Source: an optimization exercise on an open RTL-to-GDS flow (aim: small area). Production flows keep margins and buffers that such runs may drop.
Only simulation tests tie the RTL to the original design; equivalence was not proved.
Not every run is shown, and edits may drop behaviour that the tests do not exercise.

run_1/registers.png
(2 px per µm)
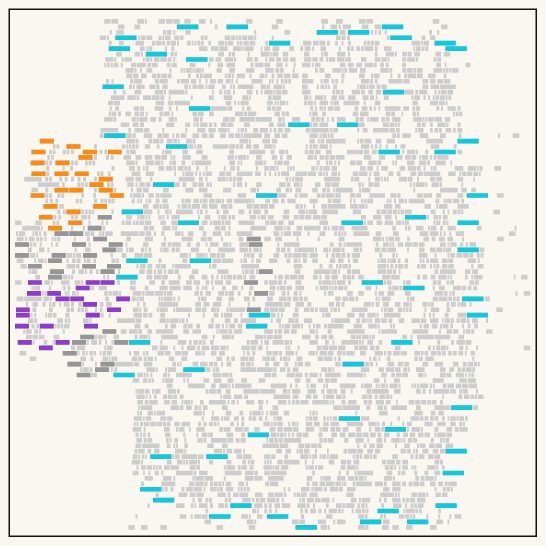
run_1/drive_strength.png
(2 px per µm)
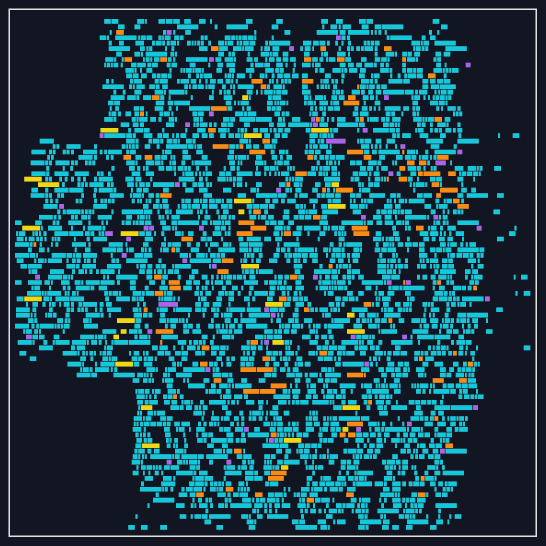
run_1/final_clocks.png
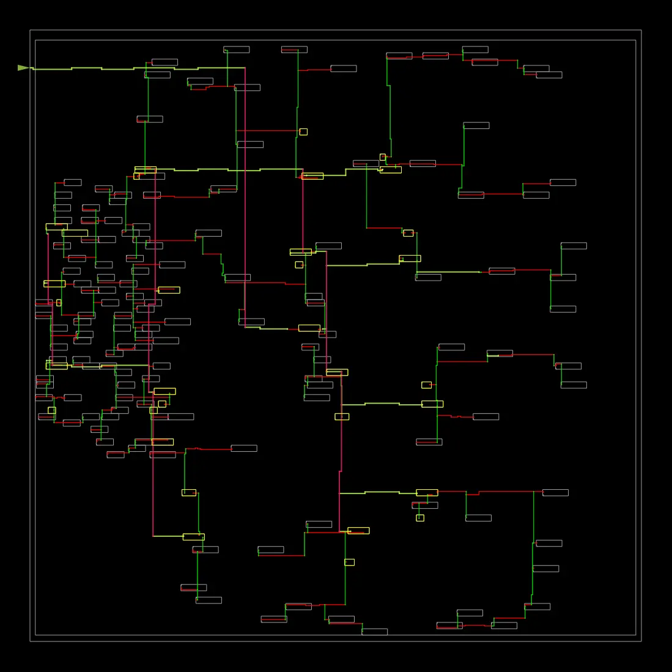
==> design.v <==
module values (
    input logic       clk,
    input logic       rst_n,       
    input logic       newframe,   
    input logic [5:0] pixel,       
    input logic [63:0] seed,       
    output logic [7:0] read_data,
    output logic [63:0] debug_grid  
);
    logic [63:0] current_state;
    logic [63:0] next_state;
    logic [31:0] frame_counter;    
    logic update_frame;            
    always_ff @(posedge clk) begin
        if (!rst_n) begin
            current_state <= seed;   
        end else if (newframe) begin
            current_state <= next_state;
        end
    end
    assign debug_grid = current_state;
always_comb begin 
    integer x_offset, y_offset;
    logic [5:0] neighbor_count[64];
    next_state = 64'b0;
    if (newframe) begin
        int neighbor_counter;
        logic [2:0] row;
        logic [2:0] col;
        logic is_alive;
        logic becomes_alive;
        for (int i = 0; i < 64; i++) begin
            neighbor_counter = 0;
            row = i / 8;  
            col = i % 8;   
            for (x_offset = -1; x_offset <= 1; x_offset = x_offset + 1) begin
                for (y_offset = -1; y_offset <= 1; y_offset = y_offset + 1) begin
                    if (!(x_offset == 0 && y_offset == 0)) begin
                        logic [5:0] neighbor_index;
                        logic [2:0] new_row, new_col;
                        if ((row + x_offset >= 0) && (row + x_offset < 8) &&
                            (col + y_offset >= 0) && (col + y_offset < 8)) begin
                            new_row = row + x_offset;
                            new_col = col + y_offset;
                            neighbor_index = new_row * 8 + new_col;
                            if (current_state[neighbor_index]) begin
                                neighbor_counter = neighbor_counter + 1;
                            end
                        end
                        else begin
                            neighbor_index =0;
                            new_row = 0;
                            new_col = 0;
                        end
                    end
                end
            end
            is_alive = current_state[i];
            becomes_alive = (is_alive && (neighbor_counter == 2 || neighbor_counter == 3)) ||
                (!is_alive && (neighbor_counter == 3));
            next_state[i] = becomes_alive;
        end
    end
    else begin
        next_state = current_state;  
        x_offset = 0;
        y_offset = 0;
    end
end
always_comb begin
    if (current_state[pixel]) begin
        read_data = 8'hFF;  
    end else begin
        read_data = 8'h00;  
    end
end
endmodule
module ws2812b(
    input logic clk, 
    input logic rst_n,
    input logic serial_in, 
    input logic transmit, 
    output logic ws2812b_out, 
    output logic shift
);
    localparam IDLE = 1'b0;  
    localparam TRANSMITTING = 1'b1;
    localparam T0_CYCLE_COUNT = 4'd5;
    localparam T1_CYCLE_COUNT = 4'd10;
    localparam MAX_CYCLE_COUNT = 4'd15;
    logic state;
    logic [3:0] cycle_count;
    logic bit_being_sent;
    always_ff @(posedge clk) begin
        if (!rst_n) begin
            state <= IDLE;
            cycle_count <= 4'd0;
            bit_being_sent <= 1'b0;
        end else
        unique case (state)
            IDLE:
                if (transmit == 1'b1) begin
                    state <= TRANSMITTING;  
                    cycle_count <= 4'd0;  
                    bit_being_sent <= serial_in;
                end
            TRANSMITTING:  
                if (transmit == 1'b0) begin
                    state <= IDLE;  
                end
                else if (cycle_count == MAX_CYCLE_COUNT - 1) begin  
                    cycle_count <= 4'd0;
                    bit_being_sent <= serial_in;
                end
                else begin
                    cycle_count <= cycle_count + 1;
                end
        endcase
    end
    always_comb begin
        if (state == TRANSMITTING)
            if (bit_being_sent == 1'b0)  
                ws2812b_out = (cycle_count < T0_CYCLE_COUNT);  
            else
                ws2812b_out = (cycle_count < T1_CYCLE_COUNT);  
        else
            ws2812b_out = 1'b0;  
    end
    assign shift = (state == TRANSMITTING) && (cycle_count == 4'd0);  
endmodule
module controller (
    input logic clk, 
    input logic rst_n,
    output logic load_sreg, 
    output logic transmit_pixel, 
    output logic [5:0] pixel, 
    output logic newframe
);
    localparam TRANSMIT_FRAME       = 1'b0;
    localparam IDLE                 = 1'b1;
    localparam [2:0] READ_CH_VALS   = 3'b001;
    localparam [2:0] LOAD_SREG      = 3'b010;
    localparam [2:0] TRANSMIT_PIXEL = 3'b100;
    localparam [8:0] TRANSMIT_CYCLES    = 9'd360;        
    localparam [19:0] IDLE_CYCLES       = 20'd3600;      
    logic state;
    logic next_state;
    logic [2:0] transmit_phase;
    logic [2:0] next_transmit_phase;
    logic [5:0] pixel_counter;
    logic [5:0] frame_counter;  
    logic [8:0] transmit_counter;
    logic [19:0] idle_counter;
    logic transmit_pixel_done;
    logic idle_done;
    assign transmit_pixel_done = (transmit_counter == TRANSMIT_CYCLES - 1);
    assign idle_done = (idle_counter == IDLE_CYCLES - 1);
    always_ff @(posedge clk) begin
        if (!rst_n) begin
            state <= TRANSMIT_FRAME;
            transmit_phase <= READ_CH_VALS;
        end else begin
            state <= next_state;
            transmit_phase <= next_transmit_phase;
        end
    end
    always_comb begin
        next_state = 1'bx;
        unique case (state)
            TRANSMIT_FRAME:
                if ((pixel_counter == 6'd0) && (transmit_pixel_done))
                    next_state = IDLE;
                else
                    next_state = TRANSMIT_FRAME;
            IDLE:
                if (idle_done)
                    next_state = TRANSMIT_FRAME;
                else
                    next_state = IDLE;
        endcase
    end
    always_comb begin
        next_transmit_phase = READ_CH_VALS;
        if (state == TRANSMIT_FRAME) begin
            case (transmit_phase)
                READ_CH_VALS:
                    next_transmit_phase = LOAD_SREG;
                LOAD_SREG:
                    next_transmit_phase = TRANSMIT_PIXEL;
                TRANSMIT_PIXEL:
                    next_transmit_phase = transmit_pixel_done ? READ_CH_VALS : TRANSMIT_PIXEL;
            endcase
        end
    end
    always_ff @(posedge clk) begin
        if (!rst_n) begin
            pixel_counter <= 6'd63;
        end else if ((state == TRANSMIT_FRAME) && transmit_pixel_done) begin
            pixel_counter <= pixel_counter - 1;
        end
    end
    always_ff @(posedge clk) begin
        if (!rst_n) begin
            newframe <= 1'b0;
            frame_counter <= 6'd0;
        end else if (idle_done) begin
            if (frame_counter == 6'd1) begin
                newframe <= 1'b1;
                frame_counter <= 6'd0;
            end else begin
                newframe <= 1'b0;
                frame_counter <= frame_counter + 6'd1;
            end
        end else begin
            newframe <= 1'b0;
        end
    end
    always_ff @(posedge clk) begin
        if (!rst_n) begin
            transmit_counter <= 9'd0;
        end else if (transmit_phase == TRANSMIT_PIXEL) begin
            transmit_counter <= transmit_counter + 1;
        end
        else begin
            transmit_counter <= 9'd0;
        end
    end
    always_ff @(posedge clk) begin
        if (!rst_n) begin
            idle_counter <= 20'd0;
        end else if (state == IDLE) begin
            idle_counter <= idle_counter + 1;
        end
        else begin
            idle_counter <= 20'd0;
        end
    end
    assign pixel = pixel_counter;
    assign load_sreg = (transmit_phase == LOAD_SREG);
    assign transmit_pixel = (transmit_phase == TRANSMIT_PIXEL);
endmodule
module top(
    input logic     clk, 
    input logic     SW, 
    input logic     BOOT, 
    input logic [63:0] seed,
    output logic    _48b, 
    output logic    _45a
);
    logic [7:0] read_data;
    logic [5:0] pixel;
    logic newframe; 
    logic [23:0] shift_reg;  
    logic load_sreg;
    logic transmit_pixel;
    logic shift; 
    logic ws2812b_out;
    logic [63:0] pixel_control;
    logic [63:0] next_pixel_control;  
    logic [5:0] pixel_index;  
    logic [1:0] flipper;  
    values u1 (
        .clk         (clk), 
        .rst_n       (SW),  
        .newframe    (newframe), 
        .pixel        (pixel),
        .seed        (seed),
        .read_data     (read_data),
        .debug_grid  ()
    );
    ws2812b u4 (  
        .clk            (clk), 
        .rst_n          (SW),
        .serial_in      (shift_reg[23]),  
        .transmit       (transmit_pixel),  
        .ws2812b_out    (ws2812b_out), 
        .shift          (shift)
    );
    controller u5 (
        .clk            (clk), 
        .rst_n          (SW),
        .load_sreg      (load_sreg), 
        .transmit_pixel (transmit_pixel), 
        .pixel          (pixel),  
        .newframe          (newframe)  
    );
    always_ff @(posedge clk) begin
        if (!SW) begin
            flipper = 2'b00;
            shift_reg <= 24'd0;
        end else begin
        if(newframe) begin
            flipper = flipper + 1;
            if (flipper == 2'b11) begin
                flipper = 2'b00;
            end
        end
        if (load_sreg) begin  
            unique case (flipper)
                2'b00:
                    shift_reg <= { read_data, 16'd0 };
                2'b01:
                    shift_reg <= { 8'd0, read_data, 8'd0 };
                2'b10:
                    shift_reg <= { 16'd0, read_data };
                2'b11:  
                    shift_reg <= { 16'd0, read_data };
            endcase
        end
        else if (shift) begin
            shift_reg <= { shift_reg[22:0], 1'b0 }; 
        end
        end
    end
    assign _48b = ws2812b_out;  
    assign _45a = ~ws2812b_out;  
endmodule
==> run.sh <==
#!/bin/bash
# synth_recipe.tcl (not shown) runs the flow's synth.tcl, then flattens the netlist and writes it again
# the make line also repeats each setting of config.mk as NAME=value (left out here)
make -C /OpenROAD-flow-scripts/flow DESIGN_CONFIG=/design/flow/config.mk WORK_HOME=/design/flow/orfs CLKGATE_MAP_FILE= SYNTH_SCRIPT=/design/flow/synth_recipe.tcl finish
==> config.mk <==
export PLATFORM = sky130hd
export DESIGN_NAME = top
export DESIGN_NICKNAME = top
export VERILOG_FILES = /design/flow/design.v
export SDC_FILE = /design/flow/constraint.sdc
export NUM_CORES = 4
export LEC_CHECK = 0
export CAP_MARGIN = 20
export CORE_MARGIN = 2
export CORE_UTILIZATION = 40
export SLEW_MARGIN = 20
==> constraint.sdc <==
create_clock -name core_clock -period 10.0 [get_ports {clk}]
set_input_delay 2.0000 -clock core_clock [delete_from_list [all_inputs] [get_ports {clk}]]
set_output_delay 2.0000 -clock core_clock [all_outputs]
set_load 0.01 [all_outputs]
==> results.yml, run 1 <==
run:
  cap_violations: 0
worst_setup_path:
  cpMostUsedCell: "ha_1"
  crit_slowest_cell: "ha_1"
  critPathTopFamily: "adder cells"
  worstPathCellList: "buf_4, inv_1, ha_1, xor2_1, ha_1, mux2_2, ha_1, nand2b_1, o31a_1, and2_1, ha_1, and2_1, a31oi_1, inv_1, ha_1, nand2_1, o21a_1, inv_1, ha_1, nand2_1, o41ai_1, nor3_1, o32ai_1"
  r2r_setup_slack_ns: 4.24
  end_kind: "register"
  worstPathArrival_ns: 6.07
  cp_num_buf_inv: 4
  worstSetupPathType: "register to register"
  slowest_delay_ns: 0.49
  worstPathRequired_ns: 10.31
  crit_fanout: 31
  start_kind: "register"
cells_and_area:
  multi_input_area_um2: 21700
  mostFrequentLayoutCells: "nand2_1, ha_1, xnor2_1, nor2_1, inv_1"
  fillerInstances: 6542
  nets: 3731
  finalInstanceArea_um2: 28600
  synthToLayoutAreaGrowth_pct: 6.91
  drive_gt1_share_pct: 6.02
  num_antenna_cells: 0
  mostFrequentLayoutCell: "nand2_1"
  largest_reg_flops: 64
  regArea_um2: 3480
cts:
  cts_buffer_depth: 2
  cts-root-buf: "clkbuf_16"
  hold_buffers: 0
  postCtsResizedCells: 0
  cts_tree: "built"
  h-tree-depth: 4
  cts_setup_buffers: 0
  clk_pin_slew_worst_paths_ns: 0.09
  insertion_delay_ns: 0.49
logic_synthesis:
  async_reset_ff_share_pct: 0
  syn_avg_cell_area_um2: 7.95
  yosys_warnings: 4
  synth_compound_area_share_pct: 18.6
  synth_top_family_by_area: "XOR/XNOR gates"
  ys_ff_latch: 142
  synth_edf_count: 64
  synth-seq-area-share_pct: 13.0
  syn_area_um2: 26800
  synthCells: 3370
  synth-simple-area-share_pct: 20.0
  yosysTopAreaCell: "ha_1"
  synth.top_cells.by_area: "ha_1, xnor2_1, edfxtp_1"
  synth_xor_area_share_pct: 21.0
  synth.distinct_cells: 94
  muxShareOfSynthArea_pct: 4.76
  ys.flop_type: "dfxtp_1"
  synth_adder_area_share_pct: 16.6
  syn-num-nets: 3789
  synth_top_area_share_pct: 16.3
sta:
  finalCritPeriodShare_pct: 57.6
  fmax_ghz: 0.174
  hold_viol: 0
  min_period_ns: 5.76
  tightest_slew_ns: 0.878
  slew_headroom_pct: 41.4
  setup_viol: 0
  setup-tns-final_ns: 0
  slew_violations: 0
  rsz0062_at_grt: "no"
outcome:
  run_status: "no timing/DRC/antenna violations"
place:
  finalWeightedCongestion: 0.811
  placed_area_um2: 28000
  hpwl_um: 46000
  port_buffers: 67
floorplan:
  die_w_um: 263
  initial_core_util_pct: 40.6
  ios: 69
  die_h_um: 263
  dieArea_um2: 69000
  fp.coreArea_um2: 66000
  rows: 94
global_routing:
  overflow: 0
  grt_max_degree: 57
  antenna_found_initial: 0
  grt_pass1_wl_um: 108000
  track_usage_pct: 18.7
  grt_pass1_vias: 21900
route:
  ant_nets: 0
  drt_wl_total_um: 65300
  wl_per_cell_um: 15.6
  drt-vias-per-instance: 5.56
  drt-initial-drc-count: 1335
  dr.pass1.iters: 5
  drc: 0
  vias: 23300
min_path:
  hold_class: "register to register"
-- registers.png (at the start) --
u5.idle_counter -> purple  # placed flops 20, where west
u1.current_state -> cyan  # placed flops 64, where widely spread
shift_reg -> orange  # placed flops 24
not coloured = 34

-- drive_strength.png (at the start) --
drive 3 to 4 -> purple  # cells 54, most used buf_4
drive 6 and up -> yellow  # cells 28, most used clkbuf_16
drive 1 or less -> cyan  # cells 3125, most used nand2_1
drive 2 -> orange  # cells 118, most used mux2_2

-- final_clocks.png (at the start) --
CTS sink count: 142
Clock Skews: 0.0238 ns
Num CTS Buffers: 17

-- run 1: worst paths after layout --
path	from	to	cells past startpoint
worst max-delay path	u1.current_state[45]	u1.current_state[54]	23
worst max register to register	u1.current_state[45]	u1.current_state[54]	23
worst min-delay path	u5.idle_counter[0]	u5.idle_counter[0]	1
worst min register to register	u5.idle_counter[0]	u5.idle_counter[0]	1
-- run 1: cells in the mapped netlist (13+ instances only) --
master / number
nand2_1: 384
ha_1: 348
xnor2_1: 274
nor2_1: 233
inv_1: 184
xor2_1: 178
o21ai_0: 155
a21oi_1: 142
nand3_1: 141
clkbuf_1: 93
dfxtp_1: 78
edfxtp_1: 64
a31oi_1: 59
nand2b_1: 57
nor3_1: 50
buf_1: 49
nor2b_1: 48
o31ai_1: 46
nand4_1: 44
and2_1: 41
mux2_2: 40
mux2i_1: 38
xnor3_1: 38
buf_2: 37
o211ai_1: 32
and3_1: 27
o311ai_0: 23
a211oi_1: 22
xor3_1: 20
mux4_2: 19
or2_2: 19
a211o_1: 18
clkinv_1: 18
o32ai_1: 16
o41ai_1: 16
nor3b_1: 15
a41oi_1: 14
o2bb2ai_1: 14
o2111ai_1: 13
o22ai_1: 13
or3_1: 13
-- run 1: per-stage QoR --
stage                     hold slack (ns)  utilization [%]  setup WS [ns]  cells
after global routing                0.488             43.4           3.82   4189
after floorplan                     0.428                -           4.61   3370
after detailed placement            0.454             42.5           4.31   4157
after global placement              0.445             42.5           4.38   4157
after CTS                           0.469             43.4           4.28   4189
final                               0.465             43.4           4.24   4189
-- run 1: metal layers --
layer	track usage (%)	vias to the layer above	wire length [µm]	part of all wire (%)
met5	0	-	0	0
met4	5.50	0	1270	1.9
met3	1.83	71	1710	2.6
met2	31.6	330	29600	45
met1	25.2	10900	32800	50
li1	-	12000	-	-
-- run 1: cell type report --
cell class / instances / area share (%)
clock inverter: 15 / 0.581
clock buffer: 17 / 1.49
multi-input combinational: 2830 / 75.7
timing repair buffer: 113 / 3.54
inverter: 208 / 2.73
sequential: 142 / 12.2
tap: 864 / 3.78
## Run 2: what changed since run 1
==> design.v (replaced) <==
module top(
    input  logic        clk,
    input  logic        SW,
    input  logic        BOOT,
    input  logic [63:0] seed,
    output logic        _48b,
    output logic        _45a
);
    logic [63:0] grid;
    logic [8:0]  hist;
    logic [5:0]  s;
    logic [3:0]  c;
    logic [4:0]  j;
    logic [6:0]  k;
    logic [1:0]  f;         
    logic        odd;       
    logic        pend;      
    logic        upd;       
    logic        nxt;       
    logic        cur;       
    logic rn, rs, cw, ce;   
    assign rn = (s[5:3] != 3'd0);    
    assign rs = (s[5:3] != 3'd7);    
    assign cw = (s[2:0] != 3'd0);    
    assign ce = (s[2:0] != 3'd7);    
    logic [7:0] nb;
    assign nb = {hist[0] & cw, hist[6] & rn & ce, hist[7] & rn, hist[8] & rn & cw,
                 grid[62] & ce, grid[56] & rs & cw, grid[55] & rs, grid[54] & rs & ce};
    logic [3:0] cnt;
    assign cnt = nb[0] + nb[1] + nb[2] + nb[3] + nb[4] + nb[5] + nb[6] + nb[7];
    logic next_cell;
    assign next_cell = (cnt == 4'd3) | (grid[63] & (cnt == 4'd2));
    always_ff @(posedge clk) begin
        if (!SW)
            grid <= seed;
        else
            grid <= {grid[62:0], upd ? next_cell : grid[63]};
    end
    always_ff @(posedge clk)
        hist <= {hist[7:0], grid[63]};
    logic kinc;
    assign kinc = (c == 4'd14) & ((j == 5'd24) | ((j == 5'd23) & k[6]));
    always_ff @(posedge clk) begin
        if (!SW) begin
            s    <= 6'd0;
            c    <= 4'd12;
            j    <= 5'd23;
            k    <= 7'd73;
            f    <= 2'd0;
            odd  <= 1'b0;
            pend <= 1'b0;
            upd  <= 1'b0;
        end else begin
            s <= s + 6'd1;
            if (c == 4'd14) begin
                if ((j == 5'd23) & !k[6]) begin
                    j <= 5'd24;
                    c <= 4'd13;
                end else begin
                    c <= 4'd0;
                    j <= kinc ? 5'd0 : j + 5'd1;
                end
            end else
                c <= c + 4'd1;
            if (kinc)
                k <= (k == 7'd73) ? 7'd0 : k + 7'd1;
            if (kinc & (k == 7'd63)) begin
                odd <= !odd;
                if (odd)
                    f <= (f == 2'd2) ? 2'd0 : f + 2'd1;
            end
            pend <= (kinc & (k == 7'd63) & odd) ? 1'b1 : ((s == 6'd63) ? 1'b0 : pend);
            if (s == 6'd63)
                upd <= pend;
        end
    end
    always_ff @(posedge clk) begin
        if (!SW)
            nxt <= seed[63];
        else if (s == (k[5:0] | {6{k[6]}}))
            nxt <= grid[62];
    end
    always_ff @(posedge clk)
        if (kinc)
            cur <= nxt;
    logic out;
    assign out = !k[6] & ((c < 4'd5) | ((c < 4'd10) & cur & (j[4:3] == f)));
    assign _48b = out;
    assign _45a = !out;
endmodule
run_2/wire_density.png
(4 px per µm) The die is cut into 21 by 21 equal tiles; black is low, pale yellow is high, scaled to the fullest tile. Values are wire area over tile area, all layers added.
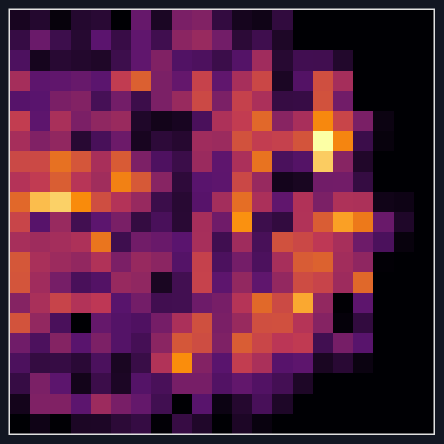
densest ninth of the die = west
nearly empty tiles = 20%
tiles over half the peak = 16%
fullest tile = 0.40
Via Count: 2748
drt total wl: 7270 µm
WL/cell: 12.8 µm
total global-route track usage: 14.0%

run_2/final_clocks.png
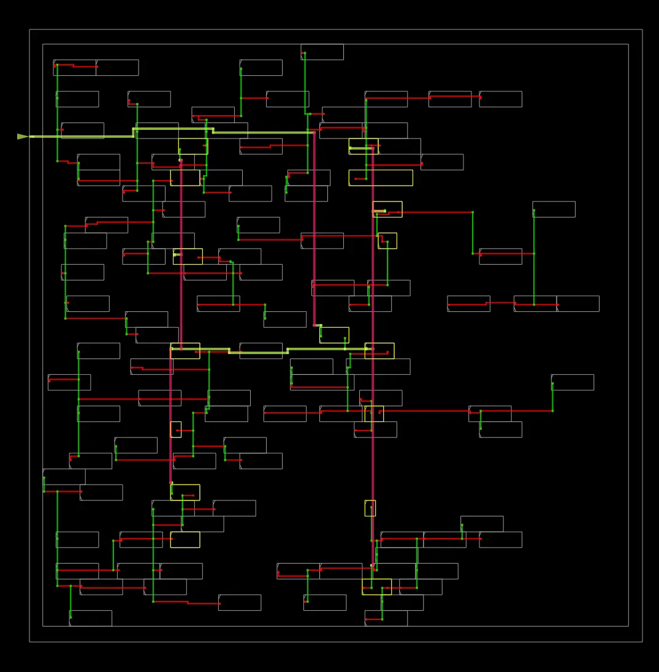
Worst-Skew Late Latency: 0.36 ns
CTS sink count: 102
Seq cells: 102

==> results.yml, run 2 <==
cts:
  hold_buffers: 0
  h-tree-depth: 3
  postCtsResizedCells: 0
  cts_setup_buffers: 0
  cts_tree: "built"
  cts_buffer_depth: 2
  clk_pin_slew_worst_paths_ns: 0.09
  numCtsBuffers: 9
  cts-root-buf: "clkbuf_8"
worst_setup_path:
  start_kind: "register"
  cpMostUsedCell: "fa_1"
  worstPathCellList: "ha_1, ha_1, nand3b_1, fa_1, inv_1, fa_1, fa_1, ha_1, fa_1, or3b_2, a31oi_1, mux2_2"
  crit_fanout: 7
  critical_path_depth: 12
  slowest_delay_ns: 0.54
  r2r_start: "s[0]"
  worstPathRequired_ns: 10.31
  worst_r2r_path_depth: 12
  crit_slowest_cell: "fa_1"
  reg2reg_to: "grid[0]"
  cp_num_buf_inv: 1
  end_kind: "register"
  critPathTopFamily: "adder cells"
  worstSetupPathType: "register to register"
  worstPathArrival_ns: 4.56
  r2r_setup_slack_ns: 5.75
sta:
  fmax_ghz: 0.235
  tightest_slew_ns: 0.729
  slew_violations: 0
  timing.hold.ws_ns: 0.334
  fin_skew_ns: 0.0107
  setup-tns-final_ns: 0
  hold_viol: 0
  setup_viol: 0
  slew_headroom_pct: 51.4
  rsz0062_at_grt: "no"
  finalCritPeriodShare_pct: 42.5
  min_period_ns: 4.25
route:
  dr.pass1.iters: 5
  drt-initial-drc-count: 36
  drt-vias-per-instance: 4.83
  ant_nets: 0
  drc: 0
global_routing:
  grt_pass1_vias: 2779
  antenna_found_initial: 0
  grt_max_degree: 63
  overflow: 0
  grt_pass1_wl_um: 12500
floorplan:
  ios: 69
  dieArea_um2: 11200
  rows: 37
  initial_core_util_pct: 40.8
  fp.coreArea_um2: 10200
cells_and_area:
  nets: 512
  num_antenna_cells: 0
  largest_reg_flops: 64
  drive_gt1_share_pct: 20.6
  top_register: "grid"
  synthToLayoutAreaGrowth_pct: 22.7
  mostFrequentLayoutCell: "dfxtp_1"
  mostFrequentLayoutCells: "dfxtp_1, clkdlybuf4s50_1, mux2_2, nand2_1, inv_1"
outcome:
  run_status: "no timing/DRC/antenna violations"
run:
  cap_violations: 0
logic_synthesis:
  ys_ff_latch: 102
  synth_common_cells: "dfxtp_1, mux2_2, nand2_1"
  synth.top_cells.by_area: "dfxtp_1, mux2_2, ha_1"
  async_reset_ff_share_pct: 0
  synthCells: 372
  synth_edf_count: 2
  ys.flop_type: "dfxtp_1"
  syn-num-nets: 456
  synth.distinct_cells: 51
  synth_most_common_cell: "dfxtp_1"
  synth-seq-area-share_pct: 49.6
  synth_top_area_share_pct: 48.2
  syn_avg_cell_area_um2: 11.2
  yosys_warnings: 1
  syn_area_um2: 4150
  yosysTopAreaCell: "dfxtp_1"
min_path:
  min-delay-start: "hist[5]"
  hold_class: "register to register"
  hold_end: "hist[6]"
  holdPathStages: 0
place:
  finalWeightedCongestion: 0.732
  hpwl_um: 5100
run_2/pins.png
(4 px per µm) Pins as bars across the die edge, other pins in grey.
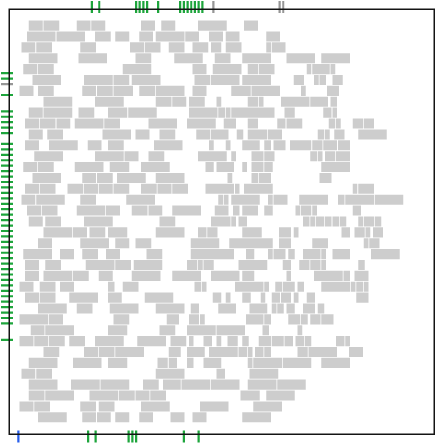
BOOT -> blue  # pins 1, direction input, edge south
seed -> green  # pins 64, direction input, edge 43 west, 14 north, 7 south
all pins by edge = 44 west, 17 north, 8 south
port bufs: 67
DIE HEIGHT: 106 µm
die width: 106 µm

run 2: worst max-delay path by stage:
| stage | to | start |
|---|---|---|
| after floorplan | grid[0] | s[0] |
| after global placement | grid[0] | s[0] |
| after detailed placement | grid[0] | s[0] |
| after CTS | grid[0] | s[0] |
| after global routing | grid[0] | s[0] |
| final | grid[0] | s[0] |
run 2: kinds of logic (layout without fill, tap and decap cells):
group | after synthesis | in the layout | share of synthesized area, %
AOI/OAI and AO/OA | 53 | 53 | 8.55
xor gates and xnor gates | 8 | 8 | 1.69
and+or+nand+nor | 85 | 85 | 11.4
buffers and inverters | 38 | 99 | 4.28
adders and majority gates | 17 | 17 | 5.84
DFF | 102 | 102 | 49.6
muxes | 69 | 69 | 18.6
run 2: metrics by stage:
stage | util, % | std cells | cell area, µm² | setup WS [ns]
global placement | 48.0 | 553 | 4890 | 5.82
detailed placement | 48.0 | 553 | 4890 | 5.76
finish | 50.0 | 569 | 5090 | 5.75
CTS | 50.0 | 569 | 5090 | 5.75
global route | 50.0 | 569 | 5090 | 5.58
floorplan | - | 372 | 4150 | 6.01
run 2: final cells by class:
type	count	area, µm²
Tap cell	136	170
Inverter	15	63.8
Clock inverter	5	57.6
Fill cell	976	5090
Clock buffer	11	151
Sequential cell	102	2060
Multi-Input combinational cell	232	1910
Timing Repair Buffer	68	676
run 2: metal layers:
metal	up-vias	global-route usage, %	share of wire (%)	wire, µm
li1	1406	-	-	-
met2	59	21.7	45	3260
met3	11	5.21	7.8	567
met1	1272	17.0	45	3280
met5	-	0	0	0
met4	0	7.05	2.2	161
## Run 3: what changed since run 2
==> design.v (replaced) <==
module top(
    input  logic        clk,
    input  logic        SW,
    input  logic        BOOT,
    input  logic [63:0] seed,
    output logic        _48b,
    output logic        _45a
);
    logic [63:0] grid;
    logic [8:0]  hist;
    logic [5:0]  s;
    logic [3:0]  c;
    logic [4:0]  j;
    logic [6:0]  k;
    logic [1:0]  f;         
    logic        odd;       
    logic        pend;      
    logic        upd;       
    logic        cur;       
    logic rs, cw, ce;       
    assign rs = (s[5:3] != 3'd7);    
    assign cw = (s[2:0] != 3'd0);    
    assign ce = (s[2:0] != 3'd7);    
    logic n0, n1, n2, n3, n4, n5, n6, n7;
    assign n0 = hist[0] & cw;
    assign n1 = hist[6] & ce;
    assign n2 = hist[7];
    assign n3 = hist[8] & cw;
    assign n4 = grid[62] & ce;
    assign n5 = grid[56] & rs & cw;
    assign n6 = grid[55] & rs;
    assign n7 = grid[54] & rs & ce;
    logic a1, a0, b1, b0, d1, d0, e1, e0, g1, g0;
    assign {a1, a0} = n0 + n1 + n2;
    assign {b1, b0} = n3 + n4 + n5;
    assign {d1, d0} = n6 + n7;
    assign {e1, e0} = a0 + b0 + d0;
    assign {g1, g0} = a1 + b1 + d1;
    logic next_cell;
    assign next_cell = !g1 & (g0 ^ e1) & (e0 | grid[63]);
    logic load;             
    rst_inv u_inv(.rst_n(SW), .load(load));
    logic [63:0] grid_next;
    assign grid_next = {grid[62:0], upd ? next_cell : grid[63]};
    always_ff @(posedge clk)
        grid <= (grid_next & {64{SW}}) | (seed & {64{load}});
    always_ff @(posedge clk)
        hist <= {hist[7:0], grid[63] & upd};
    logic c_last;           
    assign c_last = (c == 4'd8);
    logic kinc;
    assign kinc = c_last & ((j == 5'd24) | ((j == 5'd23) & k[6]));
    always_ff @(posedge clk) begin
        if (!SW) begin
            s    <= 6'd0;
            c    <= 4'd14;
            j    <= 5'd23;
            k    <= 7'd127;
            f    <= 2'd0;
            odd  <= 1'b0;
            pend <= 1'b0;
            upd  <= 1'b0;
        end else begin
            s <= s + 6'd1;
            if (c_last & (j == 5'd23) & !k[6]) begin
                j <= 5'd24;
                c <= 4'd12;
            end else begin
                c <= {c[2:0], c[3] ^ c[2]};
                if (c_last)
                    j <= kinc ? 5'd0 : j + 5'd1;
            end
            if (kinc)
                k <= (k == 7'd63) ? 7'd118 : k + 7'd1;
            if (kinc & (k == 7'd63)) begin
                odd <= !odd;
                if (odd)
                    f <= (f == 2'd2) ? 2'd0 : f + 2'd1;
            end
            pend <= (kinc & (k == 7'd63) & odd) ? 1'b1 : ((s == 6'd63) ? 1'b0 : pend);
            if (s == 6'd63)
                upd <= pend;
        end
    end
    always_ff @(posedge clk) begin
        if (!SW)
            cur <= seed[63];
        else if (s == k[5:0])
            cur <= (k[6] | ((f == 2'd0) & (j[4:3] != 2'd0))) ? grid[62] : grid[63];
    end
    logic c_lo, c_mid;
    always_comb begin
        case (c)
            4'd1, 4'd2, 4'd4, 4'd9, 4'd3:           begin c_lo = 1'b1; c_mid = 1'b1; end
            4'd6, 4'd13, 4'd10, 4'd5, 4'd11:        begin c_lo = 1'b0; c_mid = 1'b1; end
            default:                                begin c_lo = 1'b0; c_mid = 1'b0; end
        endcase
    end
    logic out;
    assign out = !k[6] & (c_lo | (c_mid & cur & (j[4:3] == f)));
    assign _48b = out;
    assign _45a = !out;
endmodule
module rst_inv(
    input  logic rst_n,
    output logic load
);
    assign load = !rst_n;
endmodule
==> flow/run.sh (new file) <==
#!/bin/bash
# The standard layout, with the smallest buffer on every port instead of the
# resizer's default pick.
set -euo pipefail
export BUFFER_PORTS_ARGS="-buffer_cell sky130_fd_sc_hd__buf_1"
bash standard.sh > standard_flow.log 2>&1
==> standard.sh (new file) <==
#!/bin/bash
# synth_recipe.tcl (not shown) runs the flow's synth.tcl, then flattens the netlist and writes it again
# the make line also repeats each setting of config.mk as NAME=value (left out here)
make -C /OpenROAD-flow-scripts/flow DESIGN_CONFIG=/design/flow/config.mk WORK_HOME=/design/flow/orfs CLKGATE_MAP_FILE= SYNTH_SCRIPT=/design/flow/synth_recipe.tcl "${@:-finish}"
--- a/config.mk
+++ b/config.mk
@@ -11 +11,3 @@
 export SLEW_MARGIN = 20
+export SYNTH_HIERARCHICAL = 1
+export SYNTH_MINIMUM_KEEP_SIZE = 0
removed: run.sh
run_3/registers.png
(4 px per µm)
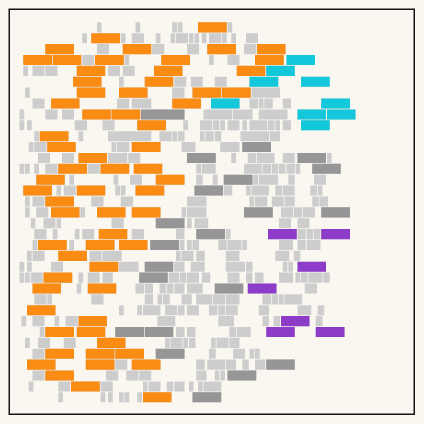
Core Util, Final: 46.4%
Seq/total area: 47.6%

run_3/wire_density.png
(4 px per µm) The die is cut into 20 by 20 equal tiles; black is low, pale yellow is high, scaled to the fullest tile. Values are wire area over tile area, all layers added.
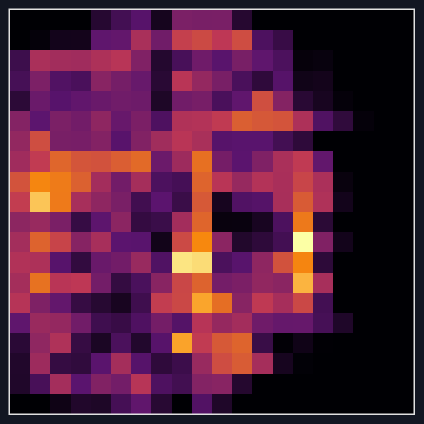
emptiest ninth of the die = north-east
mean over tiles = 0.11
nearly empty tiles = 26%
densest ninth of the die = west

==> results.yml, run 3 <==
logic_synthesis:
  ys_ff_latch: 101
  ys.flop_type: "dfxtp_1"
  synth.distinct_cells: 50
  async_reset_ff_share_pct: 0
  synth_top_family_by_area: "compound AO/OA/AOI/OAI gates"
  syn_avg_cell_area_um2: 11.0
  synth_edf_count: 1
  synth_xor_area_share_pct: 2.56
  synth_common_cells: "dfxtp_1, a22o_1, clkbuf_1, nand2_1, nor2_1"
  yosysTopAreaCell: "dfxtp_1"
  synth-seq-area-share_pct: 54.1
  synth_top_area_share_pct: 53.3
  syn_area_um2: 3760
  synth_most_common_cell: "dfxtp_1"
sta:
  min_period_ns: 3.90
  setup_viol: 0
  fin_skew_ns: 0.00999
  rsz0062_at_grt: "no"
  tightest_slew_ns: 0.982
  slew_violations: 0
  fmax_ghz: 0.256
  timing.hold.ws_ns: 0.332
  setup-tns-final_ns: 0
  hold_viol: 0
cts:
  cts-root-buf: "clkbuf_8"
  hold_buffers: 0
  cts_setup_buffers: 0
  numCtsBuffers: 9
  cts_buffer_depth: 2
  clk_pin_slew_worst_paths_ns: 0.10
  insertion_delay_ns: 0.35
  cts_tree: "built"
cells_and_area:
  mostFrequentLayoutCell: "dfxtp_1"
  top_register: "grid"
  nets: 477
  mostFrequentLayoutCells: "dfxtp_1, buf_1, a22o_1, nand2_1, nor2_1"
  num_antenna_cells: 0
global_routing:
  met1_usage_pct: 18.6
  grt_pass1_vias: 2555
  grt-busiest-layer: "met2"
  antenna_found_initial: 0
  overflow: 0
  grt_use_met3_pct: 5.48
  grt_pass1_wl_um: 11600
  track_usage_pct: 14.1
run:
  cap_violations: 0
floorplan:
  dieArea_um2: 10200
  ios: 69
  rows: 35
  fp.coreArea_um2: 9200
worst_setup_path:
  crit_slowest_cell: "dfxtp_1"
  reg2reg_to: "grid[0]"
  end_kind: "primary output"
  r2r_setup_slack_ns: 7.53
  cp_num_buf_inv: 1
  worstPathArrival_ns: 1.90
  worstPathRequired_ns: 8.00
  worstPathCellList: "xor2_1, o31ai_1, a211oi_1, or3b_1, buf_1"
route:
  vias: 2663
  dr.pass1.iters: 4
  drt_wl_total_um: 6860
  ant_nets: 0
  drc: 0
  wl_per_cell_um: 13.3
min_path:
  holdPathStages: 0
place:
  hpwl_um: 4490
  finalWeightedCongestion: 0.754
  port_buffers: 67
outcome:
  run_status: "no timing/DRC/antenna violations"
run_3/pins.png
(4 px per µm) Pins as bars across the die edge, other pins in grey.
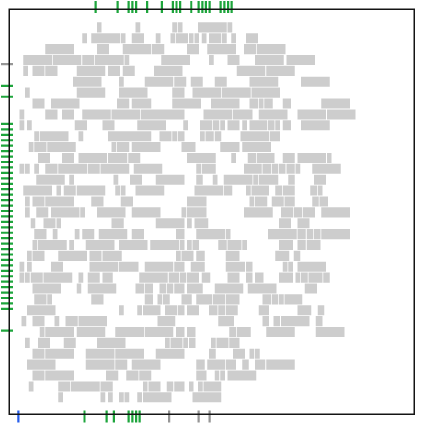
BOOT -> blue  # pins 1, direction input, edge south
seed -> green  # pins 64, direction input, edge 38 west, 19 north, 7 south
all pins by edge = 39 west, 19 north, 11 south
die width: 101 µm
DIE HEIGHT: 101 µm

run 3: how the worst max path moves through the flow:
stage,cells past startpoint,slack (ns),to,from
after floorplan,5,6.69,_45a,j[3]
after global placement,6,6.04,j[3],SW
after detailed placement,6,6.01,j[3],SW
after CTS,5,6.08,_45a,j[3]
after global routing,5,5.94,_45a,j[3]
final,5,6.10,_45a,j[3]
run 3: metal layers:
metal  up-vias  wire length, µm
li1       1360                -
met1      1232             3320
met2        60             3000
met3        11              427
met4         0              108
met5         -                0
run 3: logic make-up (layout without fill, tap and decap cells):
kind of cell / after synthesis / in the layout
buffers and inverters: 33 / 94
adder cells (fa/ha/maj): 12 / 12
flip-flops: 101 / 101
multiplexers: 8 / 8
AO/OA/AOI/OAI: 102 / 102
AND/OR/NAND/NOR: 75 / 75
XOR/XNOR: 11 / 11
run 3: through the flow:
stage	setup WS, ns	instances	area [µm²]
floorplan	6.69	342	3760
global placement	6.04	498	4060
detailed placement	6.01	498	4060
CTS	6.08	514	4270
global route	5.94	514	4270
finish	6.10	514	4270
run 3: layout make-up:
cell class	instances	area, µm²
timing repair buffer	68	260
clock buffer	11	141
sequential	101	2030
multi-input combinational	208	1590
inverter	10	37.5
tap	111	139
clock inverter	5	66.3
fill	872	4930
run 3: worst reg2reg max path, stage by stage (launching register included):
cell and delay [ns]:
dfxtp_1 0.36, ha_1 0.24, ha_1 0.22, nand2b_1 0.17
fa_1 0.49, inv_1 0.05, fa_1 0.37, xnor2_1 0.16
o21ai_0 0.09, a22o_1 0.21
run 3: per-module statistics from Yosys (local to each module, per instance):
| module | flip-flops and latches | cell area [µm²] |
|---|---|---|
| rst_inv | 0 | 3.75 |
| top | 101 | 3750 |
## Run 4: what changed since run 3
--- a/design.v
+++ b/design.v
@@ -10,3 +10,3 @@
     logic [8:0]  hist;
-    logic [5:0]  s;
+    logic [5:0]  d;         
     logic [3:0]  c;
@@ -20,5 +20,5 @@
     logic rs, cw, ce;       
-    assign rs = (s[5:3] != 3'd7);    
-    assign cw = (s[2:0] != 3'd0);    
-    assign ce = (s[2:0] != 3'd7);    
+    assign rs = (d[5:3] != 3'd7);    
+    assign cw = (d[2:0] != 3'd0);    
+    assign ce = (d[2:0] != 3'd7);    
     logic n0, n1, n2, n3, n4, n5, n6, n7;
@@ -52,5 +52,13 @@
     assign kinc = c_last & ((j == 5'd24) | ((j == 5'd23) & k[6]));
+    logic k_end;            
+    assign k_end = (k[5:0] == 6'd63);
+    logic frame_end;
+    assign frame_end = kinc & !k[6] & k_end;
+    logic d_hold;
+    assign d_hold = kinc & (k[6] == k_end);
+    logic d_top;            
+    assign d_top = (d == 6'd63);
     always_ff @(posedge clk) begin
         if (!SW) begin
-            s    <= 6'd0;
+            d    <= 6'd0;
             c    <= 4'd14;
@@ -63,3 +71,3 @@
         end else begin
-            s <= s + 6'd1;
+            d <= d + {5'd0, !d_hold};
             if (c_last & (j == 5'd23) & !k[6]) begin
@@ -74,3 +82,3 @@
                 k <= (k == 7'd63) ? 7'd118 : k + 7'd1;
-            if (kinc & (k == 7'd63)) begin
+            if (frame_end) begin
                 odd <= !odd;
@@ -79,4 +87,4 @@
             end
-            pend <= (kinc & (k == 7'd63) & odd) ? 1'b1 : ((s == 6'd63) ? 1'b0 : pend);
-            if (s == 6'd63)
+            pend <= (frame_end & odd) ? 1'b1 : ((d_top & k[6]) ? 1'b0 : pend);
+            if (d_top & k[6])
                 upd <= pend;
@@ -87,3 +95,3 @@
             cur <= seed[63];
-        else if (s == k[5:0])
+        else if (d_top)
             cur <= (k[6] | ((f == 2'd0) & (j[4:3] != 2'd0))) ? grid[62] : grid[63];
==> flow/run.sh (replaced) <==
#!/bin/bash
# The standard layout, with two changes that only affect cell choice:
#  - synthesis maps with an area-oriented ABC script (abc_area.script here)
#    instead of ORFS's speed script; everything else in synthesis is the
#    standard one (synth_recipe.tcl through standard.sh), so registers keep
#    their names and cell types;
#  - the port buffers are the smallest buffer instead of the resizer's pick.
# Each step's full output goes to a log file in this folder.
set -euo pipefail
here="$(pwd)"
cp -r "$FLOW_HOME/scripts" "$here/scripts_area"
cp "$here/flow/abc_area.script" "$here/scripts_area/abc_speed.script"
export BUFFER_PORTS_ARGS="-buffer_cell sky130_fd_sc_hd__buf_1"
SCRIPTS_DIR="$here/scripts_area" bash standard.sh synth > "$here/synth.log" 2>&1
bash standard.sh > "$here/layout.log" 2>&1
==> flow/abc_area.script (new file) <==
strash
dch
map -a
strash
dch
map -a
strash
&get -n
&dch
&nf -a
&put
topo
stime -c
run_4/drive_strength.png
(6 px per µm)
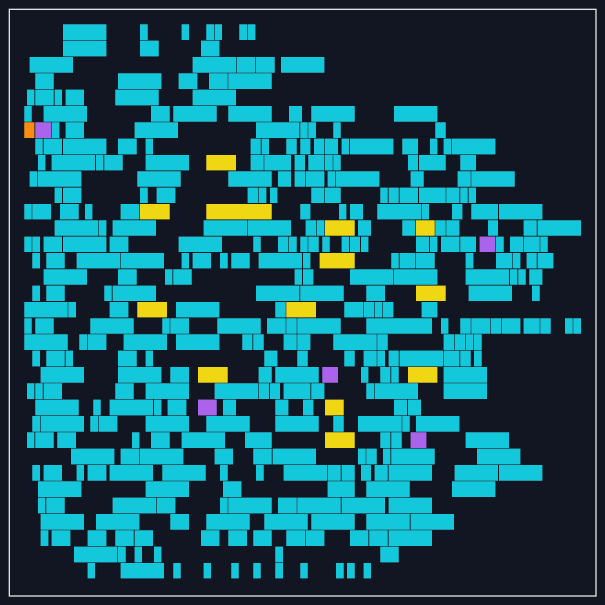
drive 3 to 4 -> purple  # cells 5, most used buf_4
drive 6 and up -> yellow  # cells 13, most used clkbuf_8
drive 1 or less -> cyan  # cells 383, most used dfxtp_1
drive 2 -> orange  # cells 1, most used clkbuf_2

run_4/final_clocks.png
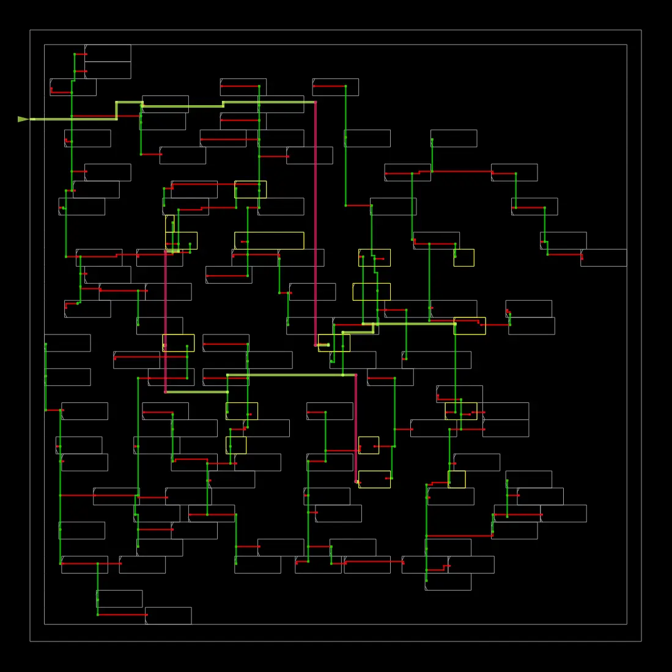
CTS sink count: 101

==> results.yml, run 4 <==
outcome:
  run_status: "no timing/DRC/antenna violations"
floorplan:
  rows: 34
  die_w_um: 97.5
  dieArea_um2: 9510
  initial_core_util_pct: 40.7
  fp.coreArea_um2: 8590
  die_h_um: 97.5
  ios: 69
logic_synthesis:
  syn_area_um2: 3500
  yosys_warnings: 7
  synth_top_area_share_pct: 57.2
  syn_avg_cell_area_um2: 11.1
  synth.top_cells.by_area: "dfxtp_1, a22o_1, ha_1"
  synth_most_common_cell: "dfxtp_1"
  yosysTopAreaCell: "dfxtp_1"
  synth_edf_count: 1
  synthCells: 316
  async_reset_ff_share_pct: 0
  synth_common_cells: "dfxtp_1, a22o_1, nand2_1"
  synth.distinct_cells: 32
  ys.flop_type: "dfxtp_1"
  synth-seq-area-share_pct: 58.1
  ys_ff_latch: 101
  syn-num-nets: 394
sta:
  finalCritPeriodShare_pct: 35.4
  slew_headroom_pct: 45.6
  fmax_ghz: 0.282
  setup_viol: 0
  rsz0062_at_grt: "no"
  tightest_slew_ns: 0.816
  fin_skew_ns: 0.00891
  setup-tns-final_ns: 0
  hold_viol: 0
  slew_violations: 0
  min_period_ns: 3.54
global_routing:
  antenna_found_initial: 0
  grt_max_degree: 85
  grt_pass1_wl_um: 11400
  overflow: 0
  grt_pass1_vias: 2553
worst_setup_path:
  worstPathRequired_ns: 10.25
  critical_path_depth: 5
  slowest_delay_ns: 0.62
  worst_r2r_path_depth: 10
  worstPathArrival_ns: 3.79
  cp_num_buf_inv: 4
  worstSetupPathType: "primary input to register"
  r2r_start: "j[0]"
  r2r_setup_slack_ns: 7.36
  start_kind: "primary input"
  reg2reg_to: "d[4]"
  crit_path_start: "SW"
  worstPathCellList: "clkbuf_2, buf_4, clkinv_1, buf_4, a22o_1"
  end_kind: "register"
  critPathTopFamily: "buffers and inverters"
  cpMostUsedCell: "buf_4"
  crit_fanout: 84
  crit_slowest_cell: "buf_4"
  endpoint: "grid[21]"
route:
  drt-vias-per-instance: 5.13
  drc: 0
  ant_nets: 0
  dr.pass1.iters: 4
  drt-initial-drc-count: 104
cts:
  insertion_delay_ns: 0.35
  cts-root-buf: "clkbuf_8"
  hold_buffers: 0
  numCtsBuffers: 9
  h-tree-depth: 3
  postCtsResizedCells: 0
  clk_pin_slew_worst_paths_ns: 0.10
  cts_setup_buffers: 0
  cts_tree: "built"
  cts_buffer_depth: 2
min_path:
  hold_end: "hist[5]"
  hold_class: "register to register"
  min-delay-start: "hist[4]"
  holdPathStages: 0
run:
  cap_violations: 0
place:
  hpwl_um: 4370
  port_buffers: 67
  finalWeightedCongestion: 0.791
cells_and_area:
  largest_reg_flops: 64
  mostFrequentLayoutCell: "dfxtp_1"
  multi_input_area_um2: 1400
  drive_gt1_share_pct: 4.73
  regArea_um2: 2030
  num_antenna_cells: 0
  synthToLayoutAreaGrowth_pct: 17.7
  top_register: "grid"
  mostFrequentLayoutCells: "dfxtp_1, buf_1, a22o_1, nand2_1, clkinv_1"
  fillerInstances: 834
  nets: 475
run_4/wire_density.png
(4 px per µm) The die is cut into 20 by 20 equal tiles; black is low, pale yellow is high, scaled to the fullest tile. Values are wire area over tile area, all layers added.
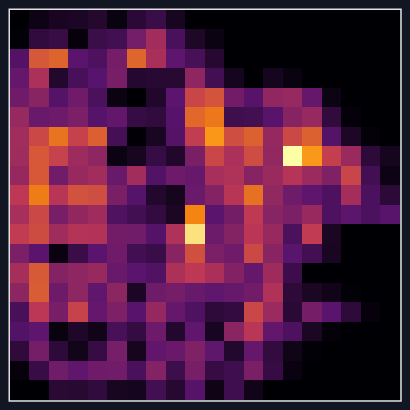
WL/cell: 12.6 µm
drt total wl: 6440 µm
total global-route track usage: 14.5%
Via Count: 2618

==> run 4: cell types whose count changed after synthesis, moves of 5 or more <==
cell and change:
mux2i_1 -6, xnor2_1 -5, clkinv_1 +16, inv_1 -9
and2_1 -5, o21ai_0 +6, nand2_1 +6, and2_0 +9
nand2b_1 -6, clkbuf_1 -14, o21ai_1 -5
==> run 4: per-stage QoR <==
| step | hold WS (ns) | setup slack [ns] | util, % | cells | cell area, µm² |
|---|---|---|---|---|---|
| floorplan | 0.310 | 6.57 | - | 316 | 3500 |
| global placement | 0.313 | 6.09 | 45.5 | 494 | 3910 |
| detailed placement | 0.312 | 6.07 | 45.5 | 494 | 3910 |
| CTS | 0.339 | 6.46 | 47.9 | 510 | 4120 |
| global route | 0.349 | 6.29 | 47.9 | 510 | 4120 |
| finish | 0.336 | 6.46 | 47.9 | 510 | 4120 |
==> run 4: metal layers <==
metal / track usage [%] / share of wire [%] / vias up
met5: 0 / 0 / -
met2: 21.1 / 43 / 64
met3: 6.19 / 7.9 / 9
met4: 5.77 / 1.4 / 0
met1: 18.9 / 47 / 1198
li1: - / - / 1347
==> run 4: Yosys stat by module, one instance, submodules excluded <==
| module | copies in the design | cell area (µm²) | cells | flops+latches |
|---|---|---|---|---|
| top | 1 | 3500 | 315 | 101 |
| rst_inv | 1 | 3.75 | 1 | 0 |
==> run 4: worst register-to-register path: cells and delay by family, from the launching register on <==
family                   cells  cell delay, ns
buffers and inverters        1            0.13
AO/OA/AOI/OAI                1            0.40
flip-flops                   1            0.40
AND/OR/NAND/NOR              5            0.99
adder cells (fa/ha/maj)      3            0.67
==> run 4: area by class of cell <==
class | count | share of cell area (%)
Tap cell | 108 | 3.28
Multi-Input combinational cell | 198 | 34.1
Clock inverter | 6 | 1.94
Timing Repair Buffer | 70 | 6.68
Sequential cell | 101 | 49.3
Clock buffer | 10 | 3.10
Inverter | 17 | 1.55
==> run 4: cell families (layout without fill, tap and decap cells) <==
logic type	count (synthesis)	count (layout)	share of synthesized area (%)
DFF	101	101	58.1
buffers and inverters	17	103	1.82
xor gates and xnor gates	2	2	0.501
AOI/OAI and AO/OA	109	109	23.6
and+or+nand+nor	76	76	11.2
adders and majority gates	11	11	4.79
## Run 5: what changed since run 4
--- a/flow/run.sh
+++ b/flow/run.sh
@@ -6,3 +6,5 @@
 #    their names and cell types;
-#  - the port buffers are the smallest buffer instead of the resizer's pick.
+#  - the port buffers are the smallest buffer instead of the resizer's pick;
+#  - clock tree synthesis adds no dummy loads (the standard arguments plus
+#    -dont_use_dummy_load).
 # Each step's full output goes to a log file in this folder.
@@ -13,2 +15,3 @@
 export BUFFER_PORTS_ARGS="-buffer_cell sky130_fd_sc_hd__buf_1"
+export CTS_ARGS="-sink_clustering_enable -repair_clock_nets -dont_use_dummy_load"
 SCRIPTS_DIR="$here/scripts_area" bash standard.sh synth > "$here/synth.log" 2>&1
run_5/registers.png
(4 px per µm)
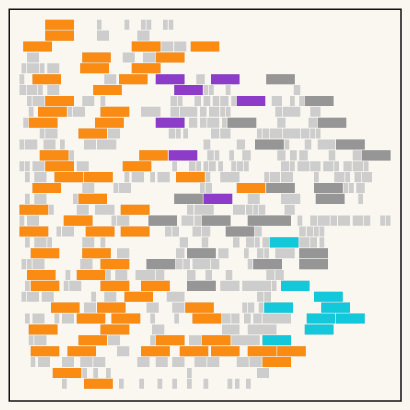
grid -> orange  # placed flops 64
hist -> cyan  # placed flops 9, where south-east
k -> purple  # placed flops 7, where north
not coloured = 21
Seq. cell area: 2030 µm²
Seq/total area: 50.4%
Core Util, Final: 46.9%

run_5/wire_density.png
(4 px per µm) The die is cut into 20 by 20 equal tiles; black is low, pale yellow is high, scaled to the fullest tile. Values are wire area over tile area, all layers added.
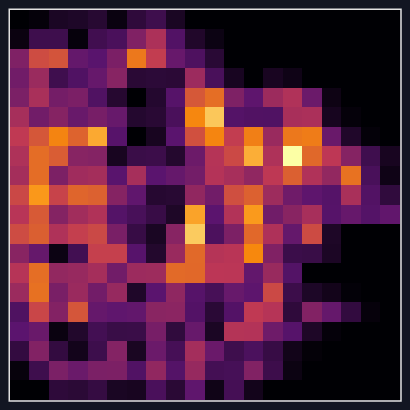
emptiest ninth of the die = south-east
fullest tile = 0.43
nearly empty tiles = 22%
tiles over half the peak = 14%
mean over tiles = 0.11

==> results.yml, run 5 <==
global_routing:
  grt_pass1_vias: 2555
  grt_pass1_wl_um: 11300
  antenna_found_initial: 0
  grt_max_degree: 85
  track_usage_pct: 14.4
  overflow: 0
cts:
  insertion_delay_ns: 0.35
  hold_buffers: 0
  clk_pin_slew_worst_paths_ns: 0.08
  cts_setup_buffers: 0
  cts-root-buf: "clkbuf_8"
  numCtsBuffers: 9
  cts_buffer_depth: 2
  h-tree-depth: 3
  cts_tree: "built"
  cts.sinks: 101
  postCtsResizedCells: 0
cells_and_area:
  mostFrequentLayoutCells: "dfxtp_1, buf_1, a22o_1, nand2_1, clkinv_1"
  instances_no_fill: 503
  nets: 475
  drive_gt1_share_pct: 3.29
  finalInstanceArea_um2: 4030
  synthToLayoutAreaGrowth_pct: 15.3
  fillerInstances: 842
  num_antenna_cells: 0
  mostFrequentLayoutCell: "dfxtp_1"
  top_register: "grid"
  multi_input_area_um2: 1400
  largest_reg_flops: 64
logic_synthesis:
  synth_common_cells: "dfxtp_1, a22o_1, nand2_1"
  yosysTopAreaCell: "dfxtp_1"
  synth-seq-area-share_pct: 58.1
  syn_area_um2: 3500
  synth.top_cells.by_area: "dfxtp_1, a22o_1, ha_1"
  syn_avg_cell_area_um2: 11.1
  ys_ff_latch: 101
  synth_top_area_share_pct: 57.2
  synth.distinct_cells: 32
  syn-num-nets: 394
  yosys_warnings: 7
  ys.flop_type: "dfxtp_1"
  synth_most_common_cell: "dfxtp_1"
  synthCells: 316
  synth_edf_count: 1
  async_reset_ff_share_pct: 0
sta:
  finalCritPeriodShare_pct: 35.6
  min_period_ns: 3.56
  tightest_slew_ns: 0.816
  setup_viol: 0
  slew_headroom_pct: 45.6
  hold_viol: 0
  fmax_ghz: 0.281
  setup-tns-final_ns: 0
  slew_violations: 0
  rsz0062_at_grt: "no"
  fin_skew_ns: 0.0220
worst_setup_path:
  start_kind: "primary input"
  crit_fanout: 84
  worstPathArrival_ns: 3.78
  worstPathRequired_ns: 10.22
  end_kind: "register"
  worstSetupPathType: "primary input to register"
route:
  vias: 2613
  dr.pass1.iters: 4
  drc: 0
  drt-vias-per-instance: 5.19
  wl_per_cell_um: 12.8
  ant_nets: 0
  drt-initial-drc-count: 125
  drt_wl_total_um: 6450
place:
  finalWeightedCongestion: 0.791
  hpwl_um: 4370
  placed_area_um2: 3910
  port_buffers: 67
  dp.cells: 494
outcome:
  run_status: "no timing/DRC/antenna violations"
floorplan:
  die_w_um: 97.5
  dieArea_um2: 9510
  rows: 34
  die_h_um: 97.5
  ios: 69
  fp.coreArea_um2: 8590
  initial_core_util_pct: 40.7
min_path:
  hold_class: "register to register"
run:
  cap_violations: 0
run_5/final_clocks.png
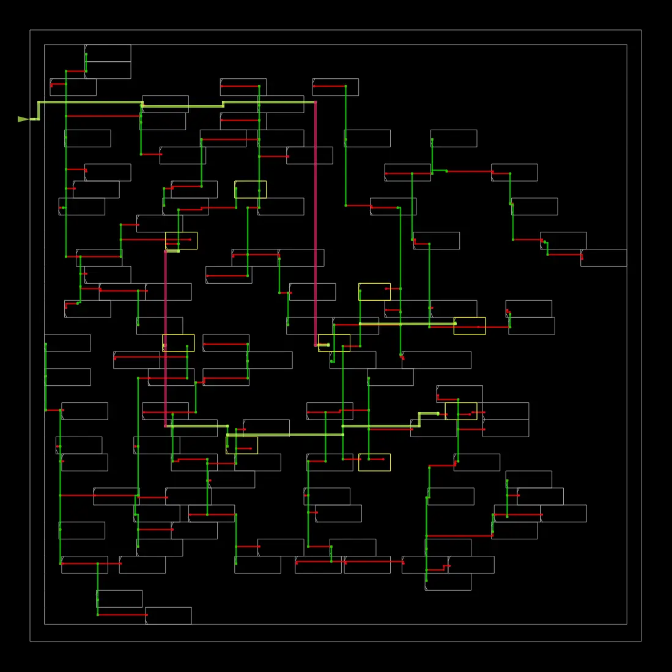
Seq cells: 101
clock buffer count: 9

-- run 5: cell counts after synthesis --
Identical to the previous run, type by type.
-- run 5: critical path: stages --
cell and delay, ns:
clkbuf_2 0.07, buf_4 0.62, clkinv_1 0.36, buf_4 0.40
a22o_1 0.26
-- run 5: final timing paths --
kind / from / end / slack (ns) / cells past startpoint
max: SW / grid[19] / 6.44 / 5
min: hist[4] / hist[5] / 0.33 / 0
max reg2reg: j[1] / d[5] / 7.37 / 10
min reg2reg: hist[4] / hist[5] / 0.33 / 0
-- run 5: metal layers --
| layer | vias to the layer above | track usage (%) | wire, µm |
|---|---|---|---|
| li1 | 1338 | - | - |
| met1 | 1199 | 18.9 | 3060 |
| met2 | 69 | 21.0 | 2790 |
| met3 | 7 | 5.54 | 521 |
| met4 | 0 | 6.41 | 80 |
| met5 | - | 0 | 0 |
-- run 5: cell families after synthesis --
logic type	after synthesis	share of synthesized area, %
AO/OA/AOI/OAI	109	23.6
XOR/XNOR	2	0.501
adder cells (fa/ha/maj)	11	4.79
buffers and inverters	17	1.82
flip-flops	101	58.1
AND/OR/NAND/NOR	76	11.2
-- run 5: per-module statistics from Yosys, one instance, submodules excluded --
| module | cells | flip-flops and latches | cell area, µm² | times used |
|---|---|---|---|---|
| rst_inv | 1 | 0 | 3.75 | 1 |
| top | 315 | 101 | 3500 | 1 |
-- run 5: cell type report --
class                   instances  share of cell area (%)
well taps                     108                    3.35
clock buffers                   9                    3.07
flip-flops and latches        101                    50.4
repair buffers                 70                    6.82
inverters                      17                    1.58
multi-input cells             198                    34.8
-- run 5: metrics by stage --
step	setup slack, ns	utilization [%]	hold WS, ns
6_report	6.44	46.9	0.332
5_1_grt	6.26	46.9	0.345
4_1_cts	6.43	46.9	0.336
3_5_place_dp	6.07	45.5	0.312
3_3_place_gp	6.09	45.5	0.313
2_1_floorplan	6.57	-	0.310
## Run 6: what changed since run 5
==> design.v (replaced) <==
module top(
    input  logic        clk,
    input  logic        SW,
    input  logic        BOOT,
    input  logic [63:0] seed,
    output logic        _48b,
    output logic        _45a
);
    logic [63:0] grid;
    logic [8:0]  hist;
    logic [5:0]  d;         
    logic [3:0]  c;
    logic [4:0]  j;
    logic [6:0]  k;
    logic [1:0]  f;         
    logic        odd;       
    logic        pend;      
    logic        upd;       
    logic        cur;       
    logic rs, cw, ce;       
    assign rs = (d[5:3] != 3'd7);    
    assign cw = (d[2:0] != 3'd0);    
    assign ce = (d[2:0] != 3'd7);    
    logic p1, p0, q1, q0, m1, m0;
    assign {p1, p0} = hist[0] + hist[8] + (grid[56] & rs);
    assign {q1, q0} = hist[6] + grid[62] + (grid[54] & rs);
    assign {m1, m0} = hist[7] + (grid[55] & rs);
    logic e1, e0, g1, g0;
    assign {e1, e0} = (p0 & cw) + (q0 & ce) + m0;
    assign {g1, g0} = (p1 & cw) + (q1 & ce) + m1;
    logic next_cell;
    assign next_cell = !g1 & (g0 ^ e1) & (e0 | grid[63]);
    logic load;
    rst_inv u_inv(.rst_n(SW), .load(load));
    logic [63:0] gs;
    assign grid = gs ^ {32{2'b10}};
    always_ff @(posedge clk) begin
        gs[0] <= ((upd ? next_cell : grid[63]) & SW) | (seed[0] & load);
        for (int i = 1; i < 64; i++)
            if (i % 2 == 1)
                gs[i] <= !((load | gs[i-1]) & (SW | seed[i]));
            else
                gs[i] <= (!load & !gs[i-1]) | (load & seed[i]);
    end
    always_ff @(posedge clk)
        hist <= {hist[7:0], grid[63] & upd};
    logic c_last;           
    assign c_last = (c == 4'd12);
    logic kinc;             
    assign kinc = c_last & (j == 5'd23);
    logic k_end;            
    assign k_end = (k[5:0] == 6'd63);
    logic to_pixel;         
    assign to_pixel = (k[6] == k_end);
    logic frame_end;
    assign frame_end = kinc & !k[6] & k_end;
    logic d_hold;
    assign d_hold = kinc & to_pixel;
    logic d_top;            
    assign d_top = (d == 6'd63);
    always_ff @(posedge clk) begin
        if (!SW) begin
            d    <= 6'd0;
            c    <= 4'd12;
            j    <= 5'd23;
            k    <= 7'd127;
            f    <= 2'd0;
            odd  <= 1'b0;
            pend <= 1'b0;
            upd  <= 1'b0;
        end else begin
            d <= d + {5'd0, !d_hold};
            c <= d_hold ? 4'd14 : {c[2:0], c[3] ^ c[2]};
            if (c_last)
                j <= kinc ? {5{to_pixel}} : j + 5'd1;
            if (kinc)
                k <= (k == 7'd63) ? 7'd118 : k + 7'd1;
            if (frame_end) begin
                odd <= !odd;
                if (odd)
                    f <= (f == 2'd2) ? 2'd0 : f + 2'd1;
            end
            pend <= (frame_end & odd) ? 1'b1 : ((d_top & k[6]) ? 1'b0 : pend);
            if (d_top & k[6])
                upd <= pend;
        end
    end
    always_ff @(posedge clk) begin
        if (!SW)
            cur <= seed[63];
        else if (d_top)
            cur <= (k[6] | ((f == 2'd0) & (j[4] ^ j[3]))) ? grid[62] : grid[63];
    end
    logic c_lo, c_mid;
    always_comb begin
        case (c)
            4'd8, 4'd1, 4'd2, 4'd4, 4'd9:           begin c_lo = 1'b1; c_mid = 1'b1; end
            4'd3, 4'd6, 4'd13, 4'd10, 4'd5:         begin c_lo = 1'b0; c_mid = 1'b1; end
            default:                                begin c_lo = 1'b0; c_mid = 1'b0; end
        endcase
    end
    logic out;
    assign out = !k[6] & (c_lo | (c_mid & cur & (j[4:3] == f)));
    assign _48b = out;
    assign _45a = !out;
endmodule
module rst_inv(
    input  logic rst_n,
    output logic load
);
    assign load = !rst_n;
endmodule
--- a/flow/run.sh
+++ b/flow/run.sh
@@ -1,7 +1,8 @@
 #!/bin/bash
-# The standard layout, with two changes that only affect cell choice:
+# The standard layout, with changes that only affect cell choice:
 #  - synthesis maps with an area-oriented ABC script (abc_area.script here)
-#    instead of ORFS's speed script; everything else in synthesis is the
-#    standard one (synth_recipe.tcl through standard.sh), so registers keep
-#    their names and cell types;
+#    instead of ORFS's speed script, and leaves adders to ABC instead of
+#    mapping them to full/half-adder cells first; everything else in
+#    synthesis is the standard one (synth_recipe.tcl through standard.sh), so
+#    registers keep their names and cell types;
 #  - the port buffers are the smallest buffer instead of the resizer's pick;
@@ -14,2 +15,10 @@
 cp "$here/flow/abc_area.script" "$here/scripts_area/abc_speed.script"
+python3 - "$here/scripts_area/synth.tcl" <<'PY'
+import sys
+p = sys.argv[1]
+s = open(p).read()
+key = "# Technology mapping of adders\nif {"
+assert s.count(key) == 1
+open(p, "w").write(s.replace(key, "# Technology mapping of adders (skipped)\nif { 0 &&"))
+PY
 export BUFFER_PORTS_ARGS="-buffer_cell sky130_fd_sc_hd__buf_1"
==> flow/abc_area.script (replaced) <==
&get -n
&st
&dch
&nf -a
&st
&syn2
&if -g -K 6
&synch2
&nf -a
&st
&syn2
&if -g -K 6
&synch2
&nf -a
&st
&dch
&nf -a
&put
topo
stime -c
run_6/registers.png
(4 px per µm)
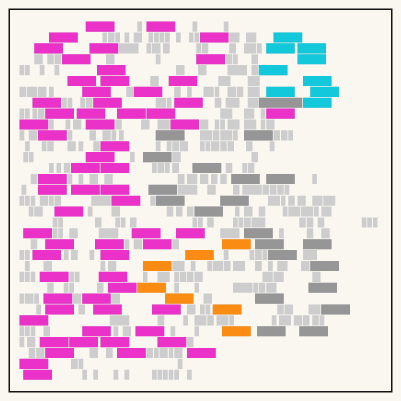
Core Util, Final: 47.4%
Seq/total area: 52.7%

run_6/pins.png
(4 px per µm) Pins as bars across the die edge, other pins in grey.
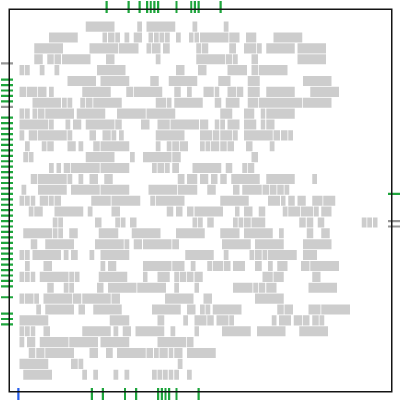
seed -> green  # pins 64, direction input, edge 41 west, 12 north, 10 south, 1 east
BOOT -> blue  # pins 1, direction input, edge south

==> results.yml, run 6 <==
worst_setup_path:
  crit_fanout: 7
  crit_slowest_cell: "dfxtp_1"
  critPathTopFamily: "compound AO/OA/AOI/OAI gates"
  worstPathArrival_ns: 1.59
  worstSetupPathType: "register to primary output"
  worstPathRequired_ns: 8.00
  cp_num_buf_inv: 2
  start_kind: "register"
  end_kind: "primary output"
  slowest_delay_ns: 0.45
route:
  ant_nets: 0
  drt-initial-drc-count: 131
  drt_wl_total_um: 6500
  dr.pass1.iters: 4
  wl_per_cell_um: 12.4
  drc: 0
  drt-vias-per-instance: 5.02
logic_synthesis:
  yosys_warnings: 7
  syn_avg_cell_area_um2: 9.71
  synth_most_common_cell: "dfxtp_1"
  synth_edf_count: 1
  ys.flop_type: "dfxtp_1"
  syn-num-nets: 410
  synth.distinct_cells: 36
  synth_common_cells: "dfxtp_1, nand2_1, o21ai_0"
  synthCells: 343
  yosysTopAreaCell: "dfxtp_1"
  ys_ff_latch: 101
  syn_area_um2: 3330
  synth-seq-area-share_pct: 61.0
  synth.top_cells.by_area: "dfxtp_1, o21ai_0, nand2_1"
  async_reset_ff_share_pct: 0
floorplan:
  dieArea_um2: 9080
  die_w_um: 95.3
  fp.coreArea_um2: 8130
  initial_core_util_pct: 41.0
  ios: 69
  rows: 33
  die_h_um: 95.3
cts:
  clk_pin_slew_worst_paths_ns: 0.08
  insertion_delay_ns: 0.37
  h-tree-depth: 3
  cts_setup_buffers: 0
  cts_buffer_depth: 2
  numCtsBuffers: 9
  cts_tree: "built"
  postCtsResizedCells: 0
  cts.sinks: 101
  cts-root-buf: "clkbuf_8"
cells_and_area:
  instances_no_fill: 526
  num_antenna_cells: 0
  mostFrequentLayoutCells: "dfxtp_1, buf_1, nand2_1, o21ai_0, o22ai_1"
  top_register: "gs"
  largest_reg_flops: 64
  mostFrequentLayoutCell: "dfxtp_1"
  synthToLayoutAreaGrowth_pct: 15.7
  nets: 490
sta:
  min_period_ns: 3.59
  finalCritPeriodShare_pct: 35.9
  slew_headroom_pct: 38.3
  rsz0062_at_grt: "no"
  slew_violations: 0
  timing.hold.ws_ns: 0.332
  fin_skew_ns: 0.0419
  setup_ws_ns: 6.41
  tightest_slew_ns: 0.924
  setup-tns-final_ns: 0
global_routing:
  track_usage_pct: 15.7
  grt_max_degree: 72
  grt_pass1_vias: 2395
  antenna_found_initial: 0
place:
  preCtsSetupSlack_ns: 6.27
  hpwl_um: 4390
  port_buffers: 67
  finalWeightedCongestion: 0.865
  dp.cells: 517
outcome:
  run_status: "no timing/DRC/antenna violations"
run:
  cap_violations: 0
min_path:
  hold_class: "register to register"
run_6/drive_strength.png
(8 px per µm)
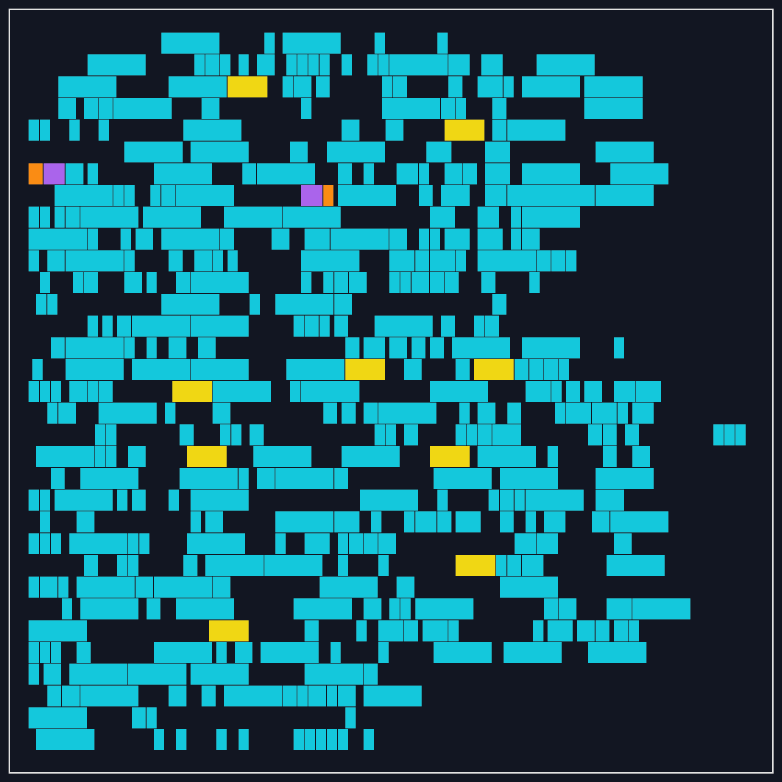
drive 6 and up -> yellow  # cells 9, most used clkbuf_8
drive 3 to 4 -> purple  # cells 2, most used buf_4
drive 2 -> orange  # cells 2
drive 1 or less -> cyan  # cells 408, most used dfxtp_1

## run 6: area by class of cell
| class | instances | area (µm²) |
|---|---|---|
| Clock buffer | 9 | 124 |
| Timing Repair Buffer | 69 | 268 |
| Fill cell | 789 | 4280 |
| Tap cell | 105 | 131 |
| Inverter | 8 | 30.0 |
| Sequential cell | 101 | 2030 |
| Multi-Input combinational cell | 234 | 1270 |
## run 6: metrics by stage
stage               cell area, µm²  util [%]
detailed placement            3730      45.9
floorplan                     3330         -
global placement              3730      45.9
finish                        3850      47.4
CTS                           3850      47.4
global route                  3850      47.4
## run 6: cells by family after synthesis
kind of cell	Yosys count	share of synthesized area [%]
simple gates	102	13.7
flops	101	61.0
fa+ha+maj	1	0.300
xor+xnor	15	3.94
compound gates	116	20.2
buf+inv	8	0.901
## run 6: final timing paths
kind                               from       to  slack, ns  cells after the start
worst min register to register  hist[1]  hist[2]       0.33                      0
worst min-delay path            hist[1]  hist[2]       0.33                      0
worst max-delay path               j[4]     _48b       6.41                      6
worst max register to register     c[2]     d[5]       6.62                      7
## run 6: routing by layer
metal,track usage (%),up-vias,part of all wire [%]
met5,0,-,0
met4,6.16,0,1.3
met3,6.72,8,7.4
met2,22.5,64,42
met1,20.9,1179,49
li1,-,1387,-
## run 6: Yosys stat by module (local to each module, per instance)
module   cells inside  area [µm²]  flops+latches  copies in the design
top               342        3330            101                     1
rst_inv             1        3.75              0                     1
## Run 7: what changed since run 6
==> flow/abc_area.script (replaced) <==
&get -n
&st
&dch
&nf -a -R 1000
&st
&syn2
&if -g -K 6
&synch2
&nf -a -R 1000
&st
&syn2
&if -g -K 6
&synch2
&nf -a -R 1000
&st
&dch
&nf -a -R 1000
&put
topo
stime -c
run_7/pins.png
(4 px per µm) Pins as bars across the die edge, other pins in grey.
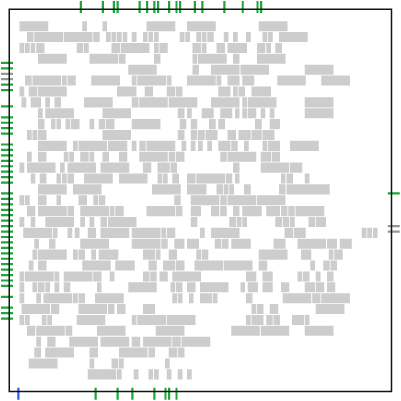
BOOT -> blue  # pins 1, direction input, edge south
seed -> green  # pins 64, direction input, edge 39 west, 17 north, 7 south, 1 east
all pins by edge = 41 west, 17 north, 8 south, 3 east
DIE HEIGHT: 95.2 µm
die width: 95.2 µm

run_7/final_clocks.png
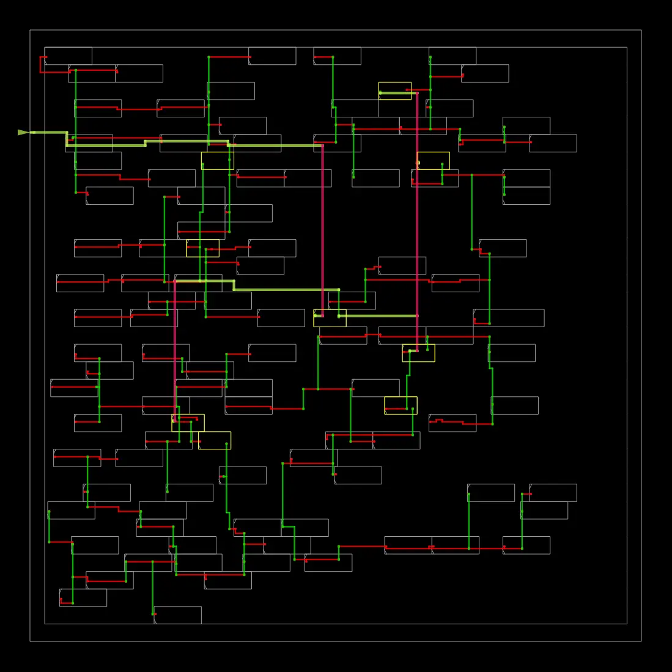
Clock Skews: 0.0324 ns
Num CTS Buffers: 9

==> results.yml, run 7 <==
cells_and_area:
  multi_input_area_um2: 1270
  synthToLayoutAreaGrowth_pct: 15.7
  nets: 488
  fillerInstances: 798
  mostFrequentLayoutCells: "dfxtp_1, buf_1, nand2_1, o21ai_0, o22ai_1"
  mostFrequentLayoutCell: "dfxtp_1"
  drive_gt1_share_pct: 3.10
  largest_reg_flops: 64
  regArea_um2: 2030
  num_antenna_cells: 0
  top_register: "gs"
sta:
  slew_headroom_pct: 46.7
  fmax_ghz: 0.281
  finalCritPeriodShare_pct: 35.6
  tightest_slew_ns: 0.798
  setup-tns-final_ns: 0
  min_period_ns: 3.56
  setup_viol: 0
  rsz0062_at_grt: "no"
  slew_violations: 0
  hold_viol: 0
place:
  port_buffers: 67
  hpwl_um: 4110
  finalWeightedCongestion: 0.848
route:
  drc: 0
  drt-initial-drc-count: 93
  ant_nets: 0
  drt-vias-per-instance: 4.97
  dr.pass1.iters: 4
run:
  cap_violations: 0
cts:
  cts_tree: "built"
  cts_buffer_depth: 2
  cts_setup_buffers: 0
  cts-root-buf: "clkbuf_8"
  clk_pin_slew_worst_paths_ns: 0.07
  h-tree-depth: 3
  insertion_delay_ns: 0.36
  cts.sinks: 101
  postCtsResizedCells: 0
  hold_buffers: 0
floorplan:
  rows: 33
  initial_core_util_pct: 40.9
  dieArea_um2: 9060
  ios: 69
  fp.coreArea_um2: 8130
logic_synthesis:
  synth_top_area_share_pct: 60.2
  ys.flop_type: "dfxtp_1"
  yosysTopAreaCell: "dfxtp_1"
  synth_most_common_cell: "dfxtp_1"
  syn-num-nets: 408
  async_reset_ff_share_pct: 0
  synthCells: 341
  synth-seq-area-share_pct: 61.1
  synth.top_cells.by_area: "dfxtp_1, o21ai_0, nand2_1"
  synth.distinct_cells: 30
  yosys_warnings: 7
  syn_avg_cell_area_um2: 9.75
  syn_area_um2: 3320
  ys_ff_latch: 101
  synth_common_cells: "dfxtp_1, nand2_1, o21ai_0"
  synth_edf_count: 1
worst_setup_path:
  worstPathRequired_ns: 8.00
  worstSetupPathType: "register to primary output"
  r2r_start: "c[2]"
  crit_fanout: 6
  crit_path_start: "j[4]"
  end_kind: "primary output"
  worstPathArrival_ns: 1.56
  start_kind: "register"
min_path:
  min-delay-start: "hist[3]"
  hold_class: "register to register"
global_routing:
  antenna_found_initial: 0
  grt_pass1_wl_um: 10400
  grt_pass1_vias: 2378
  overflow: 0
  grt_max_degree: 94
outcome:
  run_status: "no timing/DRC/antenna violations"
run_7/wire_density.png
(4 px per µm) The die is cut into 19 by 19 equal tiles; black is low, pale yellow is high, scaled to the fullest tile. Values are wire area over tile area, all layers added.
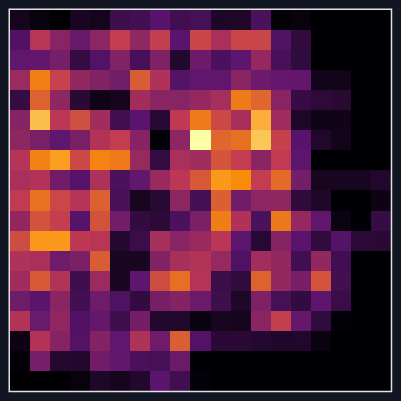
WL/cell: 12.0 µm
drt total wl: 6310 µm
Via Count: 2603
total global-route track usage: 14.6%

==> run 7: routing by layer <==
layer	track usage (%)	part of all wire, %	vias up
li1	-	-	1371
met2	21.9	42	51
met4	6.28	1.4	0
met1	19.3	50	1173
met5	0	0	-
met3	4.66	6.2	8
==> run 7: cells by family (layout without fill, tap and decap cells) <==
kind of cell           Yosys count  after routing  share of synthesized area, %
buffers and inverters            5             83                         0.565
AND/OR/NAND/NOR                101            101                          13.7
AO/OA/AOI/OAI                  116            116                          19.8
flip-flops                     101            101                          61.1
XOR/XNOR                        18             18                          4.74
==> run 7: stage by stage <==
stage                     area (µm²)  setup slack, ns  util, %  hold WS, ns  instances
after floorplan                 3320             6.03        -        0.310        341
after global placement          3720             6.45     45.8        0.311        515
after detailed placement        3720             6.40     45.8        0.315        515
after CTS                       3850             6.41     47.3        0.333        524
after global routing            3850             6.23     47.3        0.335        524
final                           3850             6.44     47.3        0.330        524
==> run 7: worst paths after layout <==
path,cells after the start,slack (ns),end
worst min register to register,0,0.33,hist[4]
worst max register to register,9,6.76,f[0]
worst min-delay path,0,0.33,hist[4]
worst max-delay path,7,6.44,_48b
==> run 7: final cells by class <==
cell class,instances,area share (%)
Sequential cell,101,52.8
Inverter,5,0.488
Timing Repair Buffer,69,6.96
Tap cell,105,3.41
Multi-Input combinational cell,235,33.1
Clock buffer,9,3.22
==> run 7: worst max-delay path, stage by stage (launching register included) <==
cell and delay [ns]:
dfxtp_1 0.43, clkinv_1 0.12, a21oi_1 0.15, o211ai_1 0.10
o211ai_1 0.09, nand4b_1 0.13, clkinv_1 0.06, buf_1 0.14
==> run 7: Yosys stat by module (local to each module, per instance) <==
module   cell area, µm²  copies in the design
rst_inv            3.75                     1
top                3320                     1
## Run 8: what changed since run 7
==> flow/run.sh (replaced) <==
#!/bin/bash
# The standard layout, with changes that only affect cell choice:
#  - synthesis maps with area-oriented ABC scripts (flow/abc_*.script)
#    instead of ORFS's speed script, and leaves adders to ABC instead of
#    mapping them to full/half-adder cells first.  Synthesis runs once per
#    script and the run with the smallest cell area is kept; everything else
#    in synthesis is the standard one (synth_recipe.tcl through standard.sh),
#    so registers keep their names and cell types;
#  - the port buffers are the smallest buffer instead of the resizer's pick;
#  - clock tree synthesis adds no dummy loads (the standard arguments plus
#    -dont_use_dummy_load).
# Each step's full output goes to a log file in this folder.
set -euo pipefail
here="$(pwd)"
export BUFFER_PORTS_ARGS="-buffer_cell sky130_fd_sc_hd__buf_1"
export CTS_ARGS="-sink_clustering_enable -repair_clock_nets -dont_use_dummy_load"
cp -r "$FLOW_HOME/scripts" "$here/scripts_area"
python3 - "$here/scripts_area/synth.tcl" <<'PY'
import sys
p = sys.argv[1]
s = open(p).read()
key = "# Technology mapping of adders\nif {"
assert s.count(key) == 1
open(p, "w").write(s.replace(key, "# Technology mapping of adders (skipped)\nif { 0 &&"))
PY
stat_file="orfs/reports/$FLOW_PLATFORM/top/base/synth_stat.txt"
best=""
best_area=""
for sc in "$here"/flow/abc_*.script; do
  name="$(basename "$sc" .script)"
  cp "$sc" "$here/scripts_area/abc_speed.script"
  rm -rf "$here/orfs"
  if SCRIPTS_DIR="$here/scripts_area" bash standard.sh synth > "$here/synth_$name.log" 2>&1; then
    area="$(grep "Chip area for top module" "$here/$stat_file" | awk '{print $NF}')"
    echo "$name $area" >> "$here/synth_areas.txt"
    if [[ -z "$best" ]] || python3 -c "import sys; sys.exit(0 if float('$area') < float('$best_area') else 1)"; then
      rm -rf "$here/orfs_best"
      mv "$here/orfs" "$here/orfs_best"
      best="$name"
      best_area="$area"
    fi
  else
    echo "$name failed" >> "$here/synth_areas.txt"
  fi
done
[[ -n "$best" ]]
rm -rf "$here/orfs"
mv "$here/orfs_best" "$here/orfs"
echo "kept $best $best_area" >> "$here/synth_areas.txt"
bash standard.sh > "$here/layout.log" 2>&1
==> flow/abc_1.script (new file) <==
&get -n
&st
&dch
&nf -a
&st
&syn2
&if -g -K 6
&synch2
&nf -a
&st
&syn2
&if -g -K 6
&synch2
&nf -a
&st
&dch
&nf -a
&put
topo
stime -c
==> flow/abc_2.script (new file) <==
&get -n
&st
&dch
&nf -a -R 1000
&st
&syn2
&if -g -K 6
&synch2
&nf -a -R 1000
&st
&syn2
&if -g -K 6
&synch2
&nf -a -R 1000
&st
&dch
&nf -a -R 1000
&put
topo
stime -c
==> flow/abc_3.script (new file) <==
strash
dch
map -a
strash
dch
map -a
strash
&get -n
&dch
&nf -a
&put
topo
stime -c
==> flow/abc_4.script (new file) <==
&get -n
&st
&dch -f
&nf -a
&st
&syn2
&if -g -K 6
&synch2
&nf -a
&st
&syn2
&if -g -K 6
&synch2
&nf -a
&st
&dch -f
&nf -a
&put
topo
stime -c
==> flow/abc_5.script (new file) <==
&get -n
&st
&dch
&nf -a
&st
&dch
&nf -a
&st
&dch
&nf -a
&put
topo
stime -c
==> flow/abc_6.script (new file) <==
&get -n
&st
&dch
&nf -a
&st
&syn2
&if -g -K 6
&synch2
&nf -a
&st
&syn2
&if -g -K 6
&synch2
&nf -a
&st
&dch
&nf -a
&st
&syn2
&if -g -K 6
&synch2
&nf -a
&st
&dch
&nf -a
&put
topo
stime -c
removed: flow/abc_area.script
run_8/registers.png
(4 px per µm)
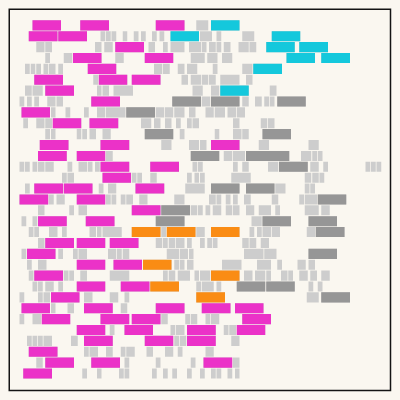
Core Util, Final: 47.2%
Seq/total area: 52.9%

run_8/pins.png
(4 px per µm) Pins as bars across the die edge, other pins in grey.
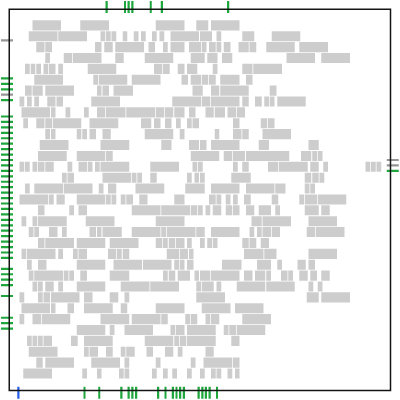
seed -> green  # pins 64, direction input, edge 39 west, 17 south, 7 north, 1 east
BOOT -> blue  # pins 1, direction input, edge south
all pins by edge = 41 west, 18 south, 7 north, 3 east

==> results.yml, run 8 <==
sta:
  fmax_ghz: 0.290
  rsz0062_at_grt: "no"
  setup-tns-final_ns: 0
  min_period_ns: 3.45
  finalCritPeriodShare_pct: 34.5
  slew_headroom_pct: 42.0
cts:
  cts_setup_buffers: 0
  cts_tree: "built"
  clk_pin_slew_worst_paths_ns: 0.08
  postCtsResizedCells: 0
  h-tree-depth: 3
  hold_buffers: 0
  cts.sinks: 101
  insertion_delay_ns: 0.35
  cts-root-buf: "clkbuf_8"
  cts_buffer_depth: 2
place:
  placed_area_um2: 3720
  dp.cells: 515
  preCtsSetupSlack_ns: 6.31
  hpwl_um: 4250
cells_and_area:
  synthToLayoutAreaGrowth_pct: 16.0
  regArea_um2: 2030
  largest_reg_flops: 64
  drive_gt1_share_pct: 3.34
  instances_no_fill: 524
  mostFrequentLayoutCells: "dfxtp_1, buf_1, nand2_1, o21ai_0, o22ai_1"
  fillerInstances: 789
  mostFrequentLayoutCell: "dfxtp_1"
  nets: 488
  top_register: "gs"
  multi_input_area_um2: 1250
  finalInstanceArea_um2: 3840
worst_setup_path:
  start_kind: "register"
  r2r_start: "c[2]"
  worstSetupPathType: "register to primary output"
  end_kind: "primary output"
  worstPathRequired_ns: 8.00
  worstPathArrival_ns: 1.45
logic_synthesis:
  synth_top_area_share_pct: 60.5
  yosysTopAreaCell: "dfxtp_1"
  syn-num-nets: 407
  synth-seq-area-share_pct: 61.4
  ys.flop_type: "dfxtp_1"
  synth.distinct_cells: 34
  synth.top_cells.by_area: "dfxtp_1, o21ai_0, nand2_1"
  syn_area_um2: 3310
  yosys_warnings: 7
  synth_xor_area_share_pct: 1.85
  synth-simple-area-share_pct: 15.5
  ys_ff_latch: 101
  synthCells: 340
run:
  cap_violations: 0
global_routing:
  antenna_found_initial: 0
  grt_pass1_vias: 2408
  track_usage_pct: 14.9
  overflow: 0
min_path:
  hold_class: "register to register"
route:
  dr.pass1.iters: 4
  vias: 2603
  drt-initial-drc-count: 112
  drt_wl_total_um: 6180
floorplan:
  dieArea_um2: 9020
  ios: 69
  initial_core_util_pct: 40.7
  die_h_um: 95.0
outcome:
  run_status: "no timing/DRC/antenna violations"
run_8/wire_density.png
(4 px per µm) The die is cut into 19 by 19 equal tiles; black is low, pale yellow is high, scaled to the fullest tile. Values are wire area over tile area, all layers added.
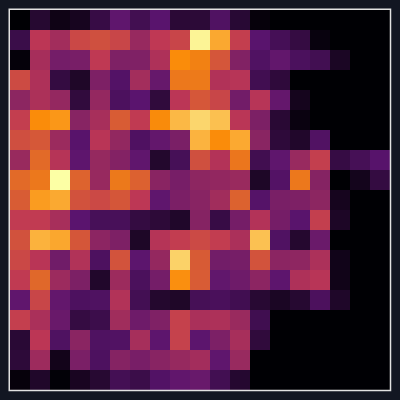
nearly empty tiles = 20%
fullest tile = 0.37
mean over tiles = 0.11
tiles over half the peak = 20%

[run 8: final cells by class]
class | instances | share of cell area [%]
multi-input combinational | 231 | 32.5
timing repair buffer | 70 | 7.17
sequential | 101 | 52.9
inverter | 8 | 0.782
clock buffer | 9 | 3.23
tap | 105 | 3.42
[run 8: worst max-delay path: stages, from the launching register on]
cell and delay [ns]:
dfxtp_1 0.35, xor2_1 0.15, a21oi_1 0.12, o211ai_1 0.11, o211ai_1 0.10, nand2_1 0.10
clkinv_1 0.05, buf_1 0.13
[run 8: kinds of logic (layout without fill, tap and decap cells)]
family	after synthesis	in the layout
compound gates	112	112
xor+xnor	7	7
fa+ha+maj	1	1
buf+inv	8	87
flops	101	101
simple gates	111	111
[run 8: layer usage]
layer | part of all wire (%) | up-vias | GRT usage (%)
met5 | 0 | - | 0
met4 | 0.74 | 0 | 6.52
met3 | 7.4 | 6 | 5.75
met2 | 43 | 58 | 21.7
met1 | 49 | 1167 | 19.5
li1 | - | 1372 | -
[run 8: how the worst max path moves through the flow]
stage                     from     end  depth (start not counted)
after floorplan             SW   gs[0]                          2
after global placement      SW  gs[38]                          5
after detailed placement    SW  gs[38]                          5
after CTS                 j[3]    _48b                          7
after global routing      c[2]    d[5]                          9
final                     j[3]    _48b                          7
[run 8: per-module statistics from Yosys (local to each module, per instance)]
module / cells inside / area (µm²)
rst_inv: 1 / 3.75
top: 339 / 3310

==> screenshots <==
Drive-strength map.
Plate I
(6 px per µm)
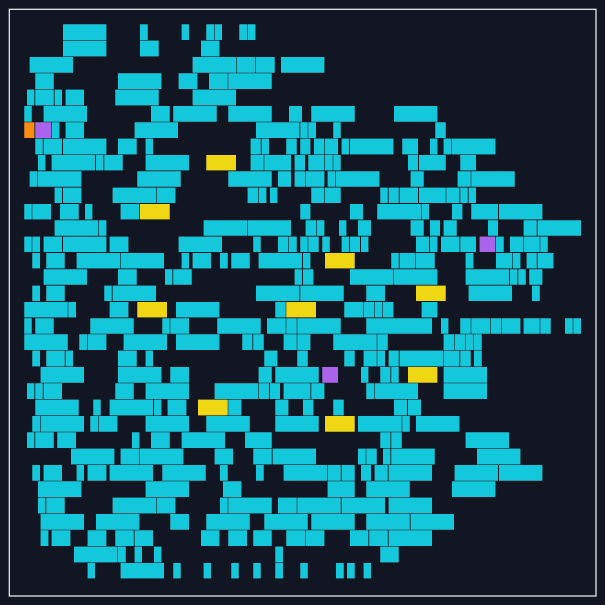
Plate II
(6 px per µm)
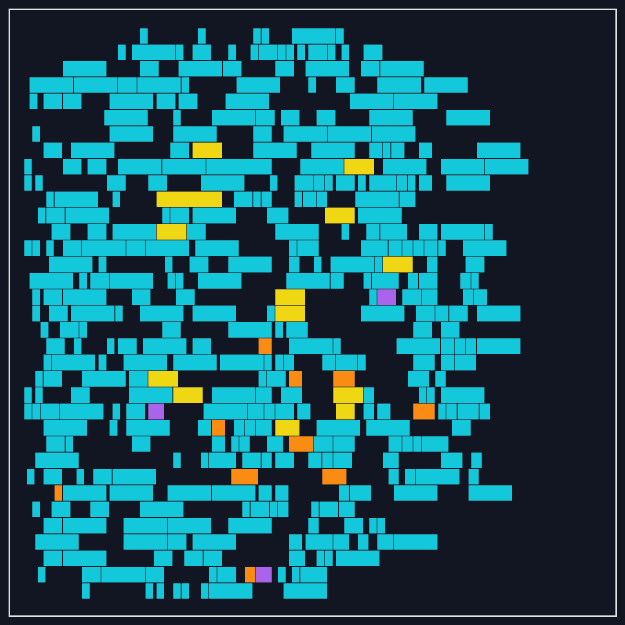
Plate III
(6 px per µm)
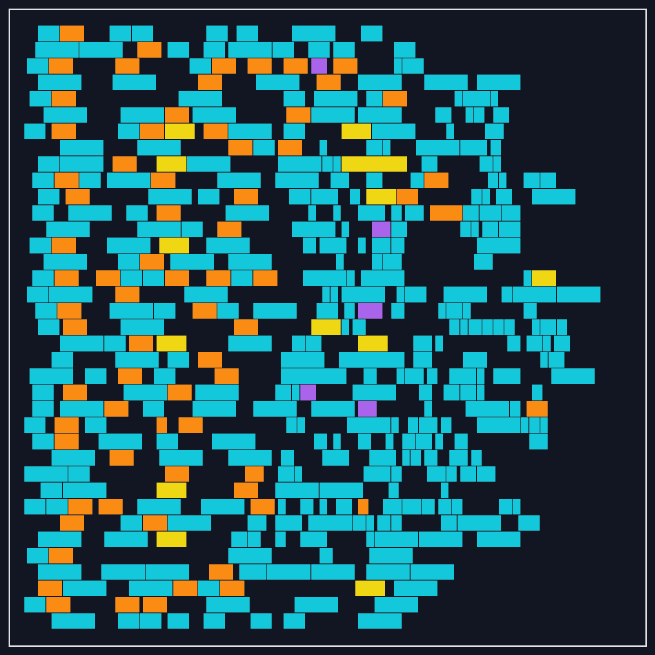
Plate IV
(8 px per µm)
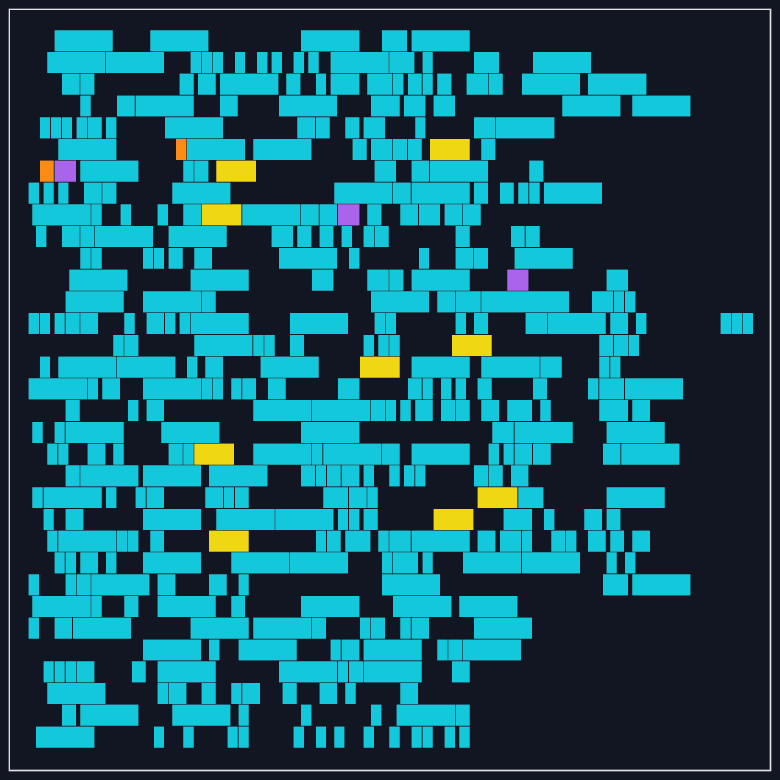
Plate II comes from run 3.
Plate I comes from run 5.
Plate IV comes from run 8.
Plate III comes from run 2.

Key to Plate IV:
drive 3 to 4 -> purple  # cells 3, most used buf_4
drive 1 or less -> cyan  # cells 405, most used dfxtp_1
drive 2 -> orange  # cells 2
drive 6 and up -> yellow  # cells 9, most used clkbuf_8


==> screenshots <==
I/O pins on the die edge.
panel A
(4 px per µm) Pins as bars across the die edge, other pins in grey.
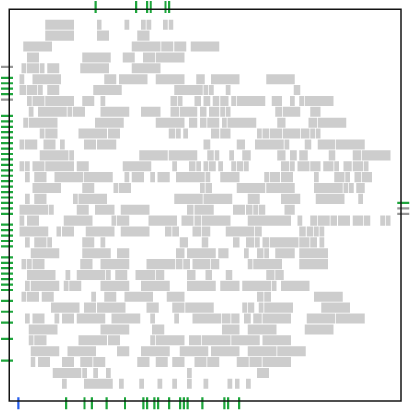
panel B
(2 px per µm) Pins as bars across the die edge, other pins in grey.
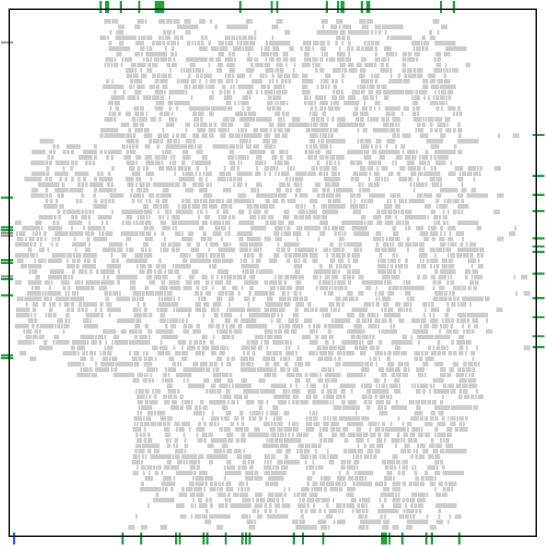
Panel B is run 1.
Panel A is run 5.
- largest die: panel B

==> static timing again, ports no longer ideal <==
No port has a modelled driver above. Below, the same layouts with a new extraction and two added sets of constraints.
Step 1 (the two cells are an assumption about what drives the block):
set clk [get_ports {clk}]
set_driving_cell -lib_cell sky130_fd_sc_hd__clkbuf_16 $clk
set_driving_cell -lib_cell sky130_fd_sc_hd__buf_2 [delete_from_list [all_inputs] $clk]
Step 2, shift: input delay + t, output delay - t, t = (earliest + latest rising clock arrival at the registers) / 2. This alone moves slack from input paths to output paths.
Slacks: ideal ports / drivers / drivers and shift; pairs: ideal ports / drivers.
run	shift t [ns]	slack for setup (ns)	worst setup path after step 2	worst register clock-pin slew, ns	cell pins on the clock port's net
run 1	0.541	4.244 / 4.244 / 4.244	register to register	0.09 / 0.09	1
run 2	0.385	5.746 / 5.746 / 5.746	register to register	0.10 / 0.10	1
run 3	0.377	6.101 / 6.070 / 6.013	input to register	0.10 / 0.10	1
run 4	0.381	6.459 / 6.468 / 6.089	input to register	0.10 / 0.10	1
run 5	0.370	6.440 / 6.450 / 6.080	input to register	0.10 / 0.10	1
run 6	0.382	6.406 / 6.376 / 6.306	input to register	0.11 / 0.11	1
run 7	0.373	6.445 / 6.415 / 6.430	input to register	0.10 / 0.10	1
run 8	0.362	6.551 / 6.521 / 6.309	input to register	0.10 / 0.10	1
After both steps setup and hold are still met in every run listed. The setup slack of run 4, which loses most, moves by +0.009 ns with the drivers and by -0.370 ns with both steps.
